This design comes from an exercise in tuning for small area on the open sky130 flow, not from production work. In this exercise RTL edits were held to simulation tests only and were not proved equivalent to the original. The series may have gaps, and a smaller design here may also do less where the tests do not look.

File: flow/run.sh
#!/bin/bash
# synth_recipe.tcl (not shown) runs the flow's synth.tcl, then flattens the netlist and writes it again
# the make line also repeats each setting of config.mk as NAME=value (left out here)
make -C /OpenROAD-flow-scripts/flow DESIGN_CONFIG=/design/flow/config.mk WORK_HOME=/design/flow/orfs CLKGATE_MAP_FILE= SYNTH_SCRIPT=/design/flow/synth_recipe.tcl finish
File: flow/config.mk
export PLATFORM = sky130hd
export DESIGN_NAME = Main
export DESIGN_NICKNAME = Main
export VERILOG_FILES = /design/flow/design.v
export SDC_FILE = /design/flow/constraint.sdc
export NUM_CORES = 4
export LEC_CHECK = 0
export CAP_MARGIN = 20
export CORE_MARGIN = 2
export CORE_UTILIZATION = 40
export SLEW_MARGIN = 20
File: flow/constraint.sdc
create_clock -name core_clock -period 5.5 [get_ports {clk}]
set_input_delay 1.1000 -clock core_clock [delete_from_list [all_inputs] [get_ports {clk}]]
set_output_delay 1.1000 -clock core_clock [all_outputs]
set_load 0.01 [all_outputs]
File: flow/design.v
`timescale 1ns / 1ps
module bcd_decode(
    input [3:0] bcd,
    output reg [6:0] seg
    );
	always @(bcd) begin
		case (bcd)
			4'd0: seg <= 7'b0111111;
			4'd1: seg <= 7'b0000110;
			4'd2: seg <= 7'b1011011;
			4'd3: seg <= 7'b1001111;
			4'd4: seg <= 7'b1100110;
			4'd5: seg <= 7'b1101101;
			4'd6: seg <= 7'b1111101;
			4'd7: seg <= 7'b0000111;
			4'd8: seg <= 7'b1111111;
			4'd9: seg <= 7'b1101111;
			4'd10: seg <= 7'b1110111;
			4'd11: seg <= 7'b1111100;
			4'd12: seg <= 7'b0111001;
			4'd13: seg <= 7'b1011110;
			4'd14: seg <= 7'b1111001;
			4'd15: seg <= 7'b1110001;
		endcase
	end
endmodule
`timescale 1ns / 1ps
module DataMemory(
    input clk,
    input [7:0] address,
    input [7:0] writeData,
	 input reset,
	 input write,
    output [7:0] readData
    );
	 reg[7:0] memory [31:0];
	 integer i;
	 always @(posedge clk or posedge reset) begin
		if(reset) begin
			for(i = 0; i < 32; i= i+1) begin
				if(i > 16 && i < 32)
					memory[i] <= (i%16) * -1;
				else
					memory[i] <= i%16;
			end
		end
		else if(write)begin
		   memory[address[4:0]] <= writeData;
		end
	 end
	 assign readData = memory[address[4:0]];
endmodule
`timescale 1ns / 1ps
module Main(
   input [7:0] instruction,
	input clk,
	input reset,
	output[7:0] pcc,
	output[6:0] out1,
	output[6:0] out2,
	output[6:0] out3,
	output[6:0] out4,
	output[6:0] out5
   );
	reg[7:0]regi [3:0]; 
	reg[7:0] pc;  
	assign pcc = pc;
	wire[1:0] command; 
	wire[1:0] rs;
	wire[1:0] rt;
	wire[1:0] rd;
	wire[7:0] temprd;
	assign command = instruction[7:6];  
	assign rs = instruction[5:4];
	assign rt = instruction[3:2];
	assign rd = instruction[1:0];
	assign temprd = (instruction[1] == 0) ? instruction[1:0] : (instruction[1:0] - 4);
	wire[7:0] mem; 
	wire[7:0] a;  
	wire[7:0] b;  
	wire check;
	assign a = regi[rs] + temprd;
	assign b = regi[rt];
	wire[6:0] m1out;
	wire[6:0] m2out;
	wire[6:0] m4out;
	wire[6:0] m5out;
	reg [7:0] regstor;
	wire [6:0] outreg1 = 7'b1010000;
	wire [6:0] outreg2 = 7'b0011100;
	wire [6:0] outreg3 = 7'b1111100;
	wire [6:0] outreg4 = 7'b0010000;
	wire [6:0] outreg5 = 7'b1101101;
	assign out1 = (reset == 1) ? outreg1 : m1out;
	assign out2 = (reset == 1) ? outreg2 : m2out;
	assign out3 = (reset == 1) ? outreg3 : 7'b0000000;
	assign out4 = (reset == 1) ? outreg4 : m4out;
	assign out5 = (reset == 1) ? outreg5 : m5out;
	wire[3:0] m1;
	wire[3:0] m2;
	wire[3:0] m4;
	wire[3:0] m5;
	wire[7:0] printpc;
	assign printpc = pc;
	assign m1 = regstor[7:4];
	assign m2 = regstor[3:0];
	assign m4 = printpc[7:4];
	assign m5 = printpc[3:0];
	assign check = (command == 1) ? 0 :
						(command == 2) ? 1 : 0;
	DataMemory d(.clk(clk), .reset(reset), .address(a), .writeData(b), .write(check), .readData(mem));
	bcd_decode d5(.bcd(m5), .seg(m5out));
	bcd_decode d4(.bcd(m4), .seg(m4out));
	bcd_decode d2(.bcd(m2), .seg(m2out));
	bcd_decode d1(.bcd(m1), .seg(m1out));
	always@(posedge clk or posedge reset) begin
		if(reset) begin
			pc <= 0;
			regi[0] <= 0;
			regi[1] <= 0;
			regi[2] <= 0;
			regi[3] <= 0;
			regstor <= 0;
		end
		else begin
			if(command == 0) begin
				regi[rd] <= regi[rs] + regi[rt];
				regstor <= regi[rs] + regi[rt];
			end
			if(command == 1) begin
				regi[rt] <= mem[7:0];
				regstor <= mem[7:0];
			end
			if(command != 3) begin
				pc <= pc + 1;
			end
			else begin
				pc <= pc + 1 + temprd;
			end
		end
	end
endmodule
run_1/pdn.png
Drawn at 2 px/µm. Pins as bars on the die edge.
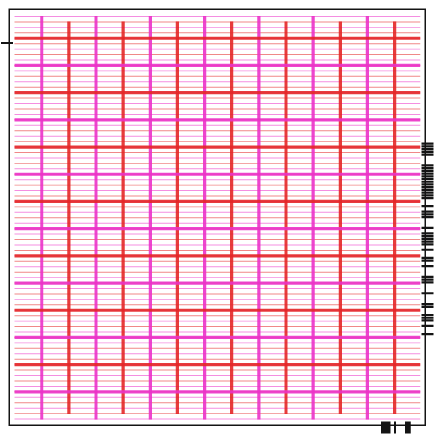
colour	net
magenta	VSS
red	VDD
rows	74
met1 rails	75
met4 straps	14
signal pins	53
DIE HEIGHT: 207 µm
core outline area: 40800 µm²
Die X-Extent: 207 µm

run_1/cell_classes.png
Drawn at 2 px/µm.
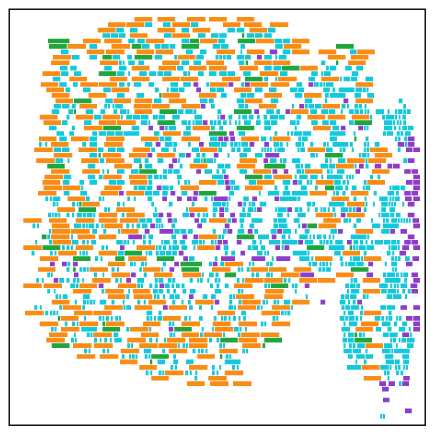
colour	class	cells	share of their area
green	clock drivers and dummy loads	67	6.5%
purple	other buffers and delay cells	169	8.0%
cyan	all other logic	1185	44%
orange	flops	304	41%
Post-Route Utilization: 47.6%
sequential share of cell area: 40.0%
placement row count: 74

==> impl_metrics.tcl, run 1 <==
set metrics [dict create \
    layout.cells.most_common "nand2_1" \
    routed_wl_um 52000 \
    synth_top_family_by_area "compound AO/OA/AOI/OAI gates" \
    synth_seq_area_share_pct 47.0 \
    fin_crit_sh_pct 93.1 \
    start_util_pct 40.5 \
    multi_input_area_um2 8120 \
    yosys_warnings 5 \
    clk_path_buf_depth 3 \
    gr-usage-met2_pct 38.1 \
    nWellTaps 532 \
    wire_per_inst_um 23.0 \
    track_usage_pct 24.1 \
    path_class "primary input to register" \
    antenna_found_initial 1 \
    cp_max_fo 10 \
    vias 13223 \
    synth_edf_count 0 \
    synthAdderAreaFrac_pct 3.39 \
    avgViaCountPerCell 5.86 \
    met1_length_um 22000 \
    regMostFlops "d.memory" \
    nets 1750 \
    fill_cells 3754 \
    grt_pass1_vias 13324 \
    max_freq_ghz 0.195 \
    muxShareOfSynthArea_pct 15.8 \
    fin_ws_ns 0.378 \
    syn_avg_cell_area_um2 10.3 \
    synth-seq-cells 304 \
    reg2reg_from "regi[3][0]$_DFF_PP0_" \
    ff2ff_setup_slack_ns 1.14 \
    max_stage_delay_ns 0.76 \
    cp_slowest_cell "fa_2" \
    crit_chain "clkdlybuf4s50_1 -> mux4_2 -> ha_2 -> inv_1 -> fa_2 -> nor2_1 -> buf_4 -> a22o_1 -> a2111oi_0 -> a31o_2 -> a32oi_1 -> a211oi_1 -> buf_4 -> a2bb2oi_1 -> a21oi_1" \
    rr_worst_depth 14 \
    path_buf_inv 4 \
    gp_congestion 0.943 \
    yosys.area.top_type "dfrtp_1" \
    dr_wl_met2_um 23700 \
    seqCellArea_um2 7760 \
    synth_common_cells "nand2_1, dfrtp_1, o21ai_0" \
    rsz0062_at_grt "false" \
    hp-class "register to register" \
    status "complete, no violations" \
    synth-main-ff-cell "dfrtp_1" \
    dominant-cell-class "multi-input combinational cells" \
    dieArea_um2 43000 \
    cts_tree "yes" \
    multi_input_area_share_pct 41.8 \
    hold_violations 0 \
    synthToLayoutAreaGrowth_pct 17.5 \
    min_from "d.memory[16][3]$_DFFE_PP0P_" \
    min_to "d.memory[16][3]$_DFFE_PP0P_" \
    use_met1_pct 32.6 \
    pre_cts_slack_ns 0.0165 \
    worstPathArrival_ns 5.51 \
    placed_cells_incl_taps 2190 \
    dp_hpwl_um 36700 \
    worstHoldPathCells 2 \
    layout-drive-gt1-share_pct 29.4 \
    cts.sinks 304 \
    layout_common_cells "nand2_1, dfrtp_1, o21ai_0" \
    drc 0 \
    dr_wl_met3_um 3930 \
    crit_end "regstor[7]$_DFFE_PP0P_" \
    ys_async_sr_fraction_pct 100 \
    maxSlewViolCount 0 \
    nFlopsAndLatches 304 \
    cts_buffers 37 \
    post-cts-setup-buffer-count 0 \
    yosys-top-cells-area "dfrtp_1, dfstp_2, mux2_2" \
    grt_pass1_wl_um 81100 \
    inverters 39 \
    synth-xor-area-share_pct 1.49 \
    worstMarginPinSlew_ns 0.910 \
    busiest_layer "met2" \
    ios 53 \
    clk_share_pct 6.29 \
    nNonClkBuffers 169 \
    antenna_cells 0 \
    grt_max_degree 163 \
    path_clk_slew_ns 0.05 \
    critical_path.top_delay_family "compound AO/OA/AOI/OAI gates" \
    slew_headroom_pct 39.3 \
    top_regs "d.memory x256, regi x32" \
    final_cells 2257 \
    timing.hold.ws_ns 0.473 \
    hold_buffers 0 \
    synthCells 1607 \
    post_cts_resized 0 \
    required_ns 5.89 \
    buffer_area_share_pct 7.71 \
    postPlaceCellArea_um2 18200 \
]
run_1/clock_map.png
Drawn at 3 px/µm.
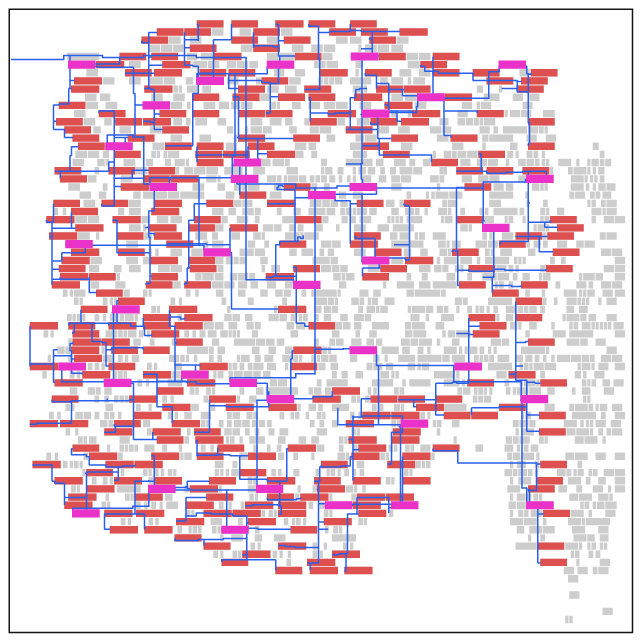
[red] flip-flops | count: 304
[magenta] cells driving clock nets | count: 37
[blue] clock wires | length: 4030 µm
flops lie	widely spread
routed clock nets	38
Clock Skew: 0.0212 ns
clock latency (worst-skew pair): 0.52 ns

run_1/final_routing.png
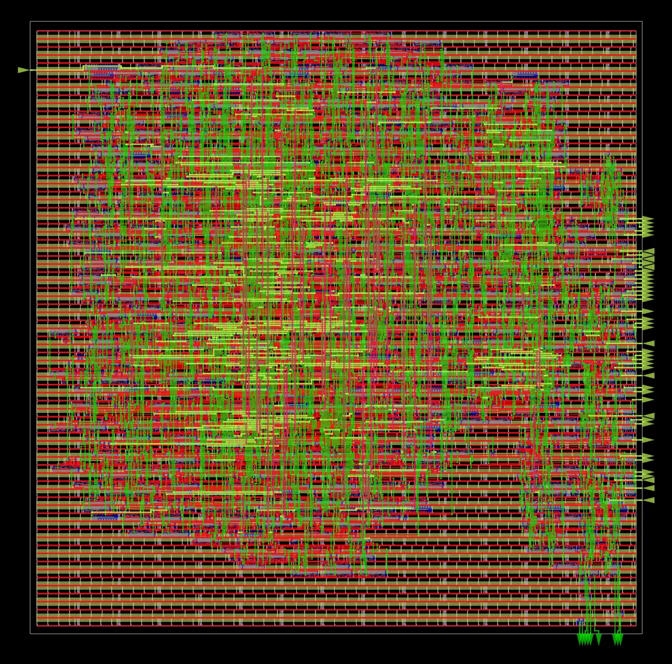

==> inputs of run 2 (changes only) <==
==> flow/design.v (replaced) <==
`timescale 1ns / 1ps
module bcd_decode(
    input [3:0] bcd,
    output [6:0] seg
    );
	wire [6:0] s0 = bcd[0] ? 7'b0000110 : 7'b0111111;  
	wire [6:0] s1 = bcd[0] ? 7'b1001111 : 7'b1011011;  
	wire [6:0] s2 = bcd[0] ? 7'b1101101 : 7'b1100110;  
	wire [6:0] s3 = bcd[0] ? 7'b0000111 : 7'b1111101;  
	wire [6:0] s4 = bcd[0] ? 7'b1101111 : 7'b1111111;  
	wire [6:0] s5 = bcd[0] ? 7'b1111100 : 7'b1110111;  
	wire [6:0] s6 = bcd[0] ? 7'b1011110 : 7'b0111001;  
	wire [6:0] s7 = bcd[0] ? 7'b1110001 : 7'b1111001;  
	wire [6:0] t0 = bcd[1] ? s1 : s0;
	wire [6:0] t1 = bcd[1] ? s3 : s2;
	wire [6:0] t2 = bcd[1] ? s5 : s4;
	wire [6:0] t3 = bcd[1] ? s7 : s6;
	wire [6:0] u0 = bcd[2] ? t1 : t0;
	wire [6:0] u1 = bcd[2] ? t3 : t2;
	assign seg = bcd[3] ? u1 : u0;
endmodule
`timescale 1ns / 1ps
module DataMemory(
    input clk,
    input [4:0] address,
    input [7:0] writeData,
    input reset,
    input write,
    output [7:0] readData
    );
	reg [7:0] memory [0:31];
	wire [7:0] d0 = writeData & {8{~reset}};
	wire [7:0] d1 = writeData | {8{reset}};
	wire [31:0] sel = 32'd1 << address;
	reg [7:0] rd;
	integer k;
	always @(*) begin
		rd = 8'd0;
		for (k = 0; k < 32; k = k + 1)
			rd = rd | (memory[k] & {8{sel[k]}});
	end
	genvar i, j;
	generate
		for (i = 0; i < 32; i = i + 1) begin : w
			localparam [7:0] INIT = (i < 16) ? i : (i == 16) ? 0 : 256 - (i - 16);
			wire en = reset | (write & sel[i]);
			for (j = 0; j < 8; j = j + 1) begin : b
				always @(posedge clk)
					if (en) memory[i][j] <= INIT[j] ? d1[j] : d0[j];
			end
		end
	endgenerate
	assign readData = rd;
endmodule
`timescale 1ns / 1ps
module Main(
   input [7:0] instruction,
	input clk,
	input reset,
	output[7:0] pcc,
	output[6:0] out1,
	output[6:0] out2,
	output[6:0] out3,
	output[6:0] out4,
	output[6:0] out5
   );
	wire [1:0] op = instruction[7:6];
	wire [1:0] rs = instruction[5:4];
	wire [1:0] rt = instruction[3:2];
	wire [1:0] rd = instruction[1:0];
	wire [7:0] off = {{6{rd[1]}}, rd};
	reg [7:0] r0, r1, r2, r3;
	reg [7:0] last;
	reg [7:0] pc;
	assign pcc = pc;
	reg [7:0] vs, vt;
	always @(*) begin
		case (rs)
			2'd0: vs = r0;
			2'd1: vs = r1;
			2'd2: vs = r2;
			default: vs = r3;
		endcase
		case (rt)
			2'd0: vt = r0;
			2'd1: vt = r1;
			2'd2: vt = r2;
			default: vt = r3;
		endcase
	end
	wire [7:0] sum = vs + vt;
	wire [4:0] addr = vs[4:0] + off[4:0];
	wire [7:0] rdata;
	DataMemory d(.clk(clk), .reset(reset), .address(addr), .writeData(vt),
	             .write(op == 2'd2), .readData(rdata));
	wire [7:0] res = op[0] ? rdata : sum;
	wire wr = ~op[1];
	wire [1:0] dst = op[0] ? rt : rd;
	wire [7:0] resz = res & {8{~reset}};
	wire we0 = reset | (wr & (dst == 2'd0));
	wire we1 = reset | (wr & (dst == 2'd1));
	wire we2 = reset | (wr & (dst == 2'd2));
	wire we3 = reset | (wr & (dst == 2'd3));
	wire wel = reset | wr;
	always @(posedge clk) begin
		if (we0) r0 <= resz;
		if (we1) r1 <= resz;
		if (we2) r2 <= resz;
		if (we3) r3 <= resz;
		if (wel) last <= resz;
	end
	always @(posedge clk or posedge reset) begin
		if (reset) pc <= 8'd0;
		else pc <= pc + ((op == 2'd3) ? off + 8'd1 : 8'd1);
	end
	wire [6:0] s1, s2, s4, s5;
	bcd_decode d1(.bcd(last[7:4]), .seg(s1));
	bcd_decode d2(.bcd(last[3:0]), .seg(s2));
	bcd_decode d4(.bcd(pc[7:4]), .seg(s4));
	bcd_decode d5(.bcd(pc[3:0]), .seg(s5));
	assign out1 = reset ? 7'b1010000 : s1;
	assign out2 = reset ? 7'b0011100 : s2;
	assign out3 = reset ? 7'b1111100 : 7'b0000000;
	assign out4 = reset ? 7'b0010000 : s4;
	assign out5 = reset ? 7'b1101101 : s5;
endmodule
run_2/final_routing.png
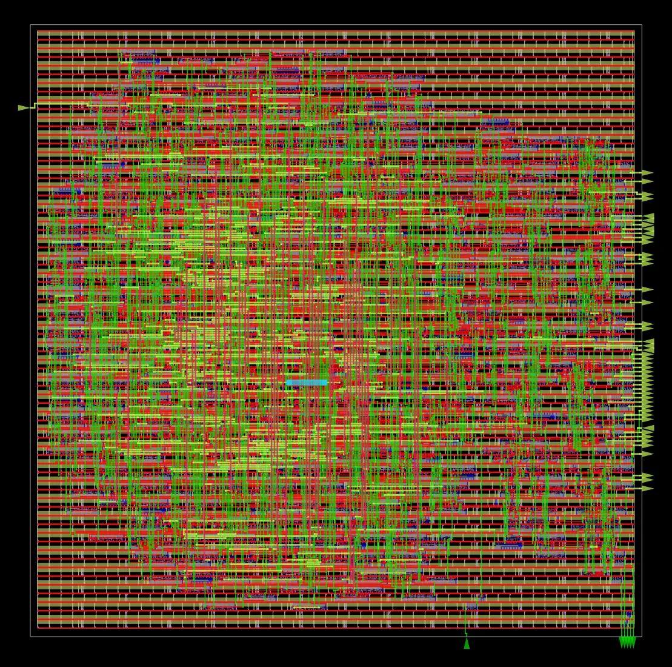
WL met3: 4830 µm
met1 wire length: 18300 µm
highest metal used: met5
WL/cell: 28.9 µm
DR WL met2: 22400 µm

==> run 2 against run 1 <==
Still clean on timing, DRC and antenna; global-route usage is 2.3 points higher; non-clock buffer count up 24; clock skew increased by 0.0060 ns; core utilization increased by 1.1 points; first-iteration DRC count rose by 29%.
==> impl_metrics.tcl, run 2 <==
set metrics [dict create \
    placed_cells_incl_taps 1613 \
    worstMarginPinSlew_ns 1.12 \
    timing.critical_path.mode_cell "buf_4" \
    critical_path.top_delay_family "compound AO/OA/AOI/OAI gates" \
    synth_common_cells "edfxtp_1, nand2_1, nand3_1, o21ai_0, nor2_1" \
    sh_seq_area_pct 53.1 \
    gp_congestion 0.984 \
    synthCells 1029 \
    min_from "pc[0]$_DFF_PP0_" \
    post-cts-setup-buffer-count 0 \
    start_util_pct 40.3 \
    drc 0 \
    clk_share_pct 5.97 \
    vias 10248 \
    path_class "primary input to register" \
    post_cts_resized 0 \
    synth_edf_count 296 \
    fin_crit_sh_pct 97.0 \
    grt_pass1_vias 9977 \
    crit_chain "clkdlybuf4s50_1 -> buf_4 -> mux4_2 -> buf_4 -> ha_1 -> a211oi_1 -> xnor2_2 -> buf_4 -> a22oi_1 -> nor3_2 -> a32o_1 -> a221oi_2 -> nor4b_2 -> a41oi_1 -> buf_4" \
    synthToLayoutAreaGrowth_pct 20.6 \
    dominant-cell-class "flip-flops and latches" \
    path_clk_slew_ns 0.06 \
    yosys.area.top_type "edfxtp_1" \
    synth-main-ff-cell "edfxtp_1" \
    reg2reg_from "r3[0]$_DFFE_PP_" \
    synthAdderAreaFrac_pct 3.86 \
    cp_slowest_cell "clkdlybuf4s50_1" \
    worstHoldPathCells 1 \
    dieArea_um2 37000 \
    dp_hpwl_um 34100 \
    max_freq_ghz 0.187 \
    buffer_area_share_pct 9.85 \
    ys_async_sr_fraction_pct 2.63 \
    use_met1_pct 33.8 \
    rsz0062_at_grt "false" \
    timing.hold.ws_ns 0.698 \
    cts_buffers 34 \
    avgViaCountPerCell 6.13 \
    final_core_utilization_pct 48.6 \
    fin_ws_ns 0.166 \
    ios 53 \
    layout-drive-gt1-share_pct 20.5 \
    max_stage_delay_ns 0.55 \
    hp-class "register to register" \
    synth_seq_area_share_pct 64.0 \
    antenna_found_initial 1 \
    cp_max_fo 6 \
    antenna_cells 0 \
    required_ns 5.76 \
    seqCellArea_um2 9090 \
    busiest_layer "met2" \
    nWellTaps 461 \
    nFlopsAndLatches 304 \
    ff2ff_setup_slack_ns 1.10 \
    synth-seq-cells 304 \
    syn_avg_cell_area_um2 13.8 \
    layout.cells.most_common "edfxtp_1" \
    fin_worst_skew_ns 0.0272 \
    final_cells 1673 \
    multi_input_area_um2 4660 \
    die_h_um 192 \
    clk_latency_ns 0.53 \
    grt_pass1_wl_um 69300 \
    pre_cts_slack_ns -0.222 \
    cts_tree "yes" \
    gr-usage-met2_pct 43.3 \
    status "complete, no violations" \
    cts.sinks 304 \
    postPlaceCellArea_um2 16100 \
    inverters 25 \
    path_buf_inv 5 \
    worstPathArrival_ns 5.60 \
    hold_violations 0 \
    crit_end "r1[2]$_DFFE_PP_" \
    track_usage_pct 26.5 \
    muxShareOfSynthArea_pct 5.21 \
    yosys_warnings 3 \
    yosys-top-cells-area "edfxtp_1, ha_1, mux4_2" \
    multi_input_area_share_pct 27.2 \
    hold_buffers 0 \
    fill_cells 3094 \
    die_w_um 192 \
    h-tree-depth 2 \
    maxSlewViolCount 0 \
    synth-xor-area-share_pct 1.57 \
    nNonClkBuffers 193 \
    routed_wl_um 48400 \
    rr_worst_depth 13 \
    nets 1240 \
    regMostFlops "d.memory" \
    synthDistinctLibCells 82 \
]
run_2/cell_classes.png
Drawn at 2 px/µm.
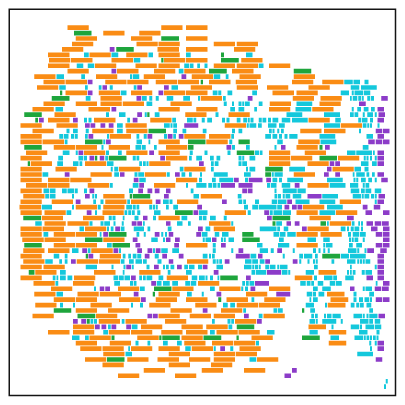
colour	class	cells	share of their area
green	clock drivers and dummy loads	60	6.2%
orange	flops	304	55%
purple	other buffers and delay cells	193	10%
cyan	all other logic	655	29%
Finished Cell Area: 17100 µm²
core outline area: 35200 µm²
placement row count: 69

run_2/clock_map.png
Drawn at 3 px/µm.
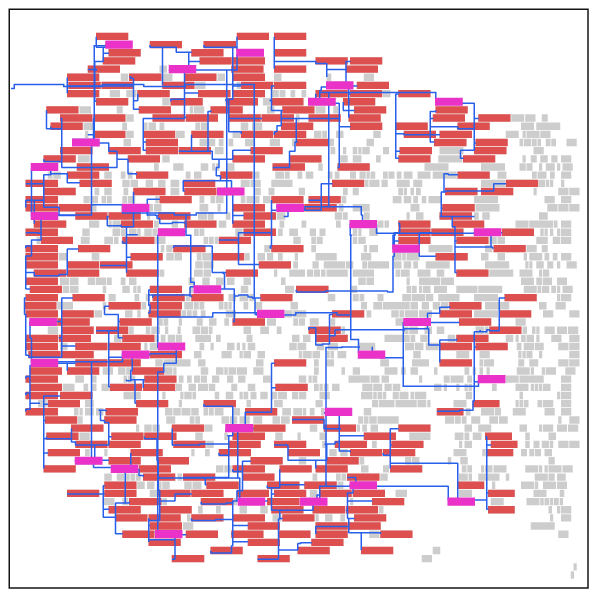

==> inputs of run 3 (changes only) <==
--- a/flow/design.v
+++ b/flow/design.v
@@ -29,27 +29,58 @@
     output [7:0] readData
     );
-	reg [7:0] memory [0:31];
-	wire [7:0] d0 = writeData & {8{~reset}};
-	wire [7:0] d1 = writeData | {8{reset}};
-	wire [31:0] sel = 32'd1 << address;
-	reg [7:0] rd;
-	integer k;
-	always @(*) begin
-		rd = 8'd0;
-		for (k = 0; k < 32; k = k + 1)
-			rd = rd | (memory[k] & {8{sel[k]}});
-	end
+	reg p;
+	wire pn = ~p & ~reset;
+	always @(posedge clk) p <= pn;
+	wire [7:0] x0 = ~((writeData & {8{~reset}}) ^ {8{pn}});
+	wire [7:0] x1 = ~((writeData | {8{reset}}) ^ {8{pn}});
+	wire [7:0] lo = 8'd1 << address[2:0];
+	wire [3:0] hi = 4'd1 << address[4:3];
+	wire [255:0] words;
 	genvar i, j;
 	generate
 		for (i = 0; i < 32; i = i + 1) begin : w
 			localparam [7:0] INIT = (i < 16) ? i : (i == 16) ? 0 : 256 - (i - 16);
-			wire en = reset | (write & sel[i]);
+			wire en = reset | (write & lo[i % 8] & hi[i / 8]);
+			wire [7:0] x;
 			for (j = 0; j < 8; j = j + 1) begin : b
-				always @(posedge clk)
-					if (en) memory[i][j] <= INIT[j] ? d1[j] : d0[j];
+				assign x[j] = INIT[j] ? x1[j] : x0[j];
 			end
+			MemWord word(.clk(clk), .we(en), .we_n(~en), .x(x), .q(words[i * 8 +: 8]));
 		end
 	endgenerate
-	assign readData = rd;
+	wire [7:0] rd;
+	MemRead r(.lo(lo), .hi(hi), .words(words), .y(rd));
+	assign readData = rd ^ {8{p}};
+endmodule
+module MemWord(
+    input clk,
+    input we,
+    input we_n,
+    input [7:0] x,
+    output [7:0] q
+    );
+	reg [7:0] s;
+	always @(posedge clk) s <= ~((s | {8{we}}) & (x | {8{we_n}}));
+	assign q = s;
+endmodule
+module MemRead(
+    input [7:0] lo,
+    input [3:0] hi,
+    input [255:0] words,
+    output [7:0] y
+    );
+	reg [7:0] g [0:3];
+	reg [7:0] rd;
+	integer k, m;
+	always @(*) begin
+		rd = 8'd0;
+		for (m = 0; m < 4; m = m + 1) begin
+			g[m] = 8'd0;
+			for (k = 0; k < 8; k = k + 1)
+				g[m] = g[m] | (words[(m * 8 + k) * 8 +: 8] & {8{lo[k]}});
+			rd = rd | (g[m] & {8{hi[m]}});
+		end
+	end
+	assign y = rd;
 endmodule
 `timescale 1ns / 1ps
==> flow/flow/run.sh (new file) <==
#!/bin/bash
# Layout flow: the standard synthesis with an area-oriented abc script (the
# registers stay exactly the standard synthesis's; checked below), then the
# standard ORFS steps with a few placement/CTS settings changed.
set -euo pipefail
W=$PWD
R=orfs/results/$FLOW_PLATFORM/Main/base
export MY_ABC_SCRIPT=$W/flow/area.abc

# Reference: the unchanged standard synthesis, in its own work folder.
sed -e "s|WORK_HOME=[^ ]*|WORK_HOME=$W/ref|" standard.sh > ref_standard.sh
bash ref_standard.sh synth > ref_synth.log 2>&1

# This flow's synthesis.
bash standard.sh SYNTH_SCRIPT=$W/flow/my_synth.tcl synth > my_synth.log 2>&1

python3 flow/regs.py ref/results/$FLOW_PLATFORM/Main/base/1_2_yosys.v > regs_ref.log
python3 flow/regs.py $R/1_2_yosys.v > regs_mine.log
if ! cmp -s regs_ref.log regs_mine.log; then
  echo "registers differ from the standard synthesis: using its netlist" > regs_fallback.log
  cp ref/results/$FLOW_PLATFORM/Main/base/1_2_yosys.v $R/1_2_yosys.v
  rm -f $R/1_synth.odb
  bash standard.sh synth > my_synth_fallback.log 2>&1
fi

bash standard.sh GPL_TIMING_DRIVEN=0 \
  "CTS_ARGS=-sink_clustering_enable -repair_clock_nets -dont_use_dummy_load" \
  "BUFFER_PORTS_ARGS=-buffer_cell sky130_fd_sc_hd__buf_1" \
  finish > finish.log 2>&1
==> flow/flow/area.abc (new file) <==
strash
dch
amap
strash
dch
amap
==> flow/flow/my_synth.tcl (new file) <==
# The standard synthesis (synth_recipe.tcl), with abc's script replaced by an
# area-oriented one (MY_ABC_SCRIPT). Registers, their names and cell types are
# the same as the standard synthesis's: only the combinational mapping differs.
proc synth {args} { yosys synth -nofsm -noshare {*}$args }
proc abc {args} {
  set i [lsearch -exact $args -script]
  if { $i >= 0 } { lset args [expr { $i + 1 }] $::env(MY_ABC_SCRIPT) }
  set j [lsearch -exact $args -D]
  if { $j >= 0 } { set args [lreplace $args $j [expr { $j + 1 }]] }
  yosys abc {*}$args
}
source $::env(SCRIPTS_DIR)/synth.tcl
# left out here: clear keep_hierarchy, flatten, clean up, hide names made inside functions, write 1_2_yosys.v
==> flow/flow/regs.py (new file) <==
#!/usr/bin/env python3
# regs.py NETLIST: list "instance celltype" of every sequential cell, sorted.
import re, sys
txt = open(sys.argv[1]).read()
out = []
for m in re.finditer(r'^\s*(sky130_fd_sc_hd__\w+)\s+(\\\S+|\w+)\s*\(', txt, re.M):
    cell, inst = m.group(1), m.group(2)
    if re.match(r'sky130_fd_sc_hd__(s?e?df|dl)', cell):
        out.append('%s %s' % (inst, re.sub(r'_\d+$', '', cell)))
print('\n'.join(sorted(out)))
==> flow/standard.sh (new file) <==
#!/bin/bash
# synth_recipe.tcl (not shown) runs the flow's synth.tcl, then flattens the netlist and writes it again
# the make line also repeats each setting of config.mk as NAME=value (left out here)
make -C /OpenROAD-flow-scripts/flow DESIGN_CONFIG=/design/flow/config.mk WORK_HOME=/design/flow/orfs CLKGATE_MAP_FILE= SYNTH_SCRIPT=/design/flow/synth_recipe.tcl "${@:-finish}"
--- a/flow/config.mk
+++ b/flow/config.mk
@@ -10,2 +10,4 @@
 export CORE_UTILIZATION = 40
 export SLEW_MARGIN = 20
+export SYNTH_HIERARCHICAL = 1
+export SYNTH_MINIMUM_KEEP_SIZE = 0
removed: flow/run.sh
run_3/clock_map.png
Drawn at 3 px/µm.
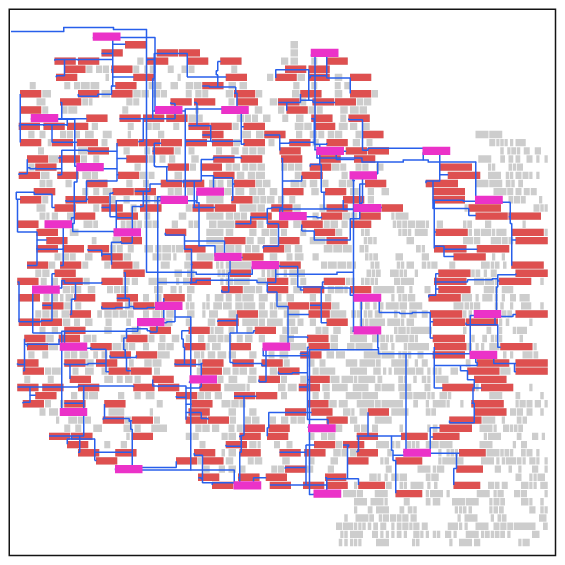
Clock Skew: 0.0481 ns

==> run 3 against run 2 <==
Still clean on timing, DRC and antenna; clock-buffer cell count shrank 8; final area decreased by 10%; largest cell class unchanged.
==> impl_metrics.tcl, run 3 <==
set metrics [dict create \
    status "complete, no violations" \
    antenna_found_initial 0 \
    path_clk_slew_ns 0.05 \
    yosys-top-cells-area "dfxtp_1, o22ai_1, edfxtp_1" \
    buffer_area_share_pct 7.32 \
    crit_chain "clkbuf_2 -> nor2_1 -> clkinv_1 -> nor2_1 -> o32a_1 -> ha_1 -> clkinv_1 -> fa_1 -> clkinvlp_4 -> clkinv_2 -> nor3_4 -> buf_6 -> a22o_1 -> a221oi_1 -> and3_1 -> o22a_1 -> o221ai_1 -> nand2_1 -> o21ai_0 -> a22oi_1 -> nor2_2" \
    clk_share_pct 5.53 \
    worstPathArrival_ns 5.45 \
    nWellTaps 402 \
    fill_cells 2831 \
    inverters 116 \
    synth_seq_area_share_pct 51.9 \
    final_cell_area_um2 15400 \
    max_freq_ghz 0.191 \
    clk_latency_ns 0.52 \
    multi_input_area_share_pct 38.3 \
    synthDistinctLibCells 38 \
    nNonClkBuffers 151 \
    fin_crit_sh_pct 95.3 \
    reg2reg_from "r1[1]$_DFFE_PP_" \
    synth-xor-area-share_pct 0 \
    required_ns 5.71 \
    dr_wl_met3_um 2360 \
    hp-class "register to register" \
    synth-main-ff-cell "dfxtp_1" \
    synthAdderAreaFrac_pct 5.14 \
    max_stage_delay_ns 0.52 \
    nFlopsAndLatches 305 \
    routed_wl_um 37700 \
    met1_length_um 17000 \
    cp_slowest_cell "fa_1" \
    nets 1520 \
    ys_async_sr_fraction_pct 2.62 \
    regMostFlops "d.w.word.s" \
    grt_pass1_wl_um 57700 \
    ios 53 \
    cp_max_fo 16 \
    ff2ff_setup_slack_ns 0.98 \
    rr_worst_depth 15 \
    sh_seq_area_pct 42.5 \
    final_cells 1860 \
    multi_input_area_um2 5890 \
    busiest_layer "met2" \
    seqCellArea_um2 6550 \
    synth_edf_count 40 \
    pre_cts_slack_ns -1.63 \
    die_w_um 182 \
    h-tree-depth 2 \
    worstMarginPinSlew_ns 1.36 \
    final_core_utilization_pct 49.2 \
    syn_avg_cell_area_um2 9.86 \
    post-cts-setup-buffer-count 9 \
    drc 0 \
    synth-seq-cells 305 \
    dp_hpwl_um 25900 \
    hold_buffers 0 \
    maxSlewViolCount 0 \
    synthToLayoutAreaGrowth_pct 22.0 \
    muxShareOfSynthArea_pct 0 \
    worstHoldPathCells 1 \
    path_class "primary input to register" \
    gp_congestion 0.844 \
]
run_3/metal_stack.png
Drawn at 3 px/µm.
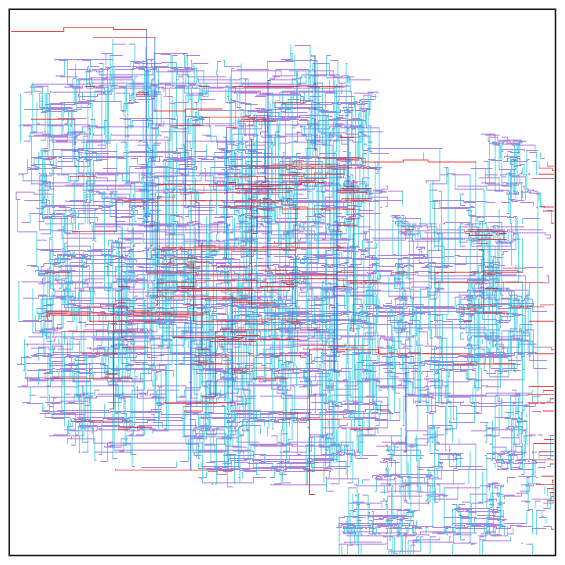
colour	layer	wire length
red	met3	2360 µm
cyan	met2	17300 µm
blue	met4	1040 µm
purple	met1	17000 µm
vias after detailed routing: 11253
WL/cell: 20.3 µm

run_3/cell_classes.png
Drawn at 2 px/µm.
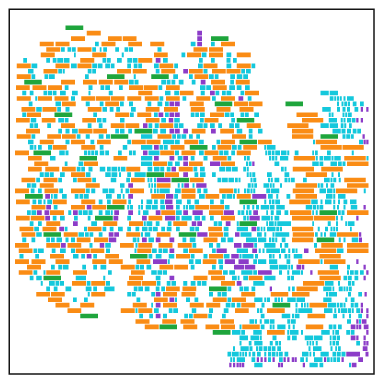

==> inputs of run 4 (changes only) <==
--- a/flow/design.v
+++ b/flow/design.v
@@ -32,8 +32,10 @@
 	wire pn = ~p & ~reset;
 	always @(posedge clk) p <= pn;
-	wire [7:0] x0 = ~((writeData & {8{~reset}}) ^ {8{pn}});
-	wire [7:0] x1 = ~((writeData | {8{reset}}) ^ {8{pn}});
+	wire [7:0] t = writeData ^ {8{p}};
+	wire [7:0] x0 = t | {8{reset}};
+	wire [7:0] x1 = t & {8{~reset}};
 	wire [7:0] lo = 8'd1 << address[2:0];
 	wire [3:0] hi = 4'd1 << address[4:3];
+	wire [31:0] sel;
 	wire [255:0] words;
 	genvar i, j;
@@ -41,5 +43,6 @@
 		for (i = 0; i < 32; i = i + 1) begin : w
 			localparam [7:0] INIT = (i < 16) ? i : (i == 16) ? 0 : 256 - (i - 16);
-			wire en = reset | (write & lo[i % 8] & hi[i / 8]);
+			assign sel[i] = lo[i % 8] & hi[i / 8];
+			wire en = reset | (write & sel[i]);
 			wire [7:0] x;
 			for (j = 0; j < 8; j = j + 1) begin : b
@@ -50,5 +53,5 @@
 	endgenerate
 	wire [7:0] rd;
-	MemRead r(.lo(lo), .hi(hi), .words(words), .y(rd));
+	MemRead r(.sel(sel), .words(words), .y(rd));
 	assign readData = rd ^ {8{p}};
 endmodule
@@ -65,22 +68,24 @@
 endmodule
 module MemRead(
-    input [7:0] lo,
-    input [3:0] hi,
+    input [31:0] sel,
     input [255:0] words,
     output [7:0] y
     );
-	reg [7:0] g [0:3];
-	reg [7:0] rd;
-	integer k, m;
-	always @(*) begin
-		rd = 8'd0;
-		for (m = 0; m < 4; m = m + 1) begin
-			g[m] = 8'd0;
-			for (k = 0; k < 8; k = k + 1)
-				g[m] = g[m] | (words[(m * 8 + k) * 8 +: 8] & {8{lo[k]}});
-			rd = rd | (g[m] & {8{hi[m]}});
+	genvar b, t;
+	generate
+		for (b = 0; b < 8; b = b + 1) begin : bt
+			wire [10:0] g;
+			for (t = 0; t < 11; t = t + 1) begin : grp
+				wire s0 = sel[t * 3];
+				wire s1 = sel[t * 3 + 1];
+				wire s2 = (t < 10) ? sel[t * 3 + 2] : 1'b0;
+				wire d0 = words[(t * 3) * 8 + b];
+				wire d1 = words[(t * 3 + 1) * 8 + b];
+				wire d2 = (t < 10) ? words[(t * 3 + 2) * 8 + b] : 1'b0;
+				assign g[t] = ~((s0 & d0) | (s1 & d1) | (s2 & d2));
+			end
+			assign y[b] = ~&g;
 		end
-	end
-	assign y = rd;
+	endgenerate
 endmodule
 `timescale 1ns / 1ps
@@ -153,5 +158,5 @@
 	assign out2 = reset ? 7'b0011100 : s2;
 	assign out3 = reset ? 7'b1111100 : 7'b0000000;
-	assign out4 = reset ? 7'b0010000 : s4;
-	assign out5 = reset ? 7'b1101101 : s5;
+	assign out4 = {s4[6], s4[5] & ~reset, s4[4], s4[3:0] & {4{~reset}}};
+	assign out5 = {s5[6] | reset, s5[5], s5[4] & ~reset, s5[3:2], s5[1] & ~reset, s5[0]};
 endmodule
--- a/flow/flow/run.sh
+++ b/flow/flow/run.sh
@@ -7,4 +7,5 @@
 R=orfs/results/$FLOW_PLATFORM/Main/base
 export MY_ABC_SCRIPT=$W/flow/area.abc
+export MY_AREA_MODULES="Main DataMemory MemWord MemRead bcd_decode"
 
 # Reference: the unchanged standard synthesis, in its own work folder.
@@ -25,5 +26,5 @@
 
 bash standard.sh GPL_TIMING_DRIVEN=0 \
-  "CTS_ARGS=-sink_clustering_enable -repair_clock_nets -dont_use_dummy_load" \
+  "CTS_ARGS=-sink_clustering_enable -repair_clock_nets -dont_use_dummy_load -sink_clustering_size 30 -sink_clustering_max_diameter 80" \
   "BUFFER_PORTS_ARGS=-buffer_cell sky130_fd_sc_hd__buf_1" \
   finish > finish.log 2>&1
--- a/flow/flow/my_synth.tcl
+++ b/flow/flow/my_synth.tcl
@@ -4,9 +4,25 @@
 proc synth {args} { yosys synth -nofsm -noshare {*}$args }
 proc abc {args} {
-  set i [lsearch -exact $args -script]
-  if { $i >= 0 } { lset args [expr { $i + 1 }] $::env(MY_ABC_SCRIPT) }
+  # Modules named in MY_AREA_MODULES get the area script MY_ABC_SCRIPT; the
+  # rest keep the standard (speed) script, with its delay target dropped.
   set j [lsearch -exact $args -D]
   if { $j >= 0 } { set args [lreplace $args $j [expr { $j + 1 }]] }
+  set area_args $args
+  set i [lsearch -exact $area_args -script]
+  lset area_args [expr { $i + 1 }] $::env(MY_ABC_SCRIPT)
+  # Modules present in the design that are on the area list.
+  set mods [list]
+  foreach m $::env(MY_AREA_MODULES) {
+    if { [llength [yosys tee -q -s result.string select -list $m]] } { lappend mods $m }
+  }
+  if { [llength $mods] } { yosys abc {*}$area_args {*}$mods }
+  # Everything still unmapped (abc leaves mapped modules alone).
   yosys abc {*}$args
+}
+# No half/full-adder extraction and no Kogge-Stone carry map: plain gates
+# for abc to map for area.
+if { [info exists ::env(MY_KEEP_ADDERS)] == 0 } {
+  set ::env(ADDER_MAP_FILE) ""
+  set ::env(SYNTH_OPERATIONS_ARGS) "-noshare"
 }
 source $::env(SCRIPTS_DIR)/synth.tcl
--- a/flow/config.mk
+++ b/flow/config.mk
@@ -8,5 +8,5 @@
 export CAP_MARGIN = 20
 export CORE_MARGIN = 2
-export CORE_UTILIZATION = 40
+export CORE_UTILIZATION = 60
 export SLEW_MARGIN = 20
 export SYNTH_HIERARCHICAL = 1
run_4/cell_classes.png
Drawn at 3 px/µm.
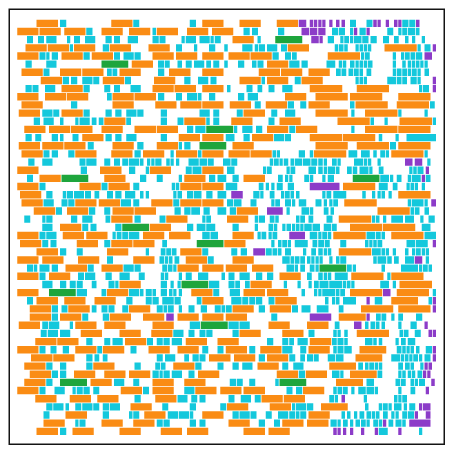
colour	class	cells	share of their area
purple	other buffers and delay cells	70	3.2%
orange	flops	305	51%
cyan	all other logic	935	43%
green	cells driving clock nets	14	2.8%
Finished Cell Area: 13100 µm²
sequential share of cell area: 50.1%
Post-Route Utilization: 67.4%
core outline area: 19400 µm²

==> run 4 against run 3 <==
Critical endpoint is now r3[3]$_DFFE_PP_; via count fell by 5.0%; sequential share of layout area rose by 7.6 points; die area fell by 37%; clock skew fell by 0.018 ns.
==> impl_metrics.tcl, run 4 <==
set metrics [dict create \
    status "complete, no violations" \
    multi_input_gates 820 \
    grt_max_degree 33 \
    critical_path.top_delay_family "compound AO/OA/AOI/OAI gates" \
    min_to "d.p$_DFF_P_" \
    die_w_um 145 \
    fin_crit_sh_pct 97.3 \
    post-cts-setup-buffer-count 0 \
    start_util_pct 61.1 \
    busiest_layer "met2" \
    gr-usage-met2_pct 48.4 \
    startpoint "instruction[4]" \
    final_cells 1589 \
    ys_async_sr_fraction_pct 2.62 \
    antenna_found_initial 0 \
    dp_hpwl_um 22600 \
    synth_area_um2 11800 \
    cts_tree "yes" \
    synthAdderAreaFrac_pct 0 \
    clock_buffer_count 14 \
    met3_usage_pct 3.71 \
    fp-row-count 51 \
    required_ns 5.79 \
    dominant-cell-class "flip-flops and latches" \
    pre_cts_slack_ns -1.17 \
    syn_avg_cell_area_um2 9.51 \
    synth-xor-area-share_pct 0 \
    max_freq_ghz 0.187 \
    synth_edf_count 40 \
    ff2ff_setup_slack_ns 0.72 \
    vias 10690 \
    synth-main-ff-cell "dfxtp_1" \
    grt_pass1_wl_um 51100 \
    final_antenna_net_count 0 \
    cp_max_fo 9 \
    crit_end "r3[3]$_DFFE_PP_" \
    synth-seq-cells 305 \
    path_class "primary input to register" \
    postPlaceCellArea_um2 12600 \
    worstPathArrival_ns 5.64 \
    ios 53 \
    nWellTaps 265 \
    yosys-top-cells-area "dfxtp_1, o22ai_1, edfxtp_1" \
    path_buf_inv 3 \
    gp_congestion 0.890 \
    maxSlewViolCount 0 \
    path_clk_slew_ns 0.11 \
    clk_latency_ns 0.50 \
    seqCellArea_um2 6550 \
    synth_common_cells "o22ai_1, dfxtp_1, nor2_1" \
    crit_chain "buf_1 -> or2_4 -> nor2_1 -> o32ai_1 -> clkinv_1 -> a21oi_1 -> nor2_1 -> a21oi_2 -> clkinv_1 -> nand2_2 -> nor2_1 -> a222oi_1 -> nand4_1 -> or4_1 -> o21ai_0 -> a22oi_1 -> nor2_2" \
    nNonClkBuffers 70 \
    worstHoldPathCells 1 \
    buffer_area_share_pct 3.12 \
    nFlopsAndLatches 305 \
    multi_input_area_share_pct 38.2 \
    muxShareOfSynthArea_pct 0 \
    hold_buffers 0 \
    hp-class "register to register" \
    routed_wl_um 33200 \
    max_stage_delay_ns 0.56 \
    fill_cells 1634 \
    reg2reg_from "r2[3]$_DFFE_PP_" \
    fin_worst_skew_ns 0.0302 \
    synthToLayoutAreaGrowth_pct 10.3 \
    cap_violations 0 \
    drc 0 \
    yosys_warnings 9 \
    cp_slowest_cell "or4_1" \
    clk_share_pct 2.68 \
    regMostFlops "d.w.word.s" \
    cts.sinks 305 \
    nets 1336 \
    met1_length_um 14100 \
    h-tree-depth 1 \
    synth_seq_area_share_pct 55.2 \
    synthDistinctLibCells 30 \
    drtIter0Drc 1136 \
    inverters 115 \
    rr_worst_depth 16 \
    worstMarginPinSlew_ns 0.933 \
    multi_input_area_um2 4990 \
]
run_4/final_routing.png
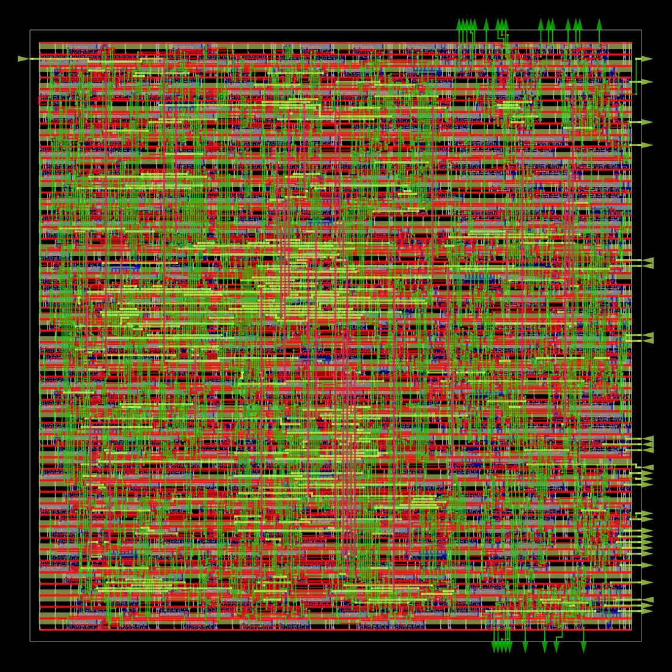
highest metal used: met4
WL met3: 2720 µm
DR WL met2: 15100 µm
WL/cell: 20.9 µm

run_4/clock_map.png
Drawn at 4 px/µm.
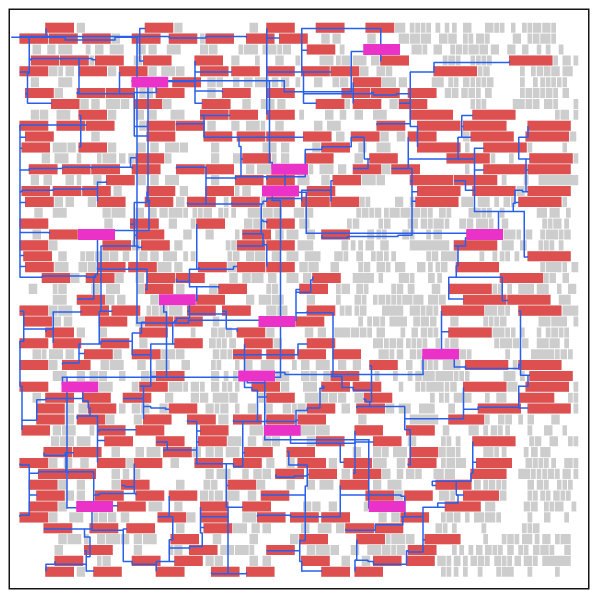

==> inputs of run 5 (changes only) <==
--- a/flow/design.v
+++ b/flow/design.v
@@ -29,10 +29,6 @@
     output [7:0] readData
     );
-	reg p;
-	wire pn = ~p & ~reset;
-	always @(posedge clk) p <= pn;
-	wire [7:0] t = writeData ^ {8{p}};
-	wire [7:0] x0 = t | {8{reset}};
-	wire [7:0] x1 = t & {8{~reset}};
+	wire [7:0] x0 = writeData | {8{reset}};
+	wire [7:0] x1 = writeData & {8{~reset}};
 	wire [7:0] lo = 8'd1 << address[2:0];
 	wire [3:0] hi = 4'd1 << address[4:3];
@@ -52,7 +48,5 @@
 		end
 	endgenerate
-	wire [7:0] rd;
-	MemRead r(.sel(sel), .words(words), .y(rd));
-	assign readData = rd ^ {8{p}};
+	MemRead r(.sel(sel), .words(words), .y(readData));
 endmodule
 module MemWord(
@@ -106,32 +100,19 @@
 	wire [1:0] rd = instruction[1:0];
 	wire [7:0] off = {{6{rd[1]}}, rd};
-	reg [7:0] r0, r1, r2, r3;
-	reg [7:0] last;
+	reg p;
+	always @(posedge clk) p <= ~p & ~reset;
 	reg [7:0] pc;
 	assign pcc = pc;
-	reg [7:0] vs, vt;
-	always @(*) begin
-		case (rs)
-			2'd0: vs = r0;
-			2'd1: vs = r1;
-			2'd2: vs = r2;
-			default: vs = r3;
-		endcase
-		case (rt)
-			2'd0: vt = r0;
-			2'd1: vt = r1;
-			2'd2: vt = r2;
-			default: vt = r3;
-		endcase
-	end
-	wire [7:0] sum = vs + vt;
-	wire [4:0] addr = vs[4:0] + off[4:0];
-	wire [7:0] rdata;
-	DataMemory d(.clk(clk), .reset(reset), .address(addr), .writeData(vt),
+	wire [7:0] q0, q1, q2, q3, ql;
+	wire [7:0] a = rs[1] ? (rs[0] ? q3 : q2) : (rs[0] ? q1 : q0);
+	wire [7:0] b = rt[1] ? (rt[0] ? q3 : q2) : (rt[0] ? q1 : q0);
+	wire [4:0] addr = (a[4:0] ^ {5{p}}) + off[4:0];
+	wire [7:0] rdata;	 
+	DataMemory d(.clk(clk), .reset(reset), .address(addr), .writeData(b),
 	             .write(op == 2'd2), .readData(rdata));
-	wire [7:0] res = op[0] ? rdata : sum;
+	wire [7:0] sum = a + b + {7'd0, p};
+	wire [7:0] x = (op[0] ? rdata : sum) | {8{reset}};
 	wire wr = ~op[1];
 	wire [1:0] dst = op[0] ? rt : rd;
-	wire [7:0] resz = res & {8{~reset}};
 	wire we0 = reset | (wr & (dst == 2'd0));
 	wire we1 = reset | (wr & (dst == 2'd1));
@@ -139,15 +120,14 @@
 	wire we3 = reset | (wr & (dst == 2'd3));
 	wire wel = reset | wr;
-	always @(posedge clk) begin
-		if (we0) r0 <= resz;
-		if (we1) r1 <= resz;
-		if (we2) r2 <= resz;
-		if (we3) r3 <= resz;
-		if (wel) last <= resz;
-	end
+	MemWord r0(.clk(clk), .we(we0), .we_n(~we0), .x(x), .q(q0));
+	MemWord r1(.clk(clk), .we(we1), .we_n(~we1), .x(x), .q(q1));
+	MemWord r2(.clk(clk), .we(we2), .we_n(~we2), .x(x), .q(q2));
+	MemWord r3(.clk(clk), .we(we3), .we_n(~we3), .x(x), .q(q3));
+	MemWord rl(.clk(clk), .we(wel), .we_n(~wel), .x(x), .q(ql));
 	always @(posedge clk or posedge reset) begin
 		if (reset) pc <= 8'd0;
 		else pc <= pc + ((op == 2'd3) ? off + 8'd1 : 8'd1);
 	end
+	wire [7:0] last = ql ^ {8{p}};
 	wire [6:0] s1, s2, s4, s5;
 	bcd_decode d1(.bcd(last[7:4]), .seg(s1));
--- a/flow/flow/run.sh
+++ b/flow/flow/run.sh
@@ -8,4 +8,6 @@
 export MY_ABC_SCRIPT=$W/flow/area.abc
 export MY_AREA_MODULES="Main DataMemory MemWord MemRead bcd_decode"
+export MY_DEEP_SCRIPT=$W/flow/deep.abc
+export MY_DEEP_MODULES="bcd_decode"
 
 # Reference: the unchanged standard synthesis, in its own work folder.
@@ -26,5 +28,5 @@
 
 bash standard.sh GPL_TIMING_DRIVEN=0 \
-  "CTS_ARGS=-sink_clustering_enable -repair_clock_nets -dont_use_dummy_load -sink_clustering_size 30 -sink_clustering_max_diameter 80" \
+  "CTS_ARGS=-sink_clustering_enable -repair_clock_nets -dont_use_dummy_load -sink_clustering_size 20 -sink_clustering_max_diameter 60 -buf_list sky130_fd_sc_hd__clkbuf_8" \
   "BUFFER_PORTS_ARGS=-buffer_cell sky130_fd_sc_hd__buf_1" \
   finish > finish.log 2>&1
==> flow/flow/deep.abc (new file) <==
strash
&get -n
&deepsyn -T 10
&put
dch
amap
--- a/flow/flow/my_synth.tcl
+++ b/flow/flow/my_synth.tcl
@@ -11,8 +11,19 @@
   set i [lsearch -exact $area_args -script]
   lset area_args [expr { $i + 1 }] $::env(MY_ABC_SCRIPT)
-  # Modules present in the design that are on the area list.
+  # Small modules named in MY_DEEP_MODULES first get the script
+  # MY_DEEP_SCRIPT (a longer search), then those on MY_AREA_MODULES the area
+  # script (glob patterns; abc leaves already mapped modules alone).
+  if { [info exists ::env(MY_DEEP_MODULES)] } {
+    set deep_args $area_args
+    lset deep_args [expr { $i + 1 }] $::env(MY_DEEP_SCRIPT)
+    set mods [list]
+    foreach m $::env(MY_DEEP_MODULES) {
+      if { [llength [yosys tee -q -s result.string select -list-mod $m]] } { lappend mods $m }
+    }
+    if { [llength $mods] } { yosys abc {*}$deep_args {*}$mods }
+  }
   set mods [list]
   foreach m $::env(MY_AREA_MODULES) {
-    if { [llength [yosys tee -q -s result.string select -list $m]] } { lappend mods $m }
+    if { [llength [yosys tee -q -s result.string select -list-mod $m]] } { lappend mods $m }
   }
   if { [llength $mods] } { yosys abc {*}$area_args {*}$mods }
@@ -22,4 +33,7 @@
 # No half/full-adder extraction and no Kogge-Stone carry map: plain gates
 # for abc to map for area.
+# Outputs wired straight to an input or a constant get the smallest buffer
+# (the layout buffers every port again anyway).
+set ::env(MIN_BUF_CELL_AND_PORTS) "sky130_fd_sc_hd__buf_1 A X"
 if { [info exists ::env(MY_KEEP_ADDERS)] == 0 } {
   set ::env(ADDER_MAP_FILE) ""
--- a/flow/config.mk
+++ b/flow/config.mk
@@ -6,8 +6,8 @@
 export NUM_CORES = 4
 export LEC_CHECK = 0
-export CAP_MARGIN = 20
+export CAP_MARGIN = 10
 export CORE_MARGIN = 2
 export CORE_UTILIZATION = 60
-export SLEW_MARGIN = 20
+export SLEW_MARGIN = 10
 export SYNTH_HIERARCHICAL = 1
 export SYNTH_MINIMUM_KEEP_SIZE = 0
run_5/clock_map.png
Drawn at 4 px/µm.
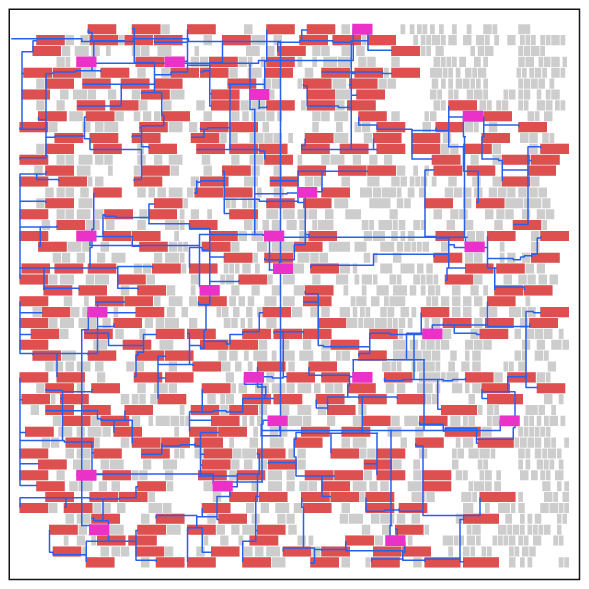
[red] flip-flops | count: 305
[magenta] cells driving clock nets | count: 21
[blue] clock wires | length: 3050 µm
flops lie	widely spread
routed clock nets	22
Clock Skew: 0.0414 ns
clock latency (worst-skew pair): 0.56 ns

run_5/cell_classes.png
Drawn at 3 px/µm.
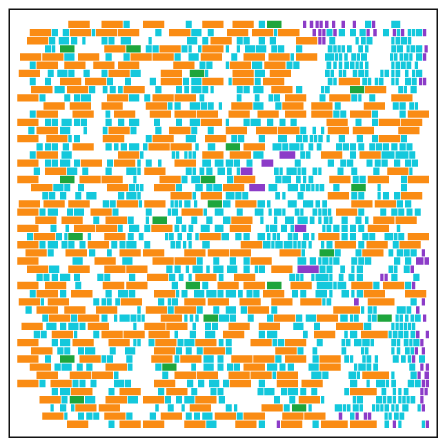
sequential share of cell area: 49.6%
core outline area: 18700 µm²
placement row count: 50
Finished Cell Area: 12400 µm²

==> run 5 against run 4 <==
Wire length fell by 0.55%; first-iteration DRC count rose by 6.2%; register-to-register slack got worse by 0.09 ns; largest cell class unchanged; highest routed layer unchanged.
==> impl_metrics.tcl, run 5 <==
set metrics [dict create \
    status "complete, no violations" \
    ys_async_sr_fraction_pct 2.62 \
    worstHoldPathCells 1 \
    final_core_utilization_pct 66.2 \
    gr-usage-met2_pct 48.6 \
    h-tree-depth 1 \
    start_util_pct 61.2 \
    seqCellArea_um2 6150 \
    maxSlewViolCount 0 \
    startpoint "instruction[4]" \
    drtIter0Drc 1206 \
    cap_violations 0 \
    synthToLayoutAreaGrowth_pct 8.17 \
    routed_wl_um 33100 \
    synth_edf_count 0 \
    cts.sinks 305 \
    nets 1305 \
    max_freq_ghz 0.192 \
    post-cts-setup-buffer-count 0 \
    wire_per_inst_um 21.7 \
    worstPathArrival_ns 5.64 \
    synth-xor-area-share_pct 0 \
    final_antenna_net_count 0 \
    synth-main-ff-cell "dfxtp_1" \
    path_buf_inv 3 \
    nWellTaps 234 \
    synthDistinctLibCells 27 \
    synth-seq-cells 305 \
    dp_hpwl_um 22100 \
    met3_usage_pct 4.00 \
    pre_cts_slack_ns -1.35 \
    cp_slowest_cell "a222oi_1" \
    rr_worst_depth 19 \
    fill_cells 1609 \
    die_w_um 142 \
    crit_chain "clkbuf_4 -> clkinv_4 -> o22ai_1 -> o22ai_2 -> o21ai_0 -> nand2_1 -> o21a_1 -> nand2_1 -> nand2_1 -> nand2_1 -> nand2_1 -> nand2_1 -> o21a_1 -> clkinv_1 -> nand2_1 -> nor2_1 -> a222oi_1 -> nand4_1 -> or4_1 -> nand2_1 -> o311ai_1 -> o22ai_1" \
    regMostFlops "d.w.word.s" \
    antenna_found_initial 0 \
    cts_tree "yes" \
    yosys-top-cells-area "dfxtp_1, o22ai_1, a222oi_1" \
    dominant-cell-class "flip-flops and latches" \
    synthAdderAreaFrac_pct 0 \
    synth_common_cells "o22ai_1, dfxtp_1, nor2_1" \
    inverters 82 \
    path_class "primary input to register" \
    required_ns 5.94 \
    dr_wl_met3_um 3030 \
    clk_share_pct 2.33 \
    final_cells 1527 \
    yosys_warnings 8 \
    nNonClkBuffers 64 \
    met1_length_um 14400 \
    max_stage_delay_ns 0.61 \
    hp-class "register to register" \
    muxShareOfSynthArea_pct 0 \
    synth_area_um2 11500 \
    multi_input_gates 821 \
    reg2reg_from "p$_DFF_P_" \
    multi_input_area_share_pct 40.7 \
    top_layer_used "met4" \
    path_clk_slew_ns 0.07 \
    hold_buffers 0 \
    multi_input_area_um2 5040 \
    drc 0 \
    grt_max_degree 52 \
    postPlaceCellArea_um2 12100 \
    synth_seq_area_share_pct 53.7 \
    worstMarginPinSlew_ns 1.25 \
    timing.hold.ws_ns 0.450 \
    critical_path.top_delay_family "compound AO/OA/AOI/OAI gates" \
    dr_wl_met2_um 14400 \
]
run_5/final_routing.png
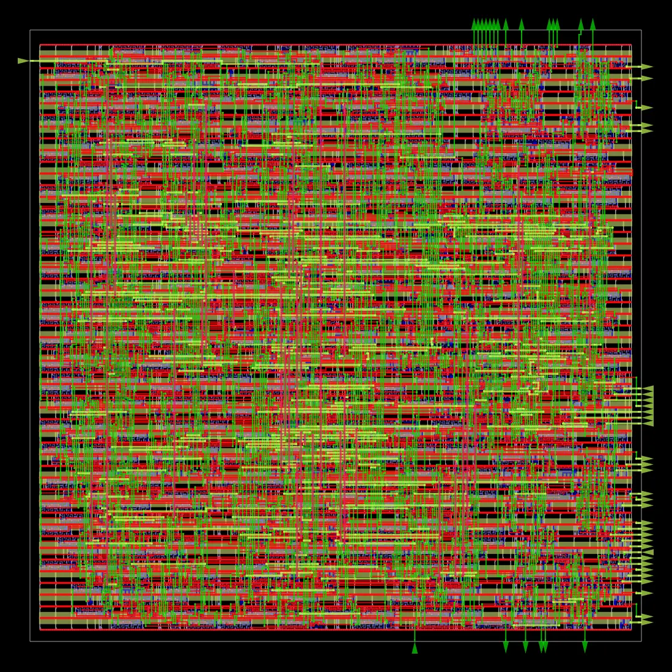

==> inputs of run 6 (changes only) <==
--- a/flow/design.v
+++ b/flow/design.v
@@ -107,9 +107,36 @@
 	wire [7:0] a = rs[1] ? (rs[0] ? q3 : q2) : (rs[0] ? q1 : q0);
 	wire [7:0] b = rt[1] ? (rt[0] ? q3 : q2) : (rt[0] ? q1 : q0);
-	wire [4:0] addr = (a[4:0] ^ {5{p}}) + off[4:0];
+	wire [4:0] ar = a[4:0] ^ {5{p}};
+	wire aup = ~rd[1] & rd[0] & ar[0];
+	wire adn = rd[1] & (~rd[0] | ~ar[0]);
+	reg [4:0] aones, azeros, addr;
+	integer n;
+	always @(*) begin
+		aones[0] = 1'b0;
+		azeros[0] = 1'b0;
+		aones[1] = 1'b1;
+		azeros[1] = 1'b1;
+		for (n = 2; n < 5; n = n + 1) begin
+			aones[n] = aones[n - 1] & ar[n - 1];
+			azeros[n] = azeros[n - 1] & ~ar[n - 1];
+		end
+		addr[0] = ar[0] ^ rd[0];
+		for (n = 1; n < 5; n = n + 1)
+			addr[n] = ar[n] ^ ((aup & aones[n]) | (adn & azeros[n]));
+	end
 	wire [7:0] rdata;	 
 	DataMemory d(.clk(clk), .reset(reset), .address(addr), .writeData(b),
 	             .write(op == 2'd2), .readData(rdata));
-	wire [7:0] sum = a + b + {7'd0, p};
+	reg [8:0] c;
+	reg [7:0] h, sum;
+	integer m;
+	always @(*) begin
+		c[0] = p;
+		for (m = 0; m < 8; m = m + 1) begin
+			h[m] = a[m] ^ b[m];
+			sum[m] = h[m] ^ c[m];
+			c[m + 1] = h[m] ? c[m] : a[m];
+		end
+	end
 	wire [7:0] x = (op[0] ? rdata : sum) | {8{reset}};
 	wire wr = ~op[1];
@@ -125,7 +152,26 @@
 	MemWord r3(.clk(clk), .we(we3), .we_n(~we3), .x(x), .q(q3));
 	MemWord rl(.clk(clk), .we(wel), .we_n(~wel), .x(x), .q(ql));
+	wire jump = (op == 2'd3);
+	wire odd = ~jump | ~rd[0];
+	wire up = ((~jump | (rd == 2'b00)) & pc[0]) | (jump & (rd == 2'b01));
+	wire dn = jump & (rd == 2'b10) & ~pc[0];
+	reg [7:0] ones, zeros, pc_next;
+	integer k;
+	always @(*) begin
+		ones[1] = 1'b1;
+		zeros[1] = 1'b1;
+		for (k = 2; k < 8; k = k + 1) begin
+			ones[k] = ones[k - 1] & pc[k - 1];
+			zeros[k] = zeros[k - 1] & ~pc[k - 1];
+		end
+		ones[0] = 1'b0;
+		zeros[0] = 1'b0;
+		pc_next[0] = pc[0] ^ odd;
+		for (k = 1; k < 8; k = k + 1)
+			pc_next[k] = pc[k] ^ ((up & ones[k]) | (dn & zeros[k]));
+	end
 	always @(posedge clk or posedge reset) begin
 		if (reset) pc <= 8'd0;
-		else pc <= pc + ((op == 2'd3) ? off + 8'd1 : 8'd1);
+		else pc <= pc_next;
 	end
 	wire [7:0] last = ql ^ {8{p}};
run_6/final_routing.png
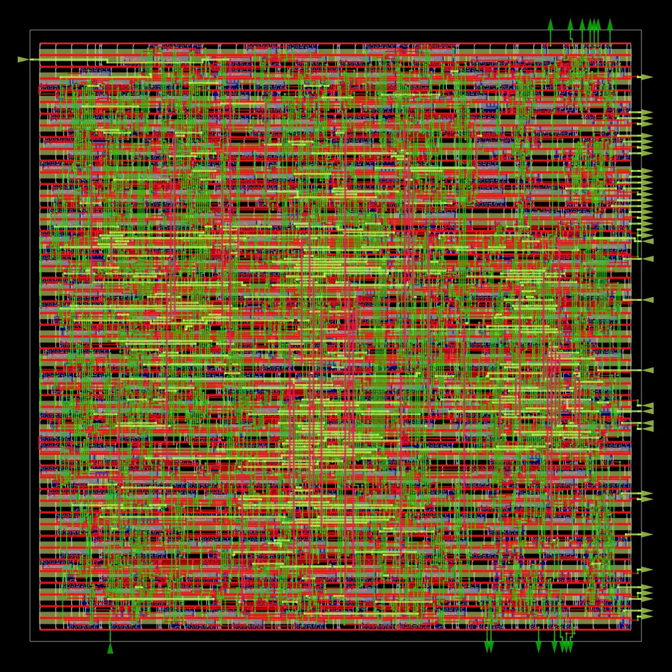
DR WL met2: 14400 µm
WL/cell: 21.9 µm
Total Routing Usage GR: 31.9%
met1 wire length: 14600 µm

run_6/metal_stack.png
Drawn at 4 px/µm.
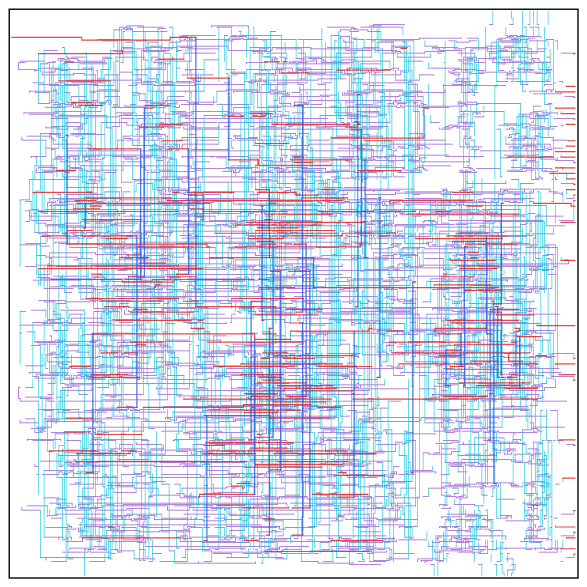
colour	layer	wire length
cyan	met2	14400 µm
blue	met4	1300 µm
purple	met1	14600 µm
red	met3	2890 µm
Routed WL: 33200 µm
vias after detailed routing: 10707

==> run 6 against run 5 <==
Core utilization is essentially flat; maximum frequency shrank 3.3%; first-iteration DRC count grew 3.2%; clock-buffer cell count is the same; worst setup slack lost 0.18 ns; sequential cell count is the same; synthesized cell count shrank 0.41%; still clean on timing, DRC and antenna; critical endpoint is now r0.s[4]$_DFF_P_; wire length grew 0.54%; non-clock buffer count shrank 1.
==> impl_metrics.tcl, run 6 <==
set metrics [dict create \
    status "complete, no violations" \
    timing.hold.ws_ns 0.450 \
    synth_edf_count 0 \
    cts.sinks 305 \
    final_antenna_net_count 0 \
    grt_max_degree 39 \
    crit_chain "clkbuf_4 -> clkinv_4 -> o22ai_1 -> o22ai_2 -> nor2_1 -> a21oi_2 -> nand2_1 -> clkinv_1 -> o22ai_1 -> nor2_1 -> a21oi_1 -> clkinv_1 -> nand3_1 -> nor2_1 -> a222oi_1 -> nand4_1 -> or4_1 -> clkinv_1 -> o221ai_1 -> o22ai_1" \
    dp_hpwl_um 22400 \
    final_cell_area_um2 12400 \
    clk_latency_ns 0.56 \
    multi_input_area_share_pct 40.2 \
    max_stage_delay_ns 0.59 \
    post-cts-setup-buffer-count 0 \
    hold_buffers 0 \
    clk_share_pct 2.34 \
    fin_worst_skew_ns 0.0403 \
    worstPathArrival_ns 5.81 \
    postPlaceCellArea_um2 12000 \
    synth_area_um2 11400 \
    required_ns 5.94 \
    worstHoldPathCells 1 \
    drtIter0Drc 1245 \
    cp_slowest_cell "a222oi_1" \
    multi_input_area_um2 4970 \
    fp-row-count 50 \
    path_class "primary input to register" \
    nWellTaps 234 \
    worstMarginPinSlew_ns 1.02 \
    multi_input_gates 811 \
    fill_cells 1551 \
    dr_wl_met3_um 2890 \
    final_core_utilization_pct 66.3 \
    sh_seq_area_pct 49.8 \
    synth_common_cells "o22ai_1, dfxtp_1, nor2_1" \
    nets 1299 \
    start_util_pct 61.1 \
    synthDistinctLibCells 28 \
    drc 0 \
    regMostFlops "d.w.word.s" \
    antenna_found_initial 0 \
    yosys_warnings 8 \
    muxShareOfSynthArea_pct 0 \
    h-tree-depth 1 \
    synth-xor-area-share_pct 0.0768 \
    startpoint "instruction[4]" \
    critical_path.top_delay_family "compound AO/OA/AOI/OAI gates" \
    synth_seq_area_share_pct 53.9 \
    path_clk_slew_ns 0.10 \
    dominant-cell-class "flip-flops and latches" \
    path_buf_inv 5 \
    synth-main-ff-cell "dfxtp_1" \
    reg2reg_from "p$_DFF_P_" \
    inverters 87 \
    die_w_um 142 \
]
run_6/clock_map.png
Drawn at 4 px/µm.
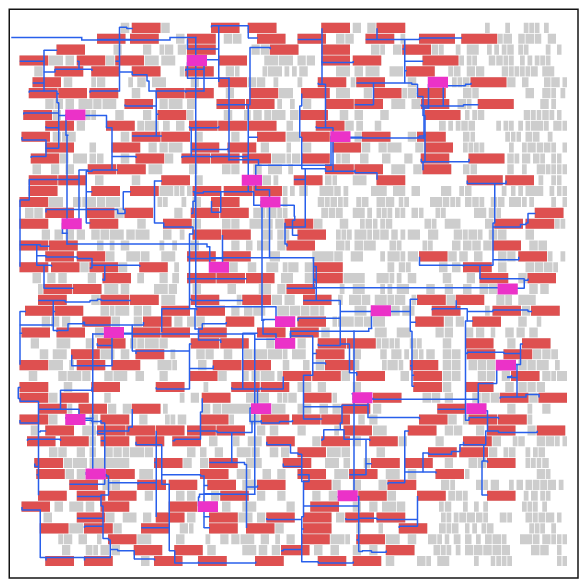

==> inputs of run 7 (changes only) <==
--- a/flow/design.v
+++ b/flow/design.v
@@ -1,5 +1,8 @@
 `timescale 1ns / 1ps
-module bcd_decode(
+module bcd_decode #(
+    parameter [6:0] FORCED = 7'b0000000
+    ) (
     input [3:0] bcd,
+    input force_,
     output [6:0] seg
     );
@@ -18,5 +21,6 @@
 	wire [6:0] u0 = bcd[2] ? t1 : t0;
 	wire [6:0] u1 = bcd[2] ? t3 : t2;
-	assign seg = bcd[3] ? u1 : u0;
+	wire [6:0] s = bcd[3] ? u1 : u0;
+	assign seg = force_ ? FORCED : s;
 endmodule
 `timescale 1ns / 1ps
@@ -176,13 +180,8 @@
 	end
 	wire [7:0] last = ql ^ {8{p}};
-	wire [6:0] s1, s2, s4, s5;
-	bcd_decode d1(.bcd(last[7:4]), .seg(s1));
-	bcd_decode d2(.bcd(last[3:0]), .seg(s2));
-	bcd_decode d4(.bcd(pc[7:4]), .seg(s4));
-	bcd_decode d5(.bcd(pc[3:0]), .seg(s5));
-	assign out1 = reset ? 7'b1010000 : s1;
-	assign out2 = reset ? 7'b0011100 : s2;
+	bcd_decode #(.FORCED(7'b1010000)) d1(.bcd(last[7:4]), .force_(reset), .seg(out1));
+	bcd_decode #(.FORCED(7'b0011100)) d2(.bcd(last[3:0]), .force_(reset), .seg(out2));
+	bcd_decode #(.FORCED(7'b0010000)) d4(.bcd(pc[7:4]), .force_(reset), .seg(out4));
+	bcd_decode #(.FORCED(7'b1101101)) d5(.bcd(pc[3:0]), .force_(reset), .seg(out5));
 	assign out3 = reset ? 7'b1111100 : 7'b0000000;
-	assign out4 = {s4[6], s4[5] & ~reset, s4[4], s4[3:0] & {4{~reset}}};
-	assign out5 = {s5[6] | reset, s5[5], s5[4] & ~reset, s5[3:2], s5[1] & ~reset, s5[0]};
 endmodule
--- a/flow/flow/run.sh
+++ b/flow/flow/run.sh
@@ -7,7 +7,7 @@
 R=orfs/results/$FLOW_PLATFORM/Main/base
 export MY_ABC_SCRIPT=$W/flow/area.abc
-export MY_AREA_MODULES="Main DataMemory MemWord MemRead bcd_decode"
+export MY_AREA_MODULES="Main DataMemory MemWord MemRead *bcd_decode*"
 export MY_DEEP_SCRIPT=$W/flow/deep.abc
-export MY_DEEP_MODULES="bcd_decode"
+export MY_DEEP_MODULES="*bcd_decode*"
 
 # Reference: the unchanged standard synthesis, in its own work folder.
run_7/clock_map.png
Drawn at 4 px/µm.
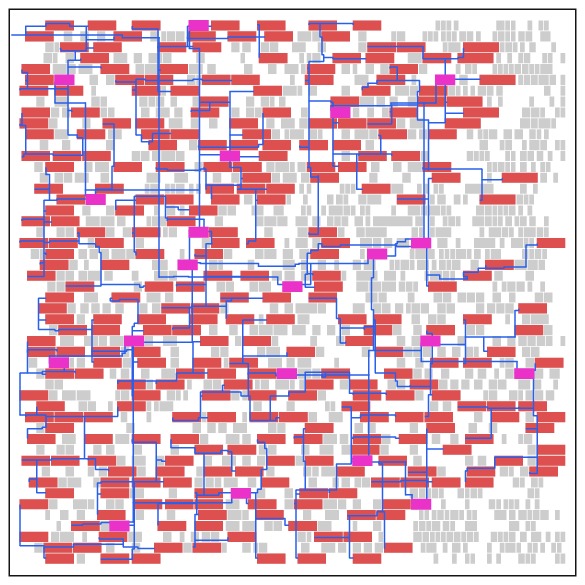
[blue] clock wires | length: 2930 µm
[red] flip-flops | count: 305
[magenta] cells driving clock nets | count: 20
flops lie	widely spread
routed clock nets	21
Clock Skew: 0.0538 ns

run_7/pdn.png
Drawn at 3 px/µm. Pins as bars on the die edge.
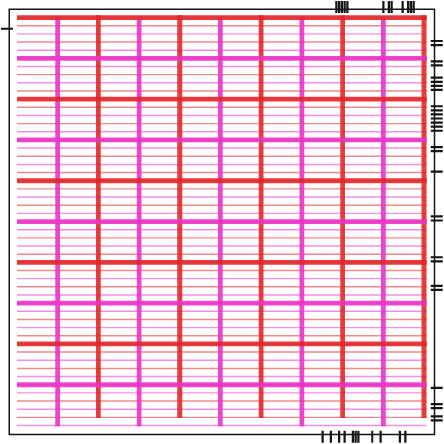
colour	net
magenta	VSS
red	VDD
met4 straps	10
met5 straps	10
rows	50
signal pins	53
met1 rails	51
Die X-Extent: 141 µm
DIE HEIGHT: 141 µm
core outline area: 18600 µm²

==> run 7 against run 6 <==
Clock skew grew 0.013 ns; critical path depth shrank 1; non-clock buffer count shrank 1; largest cell class unchanged; die area shrank 0.84%; worst hold slack lost 0.00086 ns; area after synthesis shrank 0.87%; final cell count shrank 1.5%; still clean on timing, DRC and antenna; wire length shrank 2.2%; via count shrank 2.0%.
==> impl_metrics.tcl, run 7 <==
set metrics [dict create \
    critical_path.top_delay_family "compound AO/OA/AOI/OAI gates" \
    synth-xor-area-share_pct 0.0775 \
    yosys_warnings 8 \
    sh_seq_area_pct 50.3 \
    gr-usage-met2_pct 47.0 \
    final_core_utilization_pct 65.8 \
    track_usage_pct 32.1 \
    fp-row-count 50 \
    clock_buffer_count 20 \
    final_antenna_net_count 0 \
    grt_max_degree 40 \
    dr_wl_met2_um 14200 \
    wire_per_inst_um 21.7 \
    cts.sinks 305 \
    nets 1276 \
    vias 10488 \
    hold_buffers 0 \
    worstMarginPinSlew_ns 1.22 \
    required_ns 5.93 \
    startpoint "instruction[4]" \
    path_class "primary input to register" \
    dominant-cell-class "flip-flops and latches" \
    routed_wl_um 32500 \
    multi_input_area_share_pct 39.8 \
    antenna_found_initial 0 \
    crit_chain "clkbuf_4 -> clkinv_4 -> o22ai_1 -> o22ai_2 -> a21oi_1 -> nor2b_2 -> nand2_1 -> o21ai_0 -> nor2_1 -> a21oi_2 -> clkinv_1 -> nand3_1 -> nor2_1 -> a222oi_1 -> nand4_1 -> or4_1 -> clkinv_1 -> o221ai_1 -> o22ai_1" \
    inverters 88 \
    yosys-top-cells-area "dfxtp_1, o22ai_1, a222oi_1" \
    max_stage_delay_ns 0.63 \
    dr_wl_met3_um 2820 \
    synth_top_family_by_area "compound AO/OA/AOI/OAI gates" \
    muxShareOfSynthArea_pct 0 \
    rr_worst_depth 17 \
    h-tree-depth 1 \
    start_util_pct 60.8 \
    drc 0 \
    status "complete, no violations" \
    synth_area_um2 11300 \
    buffer_area_share_pct 2.56 \
    synthDistinctLibCells 34 \
    drtIter0Drc 1246 \
    regMostFlops "d.w.word.s" \
    post-cts-setup-buffer-count 0 \
    synth_common_cells "o22ai_1, dfxtp_1, nor2_1" \
    synth_edf_count 0 \
    met1_length_um 14300 \
    synth-main-ff-cell "dfxtp_1" \
    worstHoldPathCells 1 \
    dp_hpwl_um 22100 \
    multi_input_gates 789 \
    fill_cells 1573 \
    clk_share_pct 2.25 \
    path_buf_inv 4 \
    final_cell_area_um2 12200 \
    cp_slowest_cell "a222oi_1" \
    r2r-end "r2.s[0]$_DFF_P_" \
    timing.hold.ws_ns 0.449 \
    reg2reg_from "p$_DFF_P_" \
]
run_7/final_routing.png
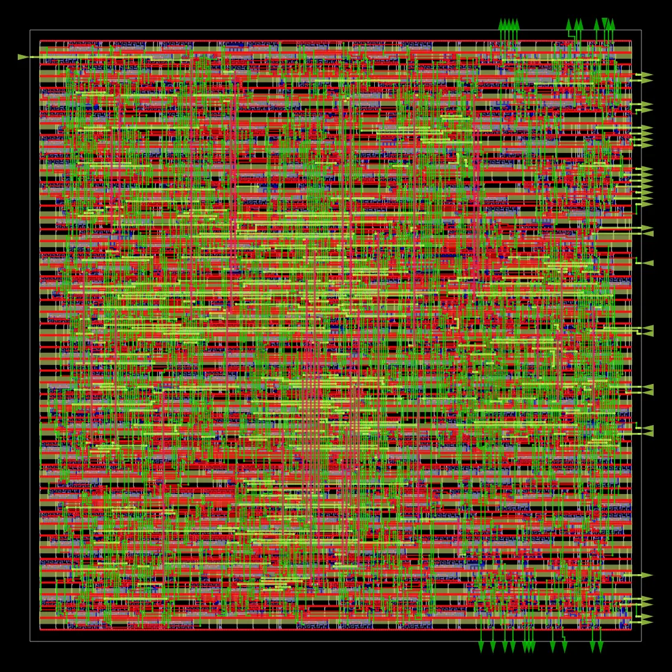

==> inputs of run 8 (changes only) <==
--- a/flow/design.v
+++ b/flow/design.v
@@ -39,5 +39,5 @@
 	wire [31:0] sel;
 	wire [255:0] words;
-	genvar i, j;
+	genvar i;
 	generate
 		for (i = 0; i < 32; i = i + 1) begin : w
@@ -45,8 +45,5 @@
 			assign sel[i] = lo[i % 8] & hi[i / 8];
 			wire en = reset | (write & sel[i]);
-			wire [7:0] x;
-			for (j = 0; j < 8; j = j + 1) begin : b
-				assign x[j] = INIT[j] ? x1[j] : x0[j];
-			end
+			wire [7:0] x = (x1 & INIT) | (x0 & ~INIT);
 			MemWord word(.clk(clk), .we(en), .we_n(~en), .x(x), .q(words[i * 8 +: 8]));
 		end
@@ -70,20 +67,17 @@
     output [7:0] y
     );
-	genvar b, t;
-	generate
-		for (b = 0; b < 8; b = b + 1) begin : bt
-			wire [10:0] g;
-			for (t = 0; t < 11; t = t + 1) begin : grp
-				wire s0 = sel[t * 3];
-				wire s1 = sel[t * 3 + 1];
-				wire s2 = (t < 10) ? sel[t * 3 + 2] : 1'b0;
-				wire d0 = words[(t * 3) * 8 + b];
-				wire d1 = words[(t * 3 + 1) * 8 + b];
-				wire d2 = (t < 10) ? words[(t * 3 + 2) * 8 + b] : 1'b0;
-				assign g[t] = ~((s0 & d0) | (s1 & d1) | (s2 & d2));
-			end
-			assign y[b] = ~&g;
-		end
-	endgenerate
+	reg [7:0] g [0:10];
+	reg [7:0] r;
+	integer t;
+	always @(*) begin
+		for (t = 0; t < 10; t = t + 1)
+			g[t] = ~((words[(t * 3) * 8 +: 8] & {8{sel[t * 3]}}) |
+			         (words[(t * 3 + 1) * 8 +: 8] & {8{sel[t * 3 + 1]}}) |
+			         (words[(t * 3 + 2) * 8 +: 8] & {8{sel[t * 3 + 2]}}));
+		g[10] = ~((words[240 +: 8] & {8{sel[30]}}) | (words[248 +: 8] & {8{sel[31]}}));
+		r = ~((((g[0] & g[1]) & (g[2] & g[3])) & ((g[4] & g[5]) & (g[6] & g[7]))) &
+		       ((g[8] & g[9]) & g[10]));
+	end
+	assign y = r;
 endmodule
 `timescale 1ns / 1ps
run_8/final_routing.png
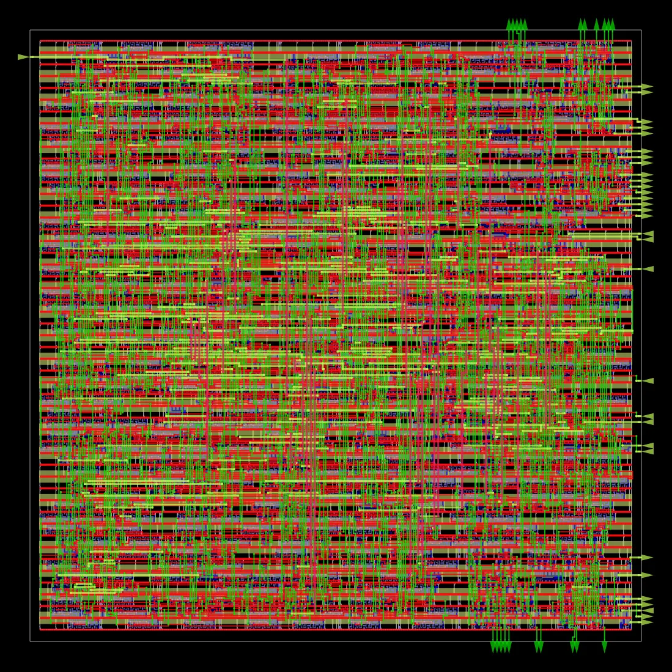
Routed WL: 32500 µm
Total Routing Usage GR: 31.6%
DR WL met2: 14200 µm

run_8/metal_stack.png
Drawn at 4 px/µm.
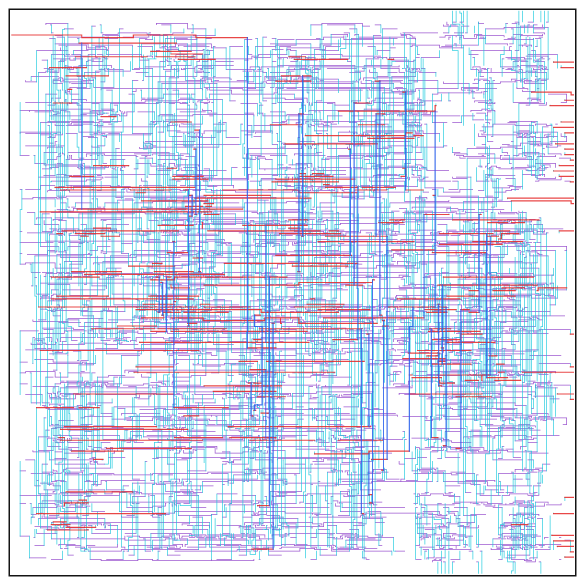
colour	layer	wire length
purple	met1	14200 µm
cyan	met2	14200 µm
blue	met4	1350 µm
red	met3	2720 µm
vias after detailed routing: 10530
WL/cell: 21.6 µm

==> run 8 against run 7 <==
Highest routed layer unchanged; largest cell class unchanged; worst hold slack lost 0.0019 ns; non-clock buffer count shrank 1; critical endpoint is now rl.s[6]$_DFF_P_; sequential cell count unchanged; synthesized cell count is 0.42% higher; die area barely moved; global-route usage decreased by 0.49 points; worst setup slack improved by 0.13 ns; still clean on timing, DRC and antenna; area after synthesis barely moved.
==> impl_metrics.tcl, run 8 <==
set metrics [dict create \
    synth_area_um2 11300 \
    hold_buffers 0 \
    die_h_um 141 \
    dr_wl_met3_um 2720 \
    buffer_area_share_pct 2.34 \
    start_util_pct 60.8 \
    ys_async_sr_fraction_pct 2.62 \
    startpoint "instruction[4]" \
    clock_buffer_count 20 \
    yosys-top-cells-area "dfxtp_1, o22ai_1, a222oi_1" \
    fill_cells 1583 \
    rr_worst_depth 16 \
    avgViaCountPerCell 7.01 \
    layout-drive-gt1-share_pct 3.86 \
    final_cell_area_um2 12200 \
    critical_path.top_delay_family "compound AO/OA/AOI/OAI gates" \
    dp_hpwl_um 22200 \
    drtIter0Drc 1364 \
    status "complete, no violations" \
    start_kind "primary input" \
    antenna_found_initial 0 \
    synth_edf_count 0 \
    yosys_warnings 10 \
    worstHoldPathCells 1 \
    clk_share_pct 2.26 \
    fp-row-count 50 \
    post-cts-setup-buffer-count 0 \
    final_core_utilization_pct 65.7 \
    max_freq_ghz 0.191 \
    die_w_um 141 \
    coreArea_um2 18600 \
    regMostFlops "d.w.word.s" \
    pre_cts_slack_ns -1.31 \
    reg2reg_from "p$_DFF_P_" \
    synth-main-ff-cell "dfxtp_1" \
    multi_input_gates 789 \
    h-tree-depth 1 \
    max_stage_delay_ns 0.74 \
    synthDistinctLibCells 34 \
    drc 0 \
    grt_pass1_wl_um 50700 \
    r2r-end "rl.s[6]$_DFF_P_" \
    muxShareOfSynthArea_pct 0 \
    crit_chain "clkbuf_4 -> clkinv_4 -> o22ai_1 -> o22ai_2 -> a21oi_1 -> nor2b_2 -> and3_1 -> nand2b_1 -> nand2_1 -> nor2_1 -> a21oi_2 -> clkinv_1 -> nand2_2 -> nor2_1 -> a222oi_1 -> nand4_1 -> or4_1 -> clkinv_1 -> o221ai_1 -> o22ai_1" \
    synth_common_cells "o22ai_1, dfxtp_1, nor2_1" \
    synth-xor-area-share_pct 0.0775 \
    path_buf_inv 4 \
    timing.hold.ws_ns 0.447 \
    cp_slowest_cell "a222oi_1" \
    multi_input_area_share_pct 39.7 \
    fin_worst_skew_ns 0.0717 \
    sh_seq_area_pct 50.4 \
    met1_length_um 14200 \
    cts.sinks 305 \
    synth_top_family_by_area "compound AO/OA/AOI/OAI gates" \
    inverters 93 \
    nets 1280 \
    worstMarginPinSlew_ns 0.976 \
    final_antenna_net_count 0 \
    gr-usage-met2_pct 48.0 \
    grt_max_degree 38 \
    required_ns 5.94 \
    dominant-cell-class "flip-flops and latches" \
]

==> screenshots <==
PDN straps and rails.
(a)
Drawn at 2 px/µm. Pins as bars on the die edge.
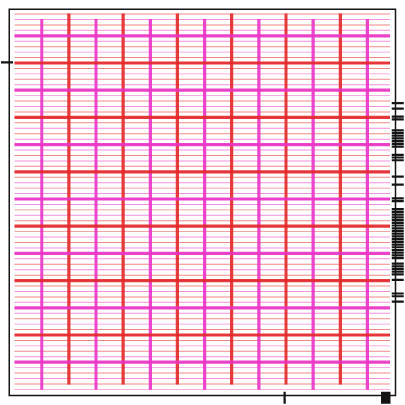
(b)
Drawn at 3 px/µm. Pins as bars on the die edge.
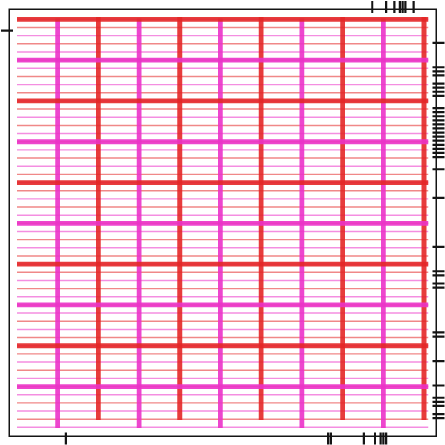
(c)
Drawn at 3 px/µm. Pins as bars on the die edge.
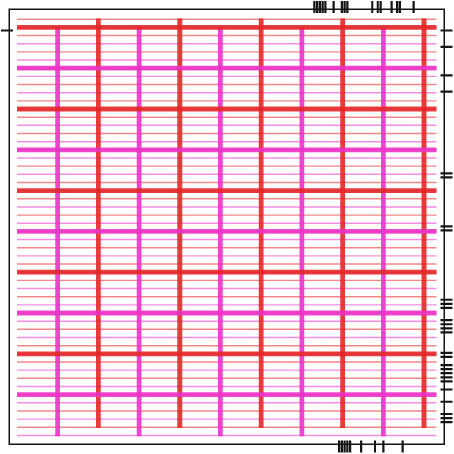
(d)
Drawn at 2 px/µm. Pins as bars on the die edge.
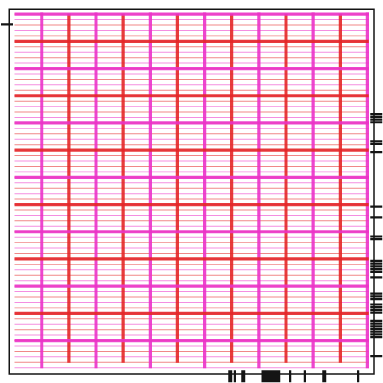
(d) -> run 3
(c) -> run 4
(b) -> run 6
(a) -> run 2


==> layout pictures side by side <==
Routed metal, one colour a layer.
shot_01.png
Drawn at 4 px/µm.
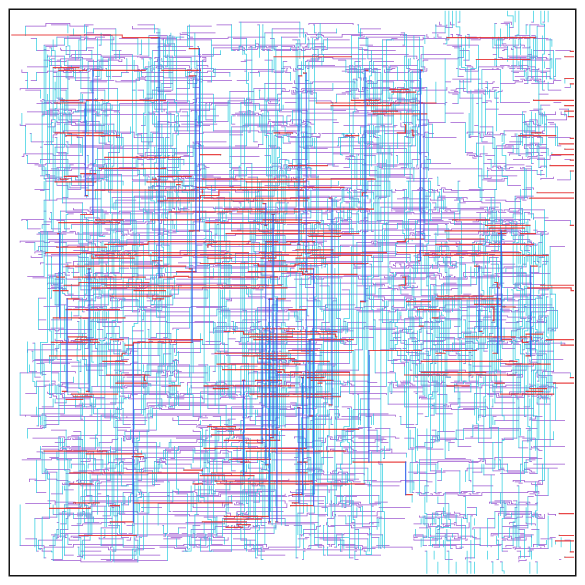
shot_02.png
Drawn at 4 px/µm.
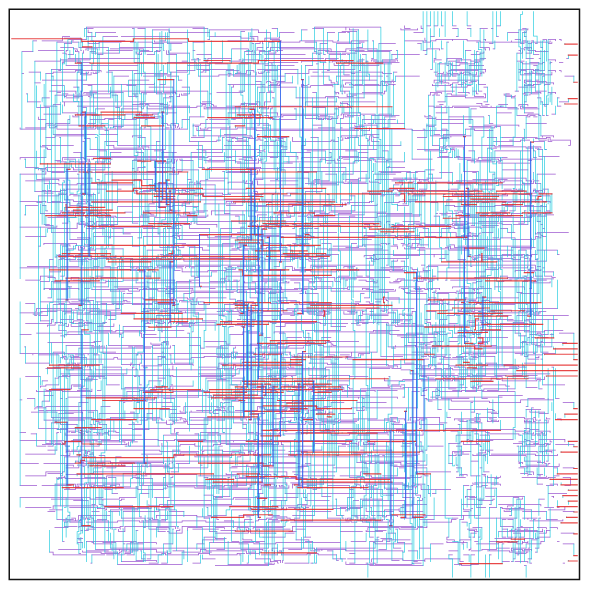
shot_03.png
Drawn at 3 px/µm.
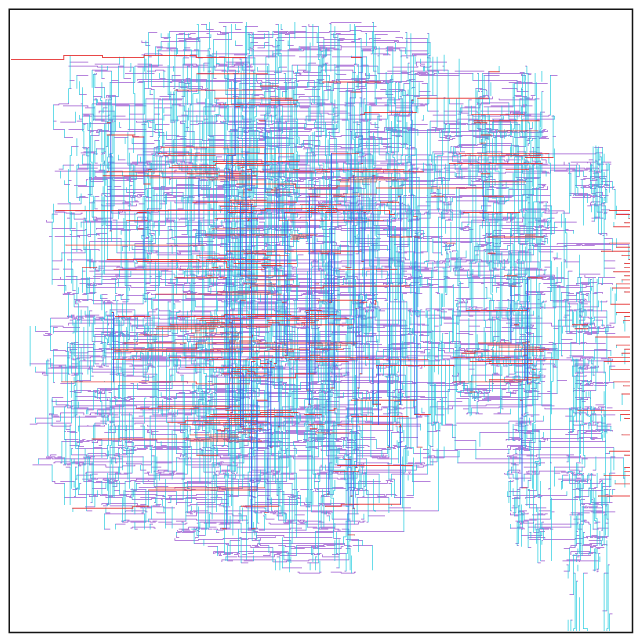
shot_04.png
Drawn at 3 px/µm.
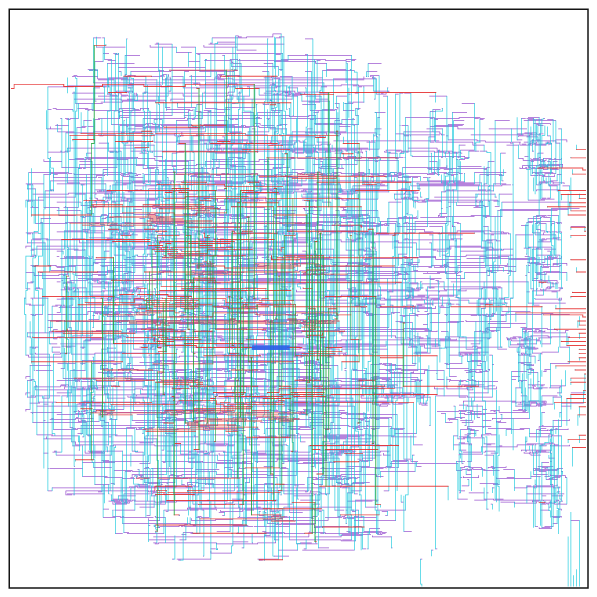
run 1: shot_03.png
run 2: shot_04.png
run 7: shot_01.png
run 5: shot_02.png

Key to shot_04.png:
colour	layer	wire length
green	met4	2910 µm
cyan	met2	22.4 mm
red	met3	4830 µm
purple	met1	18300 µm
blue	met5	11.0 µm

==> afterwards: timing with drivers on the ports <==
The flow's constraints put no driver on any port. The routed layouts listed below were extracted and timed again, unchanged, in two steps. Step 1 sets driving cells, clkbuf_16 on the clock port and buf_2 on the other inputs (assumed; they add their load-dependent delay and slew). Step 2 times the ports against the registers' clock, not the clock port: input delays grow and output delays shrink by t, the midpoint of the rising clock arrivals with the driver on. a / b / c = ideal / step 1 / step 2; a / b = the first two.
| run | t (ns) | slack for setup (ns) | worst hold slack (ns) | slew at the worst register clock pin (ns) |
|---|---|---|---|---|
| run 1 | 0.566 | 0.378 / 0.389 / -0.177 | 0.473 / 0.473 / 0.473 | 0.06 / 0.06 |
| run 2 | 0.572 | 0.166 / 0.193 / -0.379 | 0.698 / 0.698 / 0.698 | 0.06 / 0.06 |
| run 3 | 0.547 | 0.261 / 0.289 / -0.258 | 0.441 / 0.441 / 0.441 | 0.06 / 0.06 |
| run 4 | 0.534 | 0.147 / 0.171 / -0.364 | 0.428 / 0.428 / 0.428 | 0.11 / 0.11 |
| run 5 | 0.584 | 0.304 / 0.318 / -0.266 | 0.450 / 0.450 / 0.450 | 0.12 / 0.12 |
| run 6 | 0.582 | 0.129 / 0.148 / -0.434 | 0.450 / 0.450 / 0.450 | 0.12 / 0.12 |
| run 7 | 0.575 | 0.121 / 0.140 / -0.435 | 0.449 / 0.449 / 0.449 | 0.12 / 0.12 |
| run 8 | 0.580 | 0.251 / 0.273 / -0.307 | 0.447 / 0.447 / 0.447 | 0.12 / 0.12 |
Met with ideal ports but missed after step 2: setup timing in every run listed. The setup slack of run 5, which loses most, moves by +0.014 ns with the drivers and by -0.570 ns with both steps.
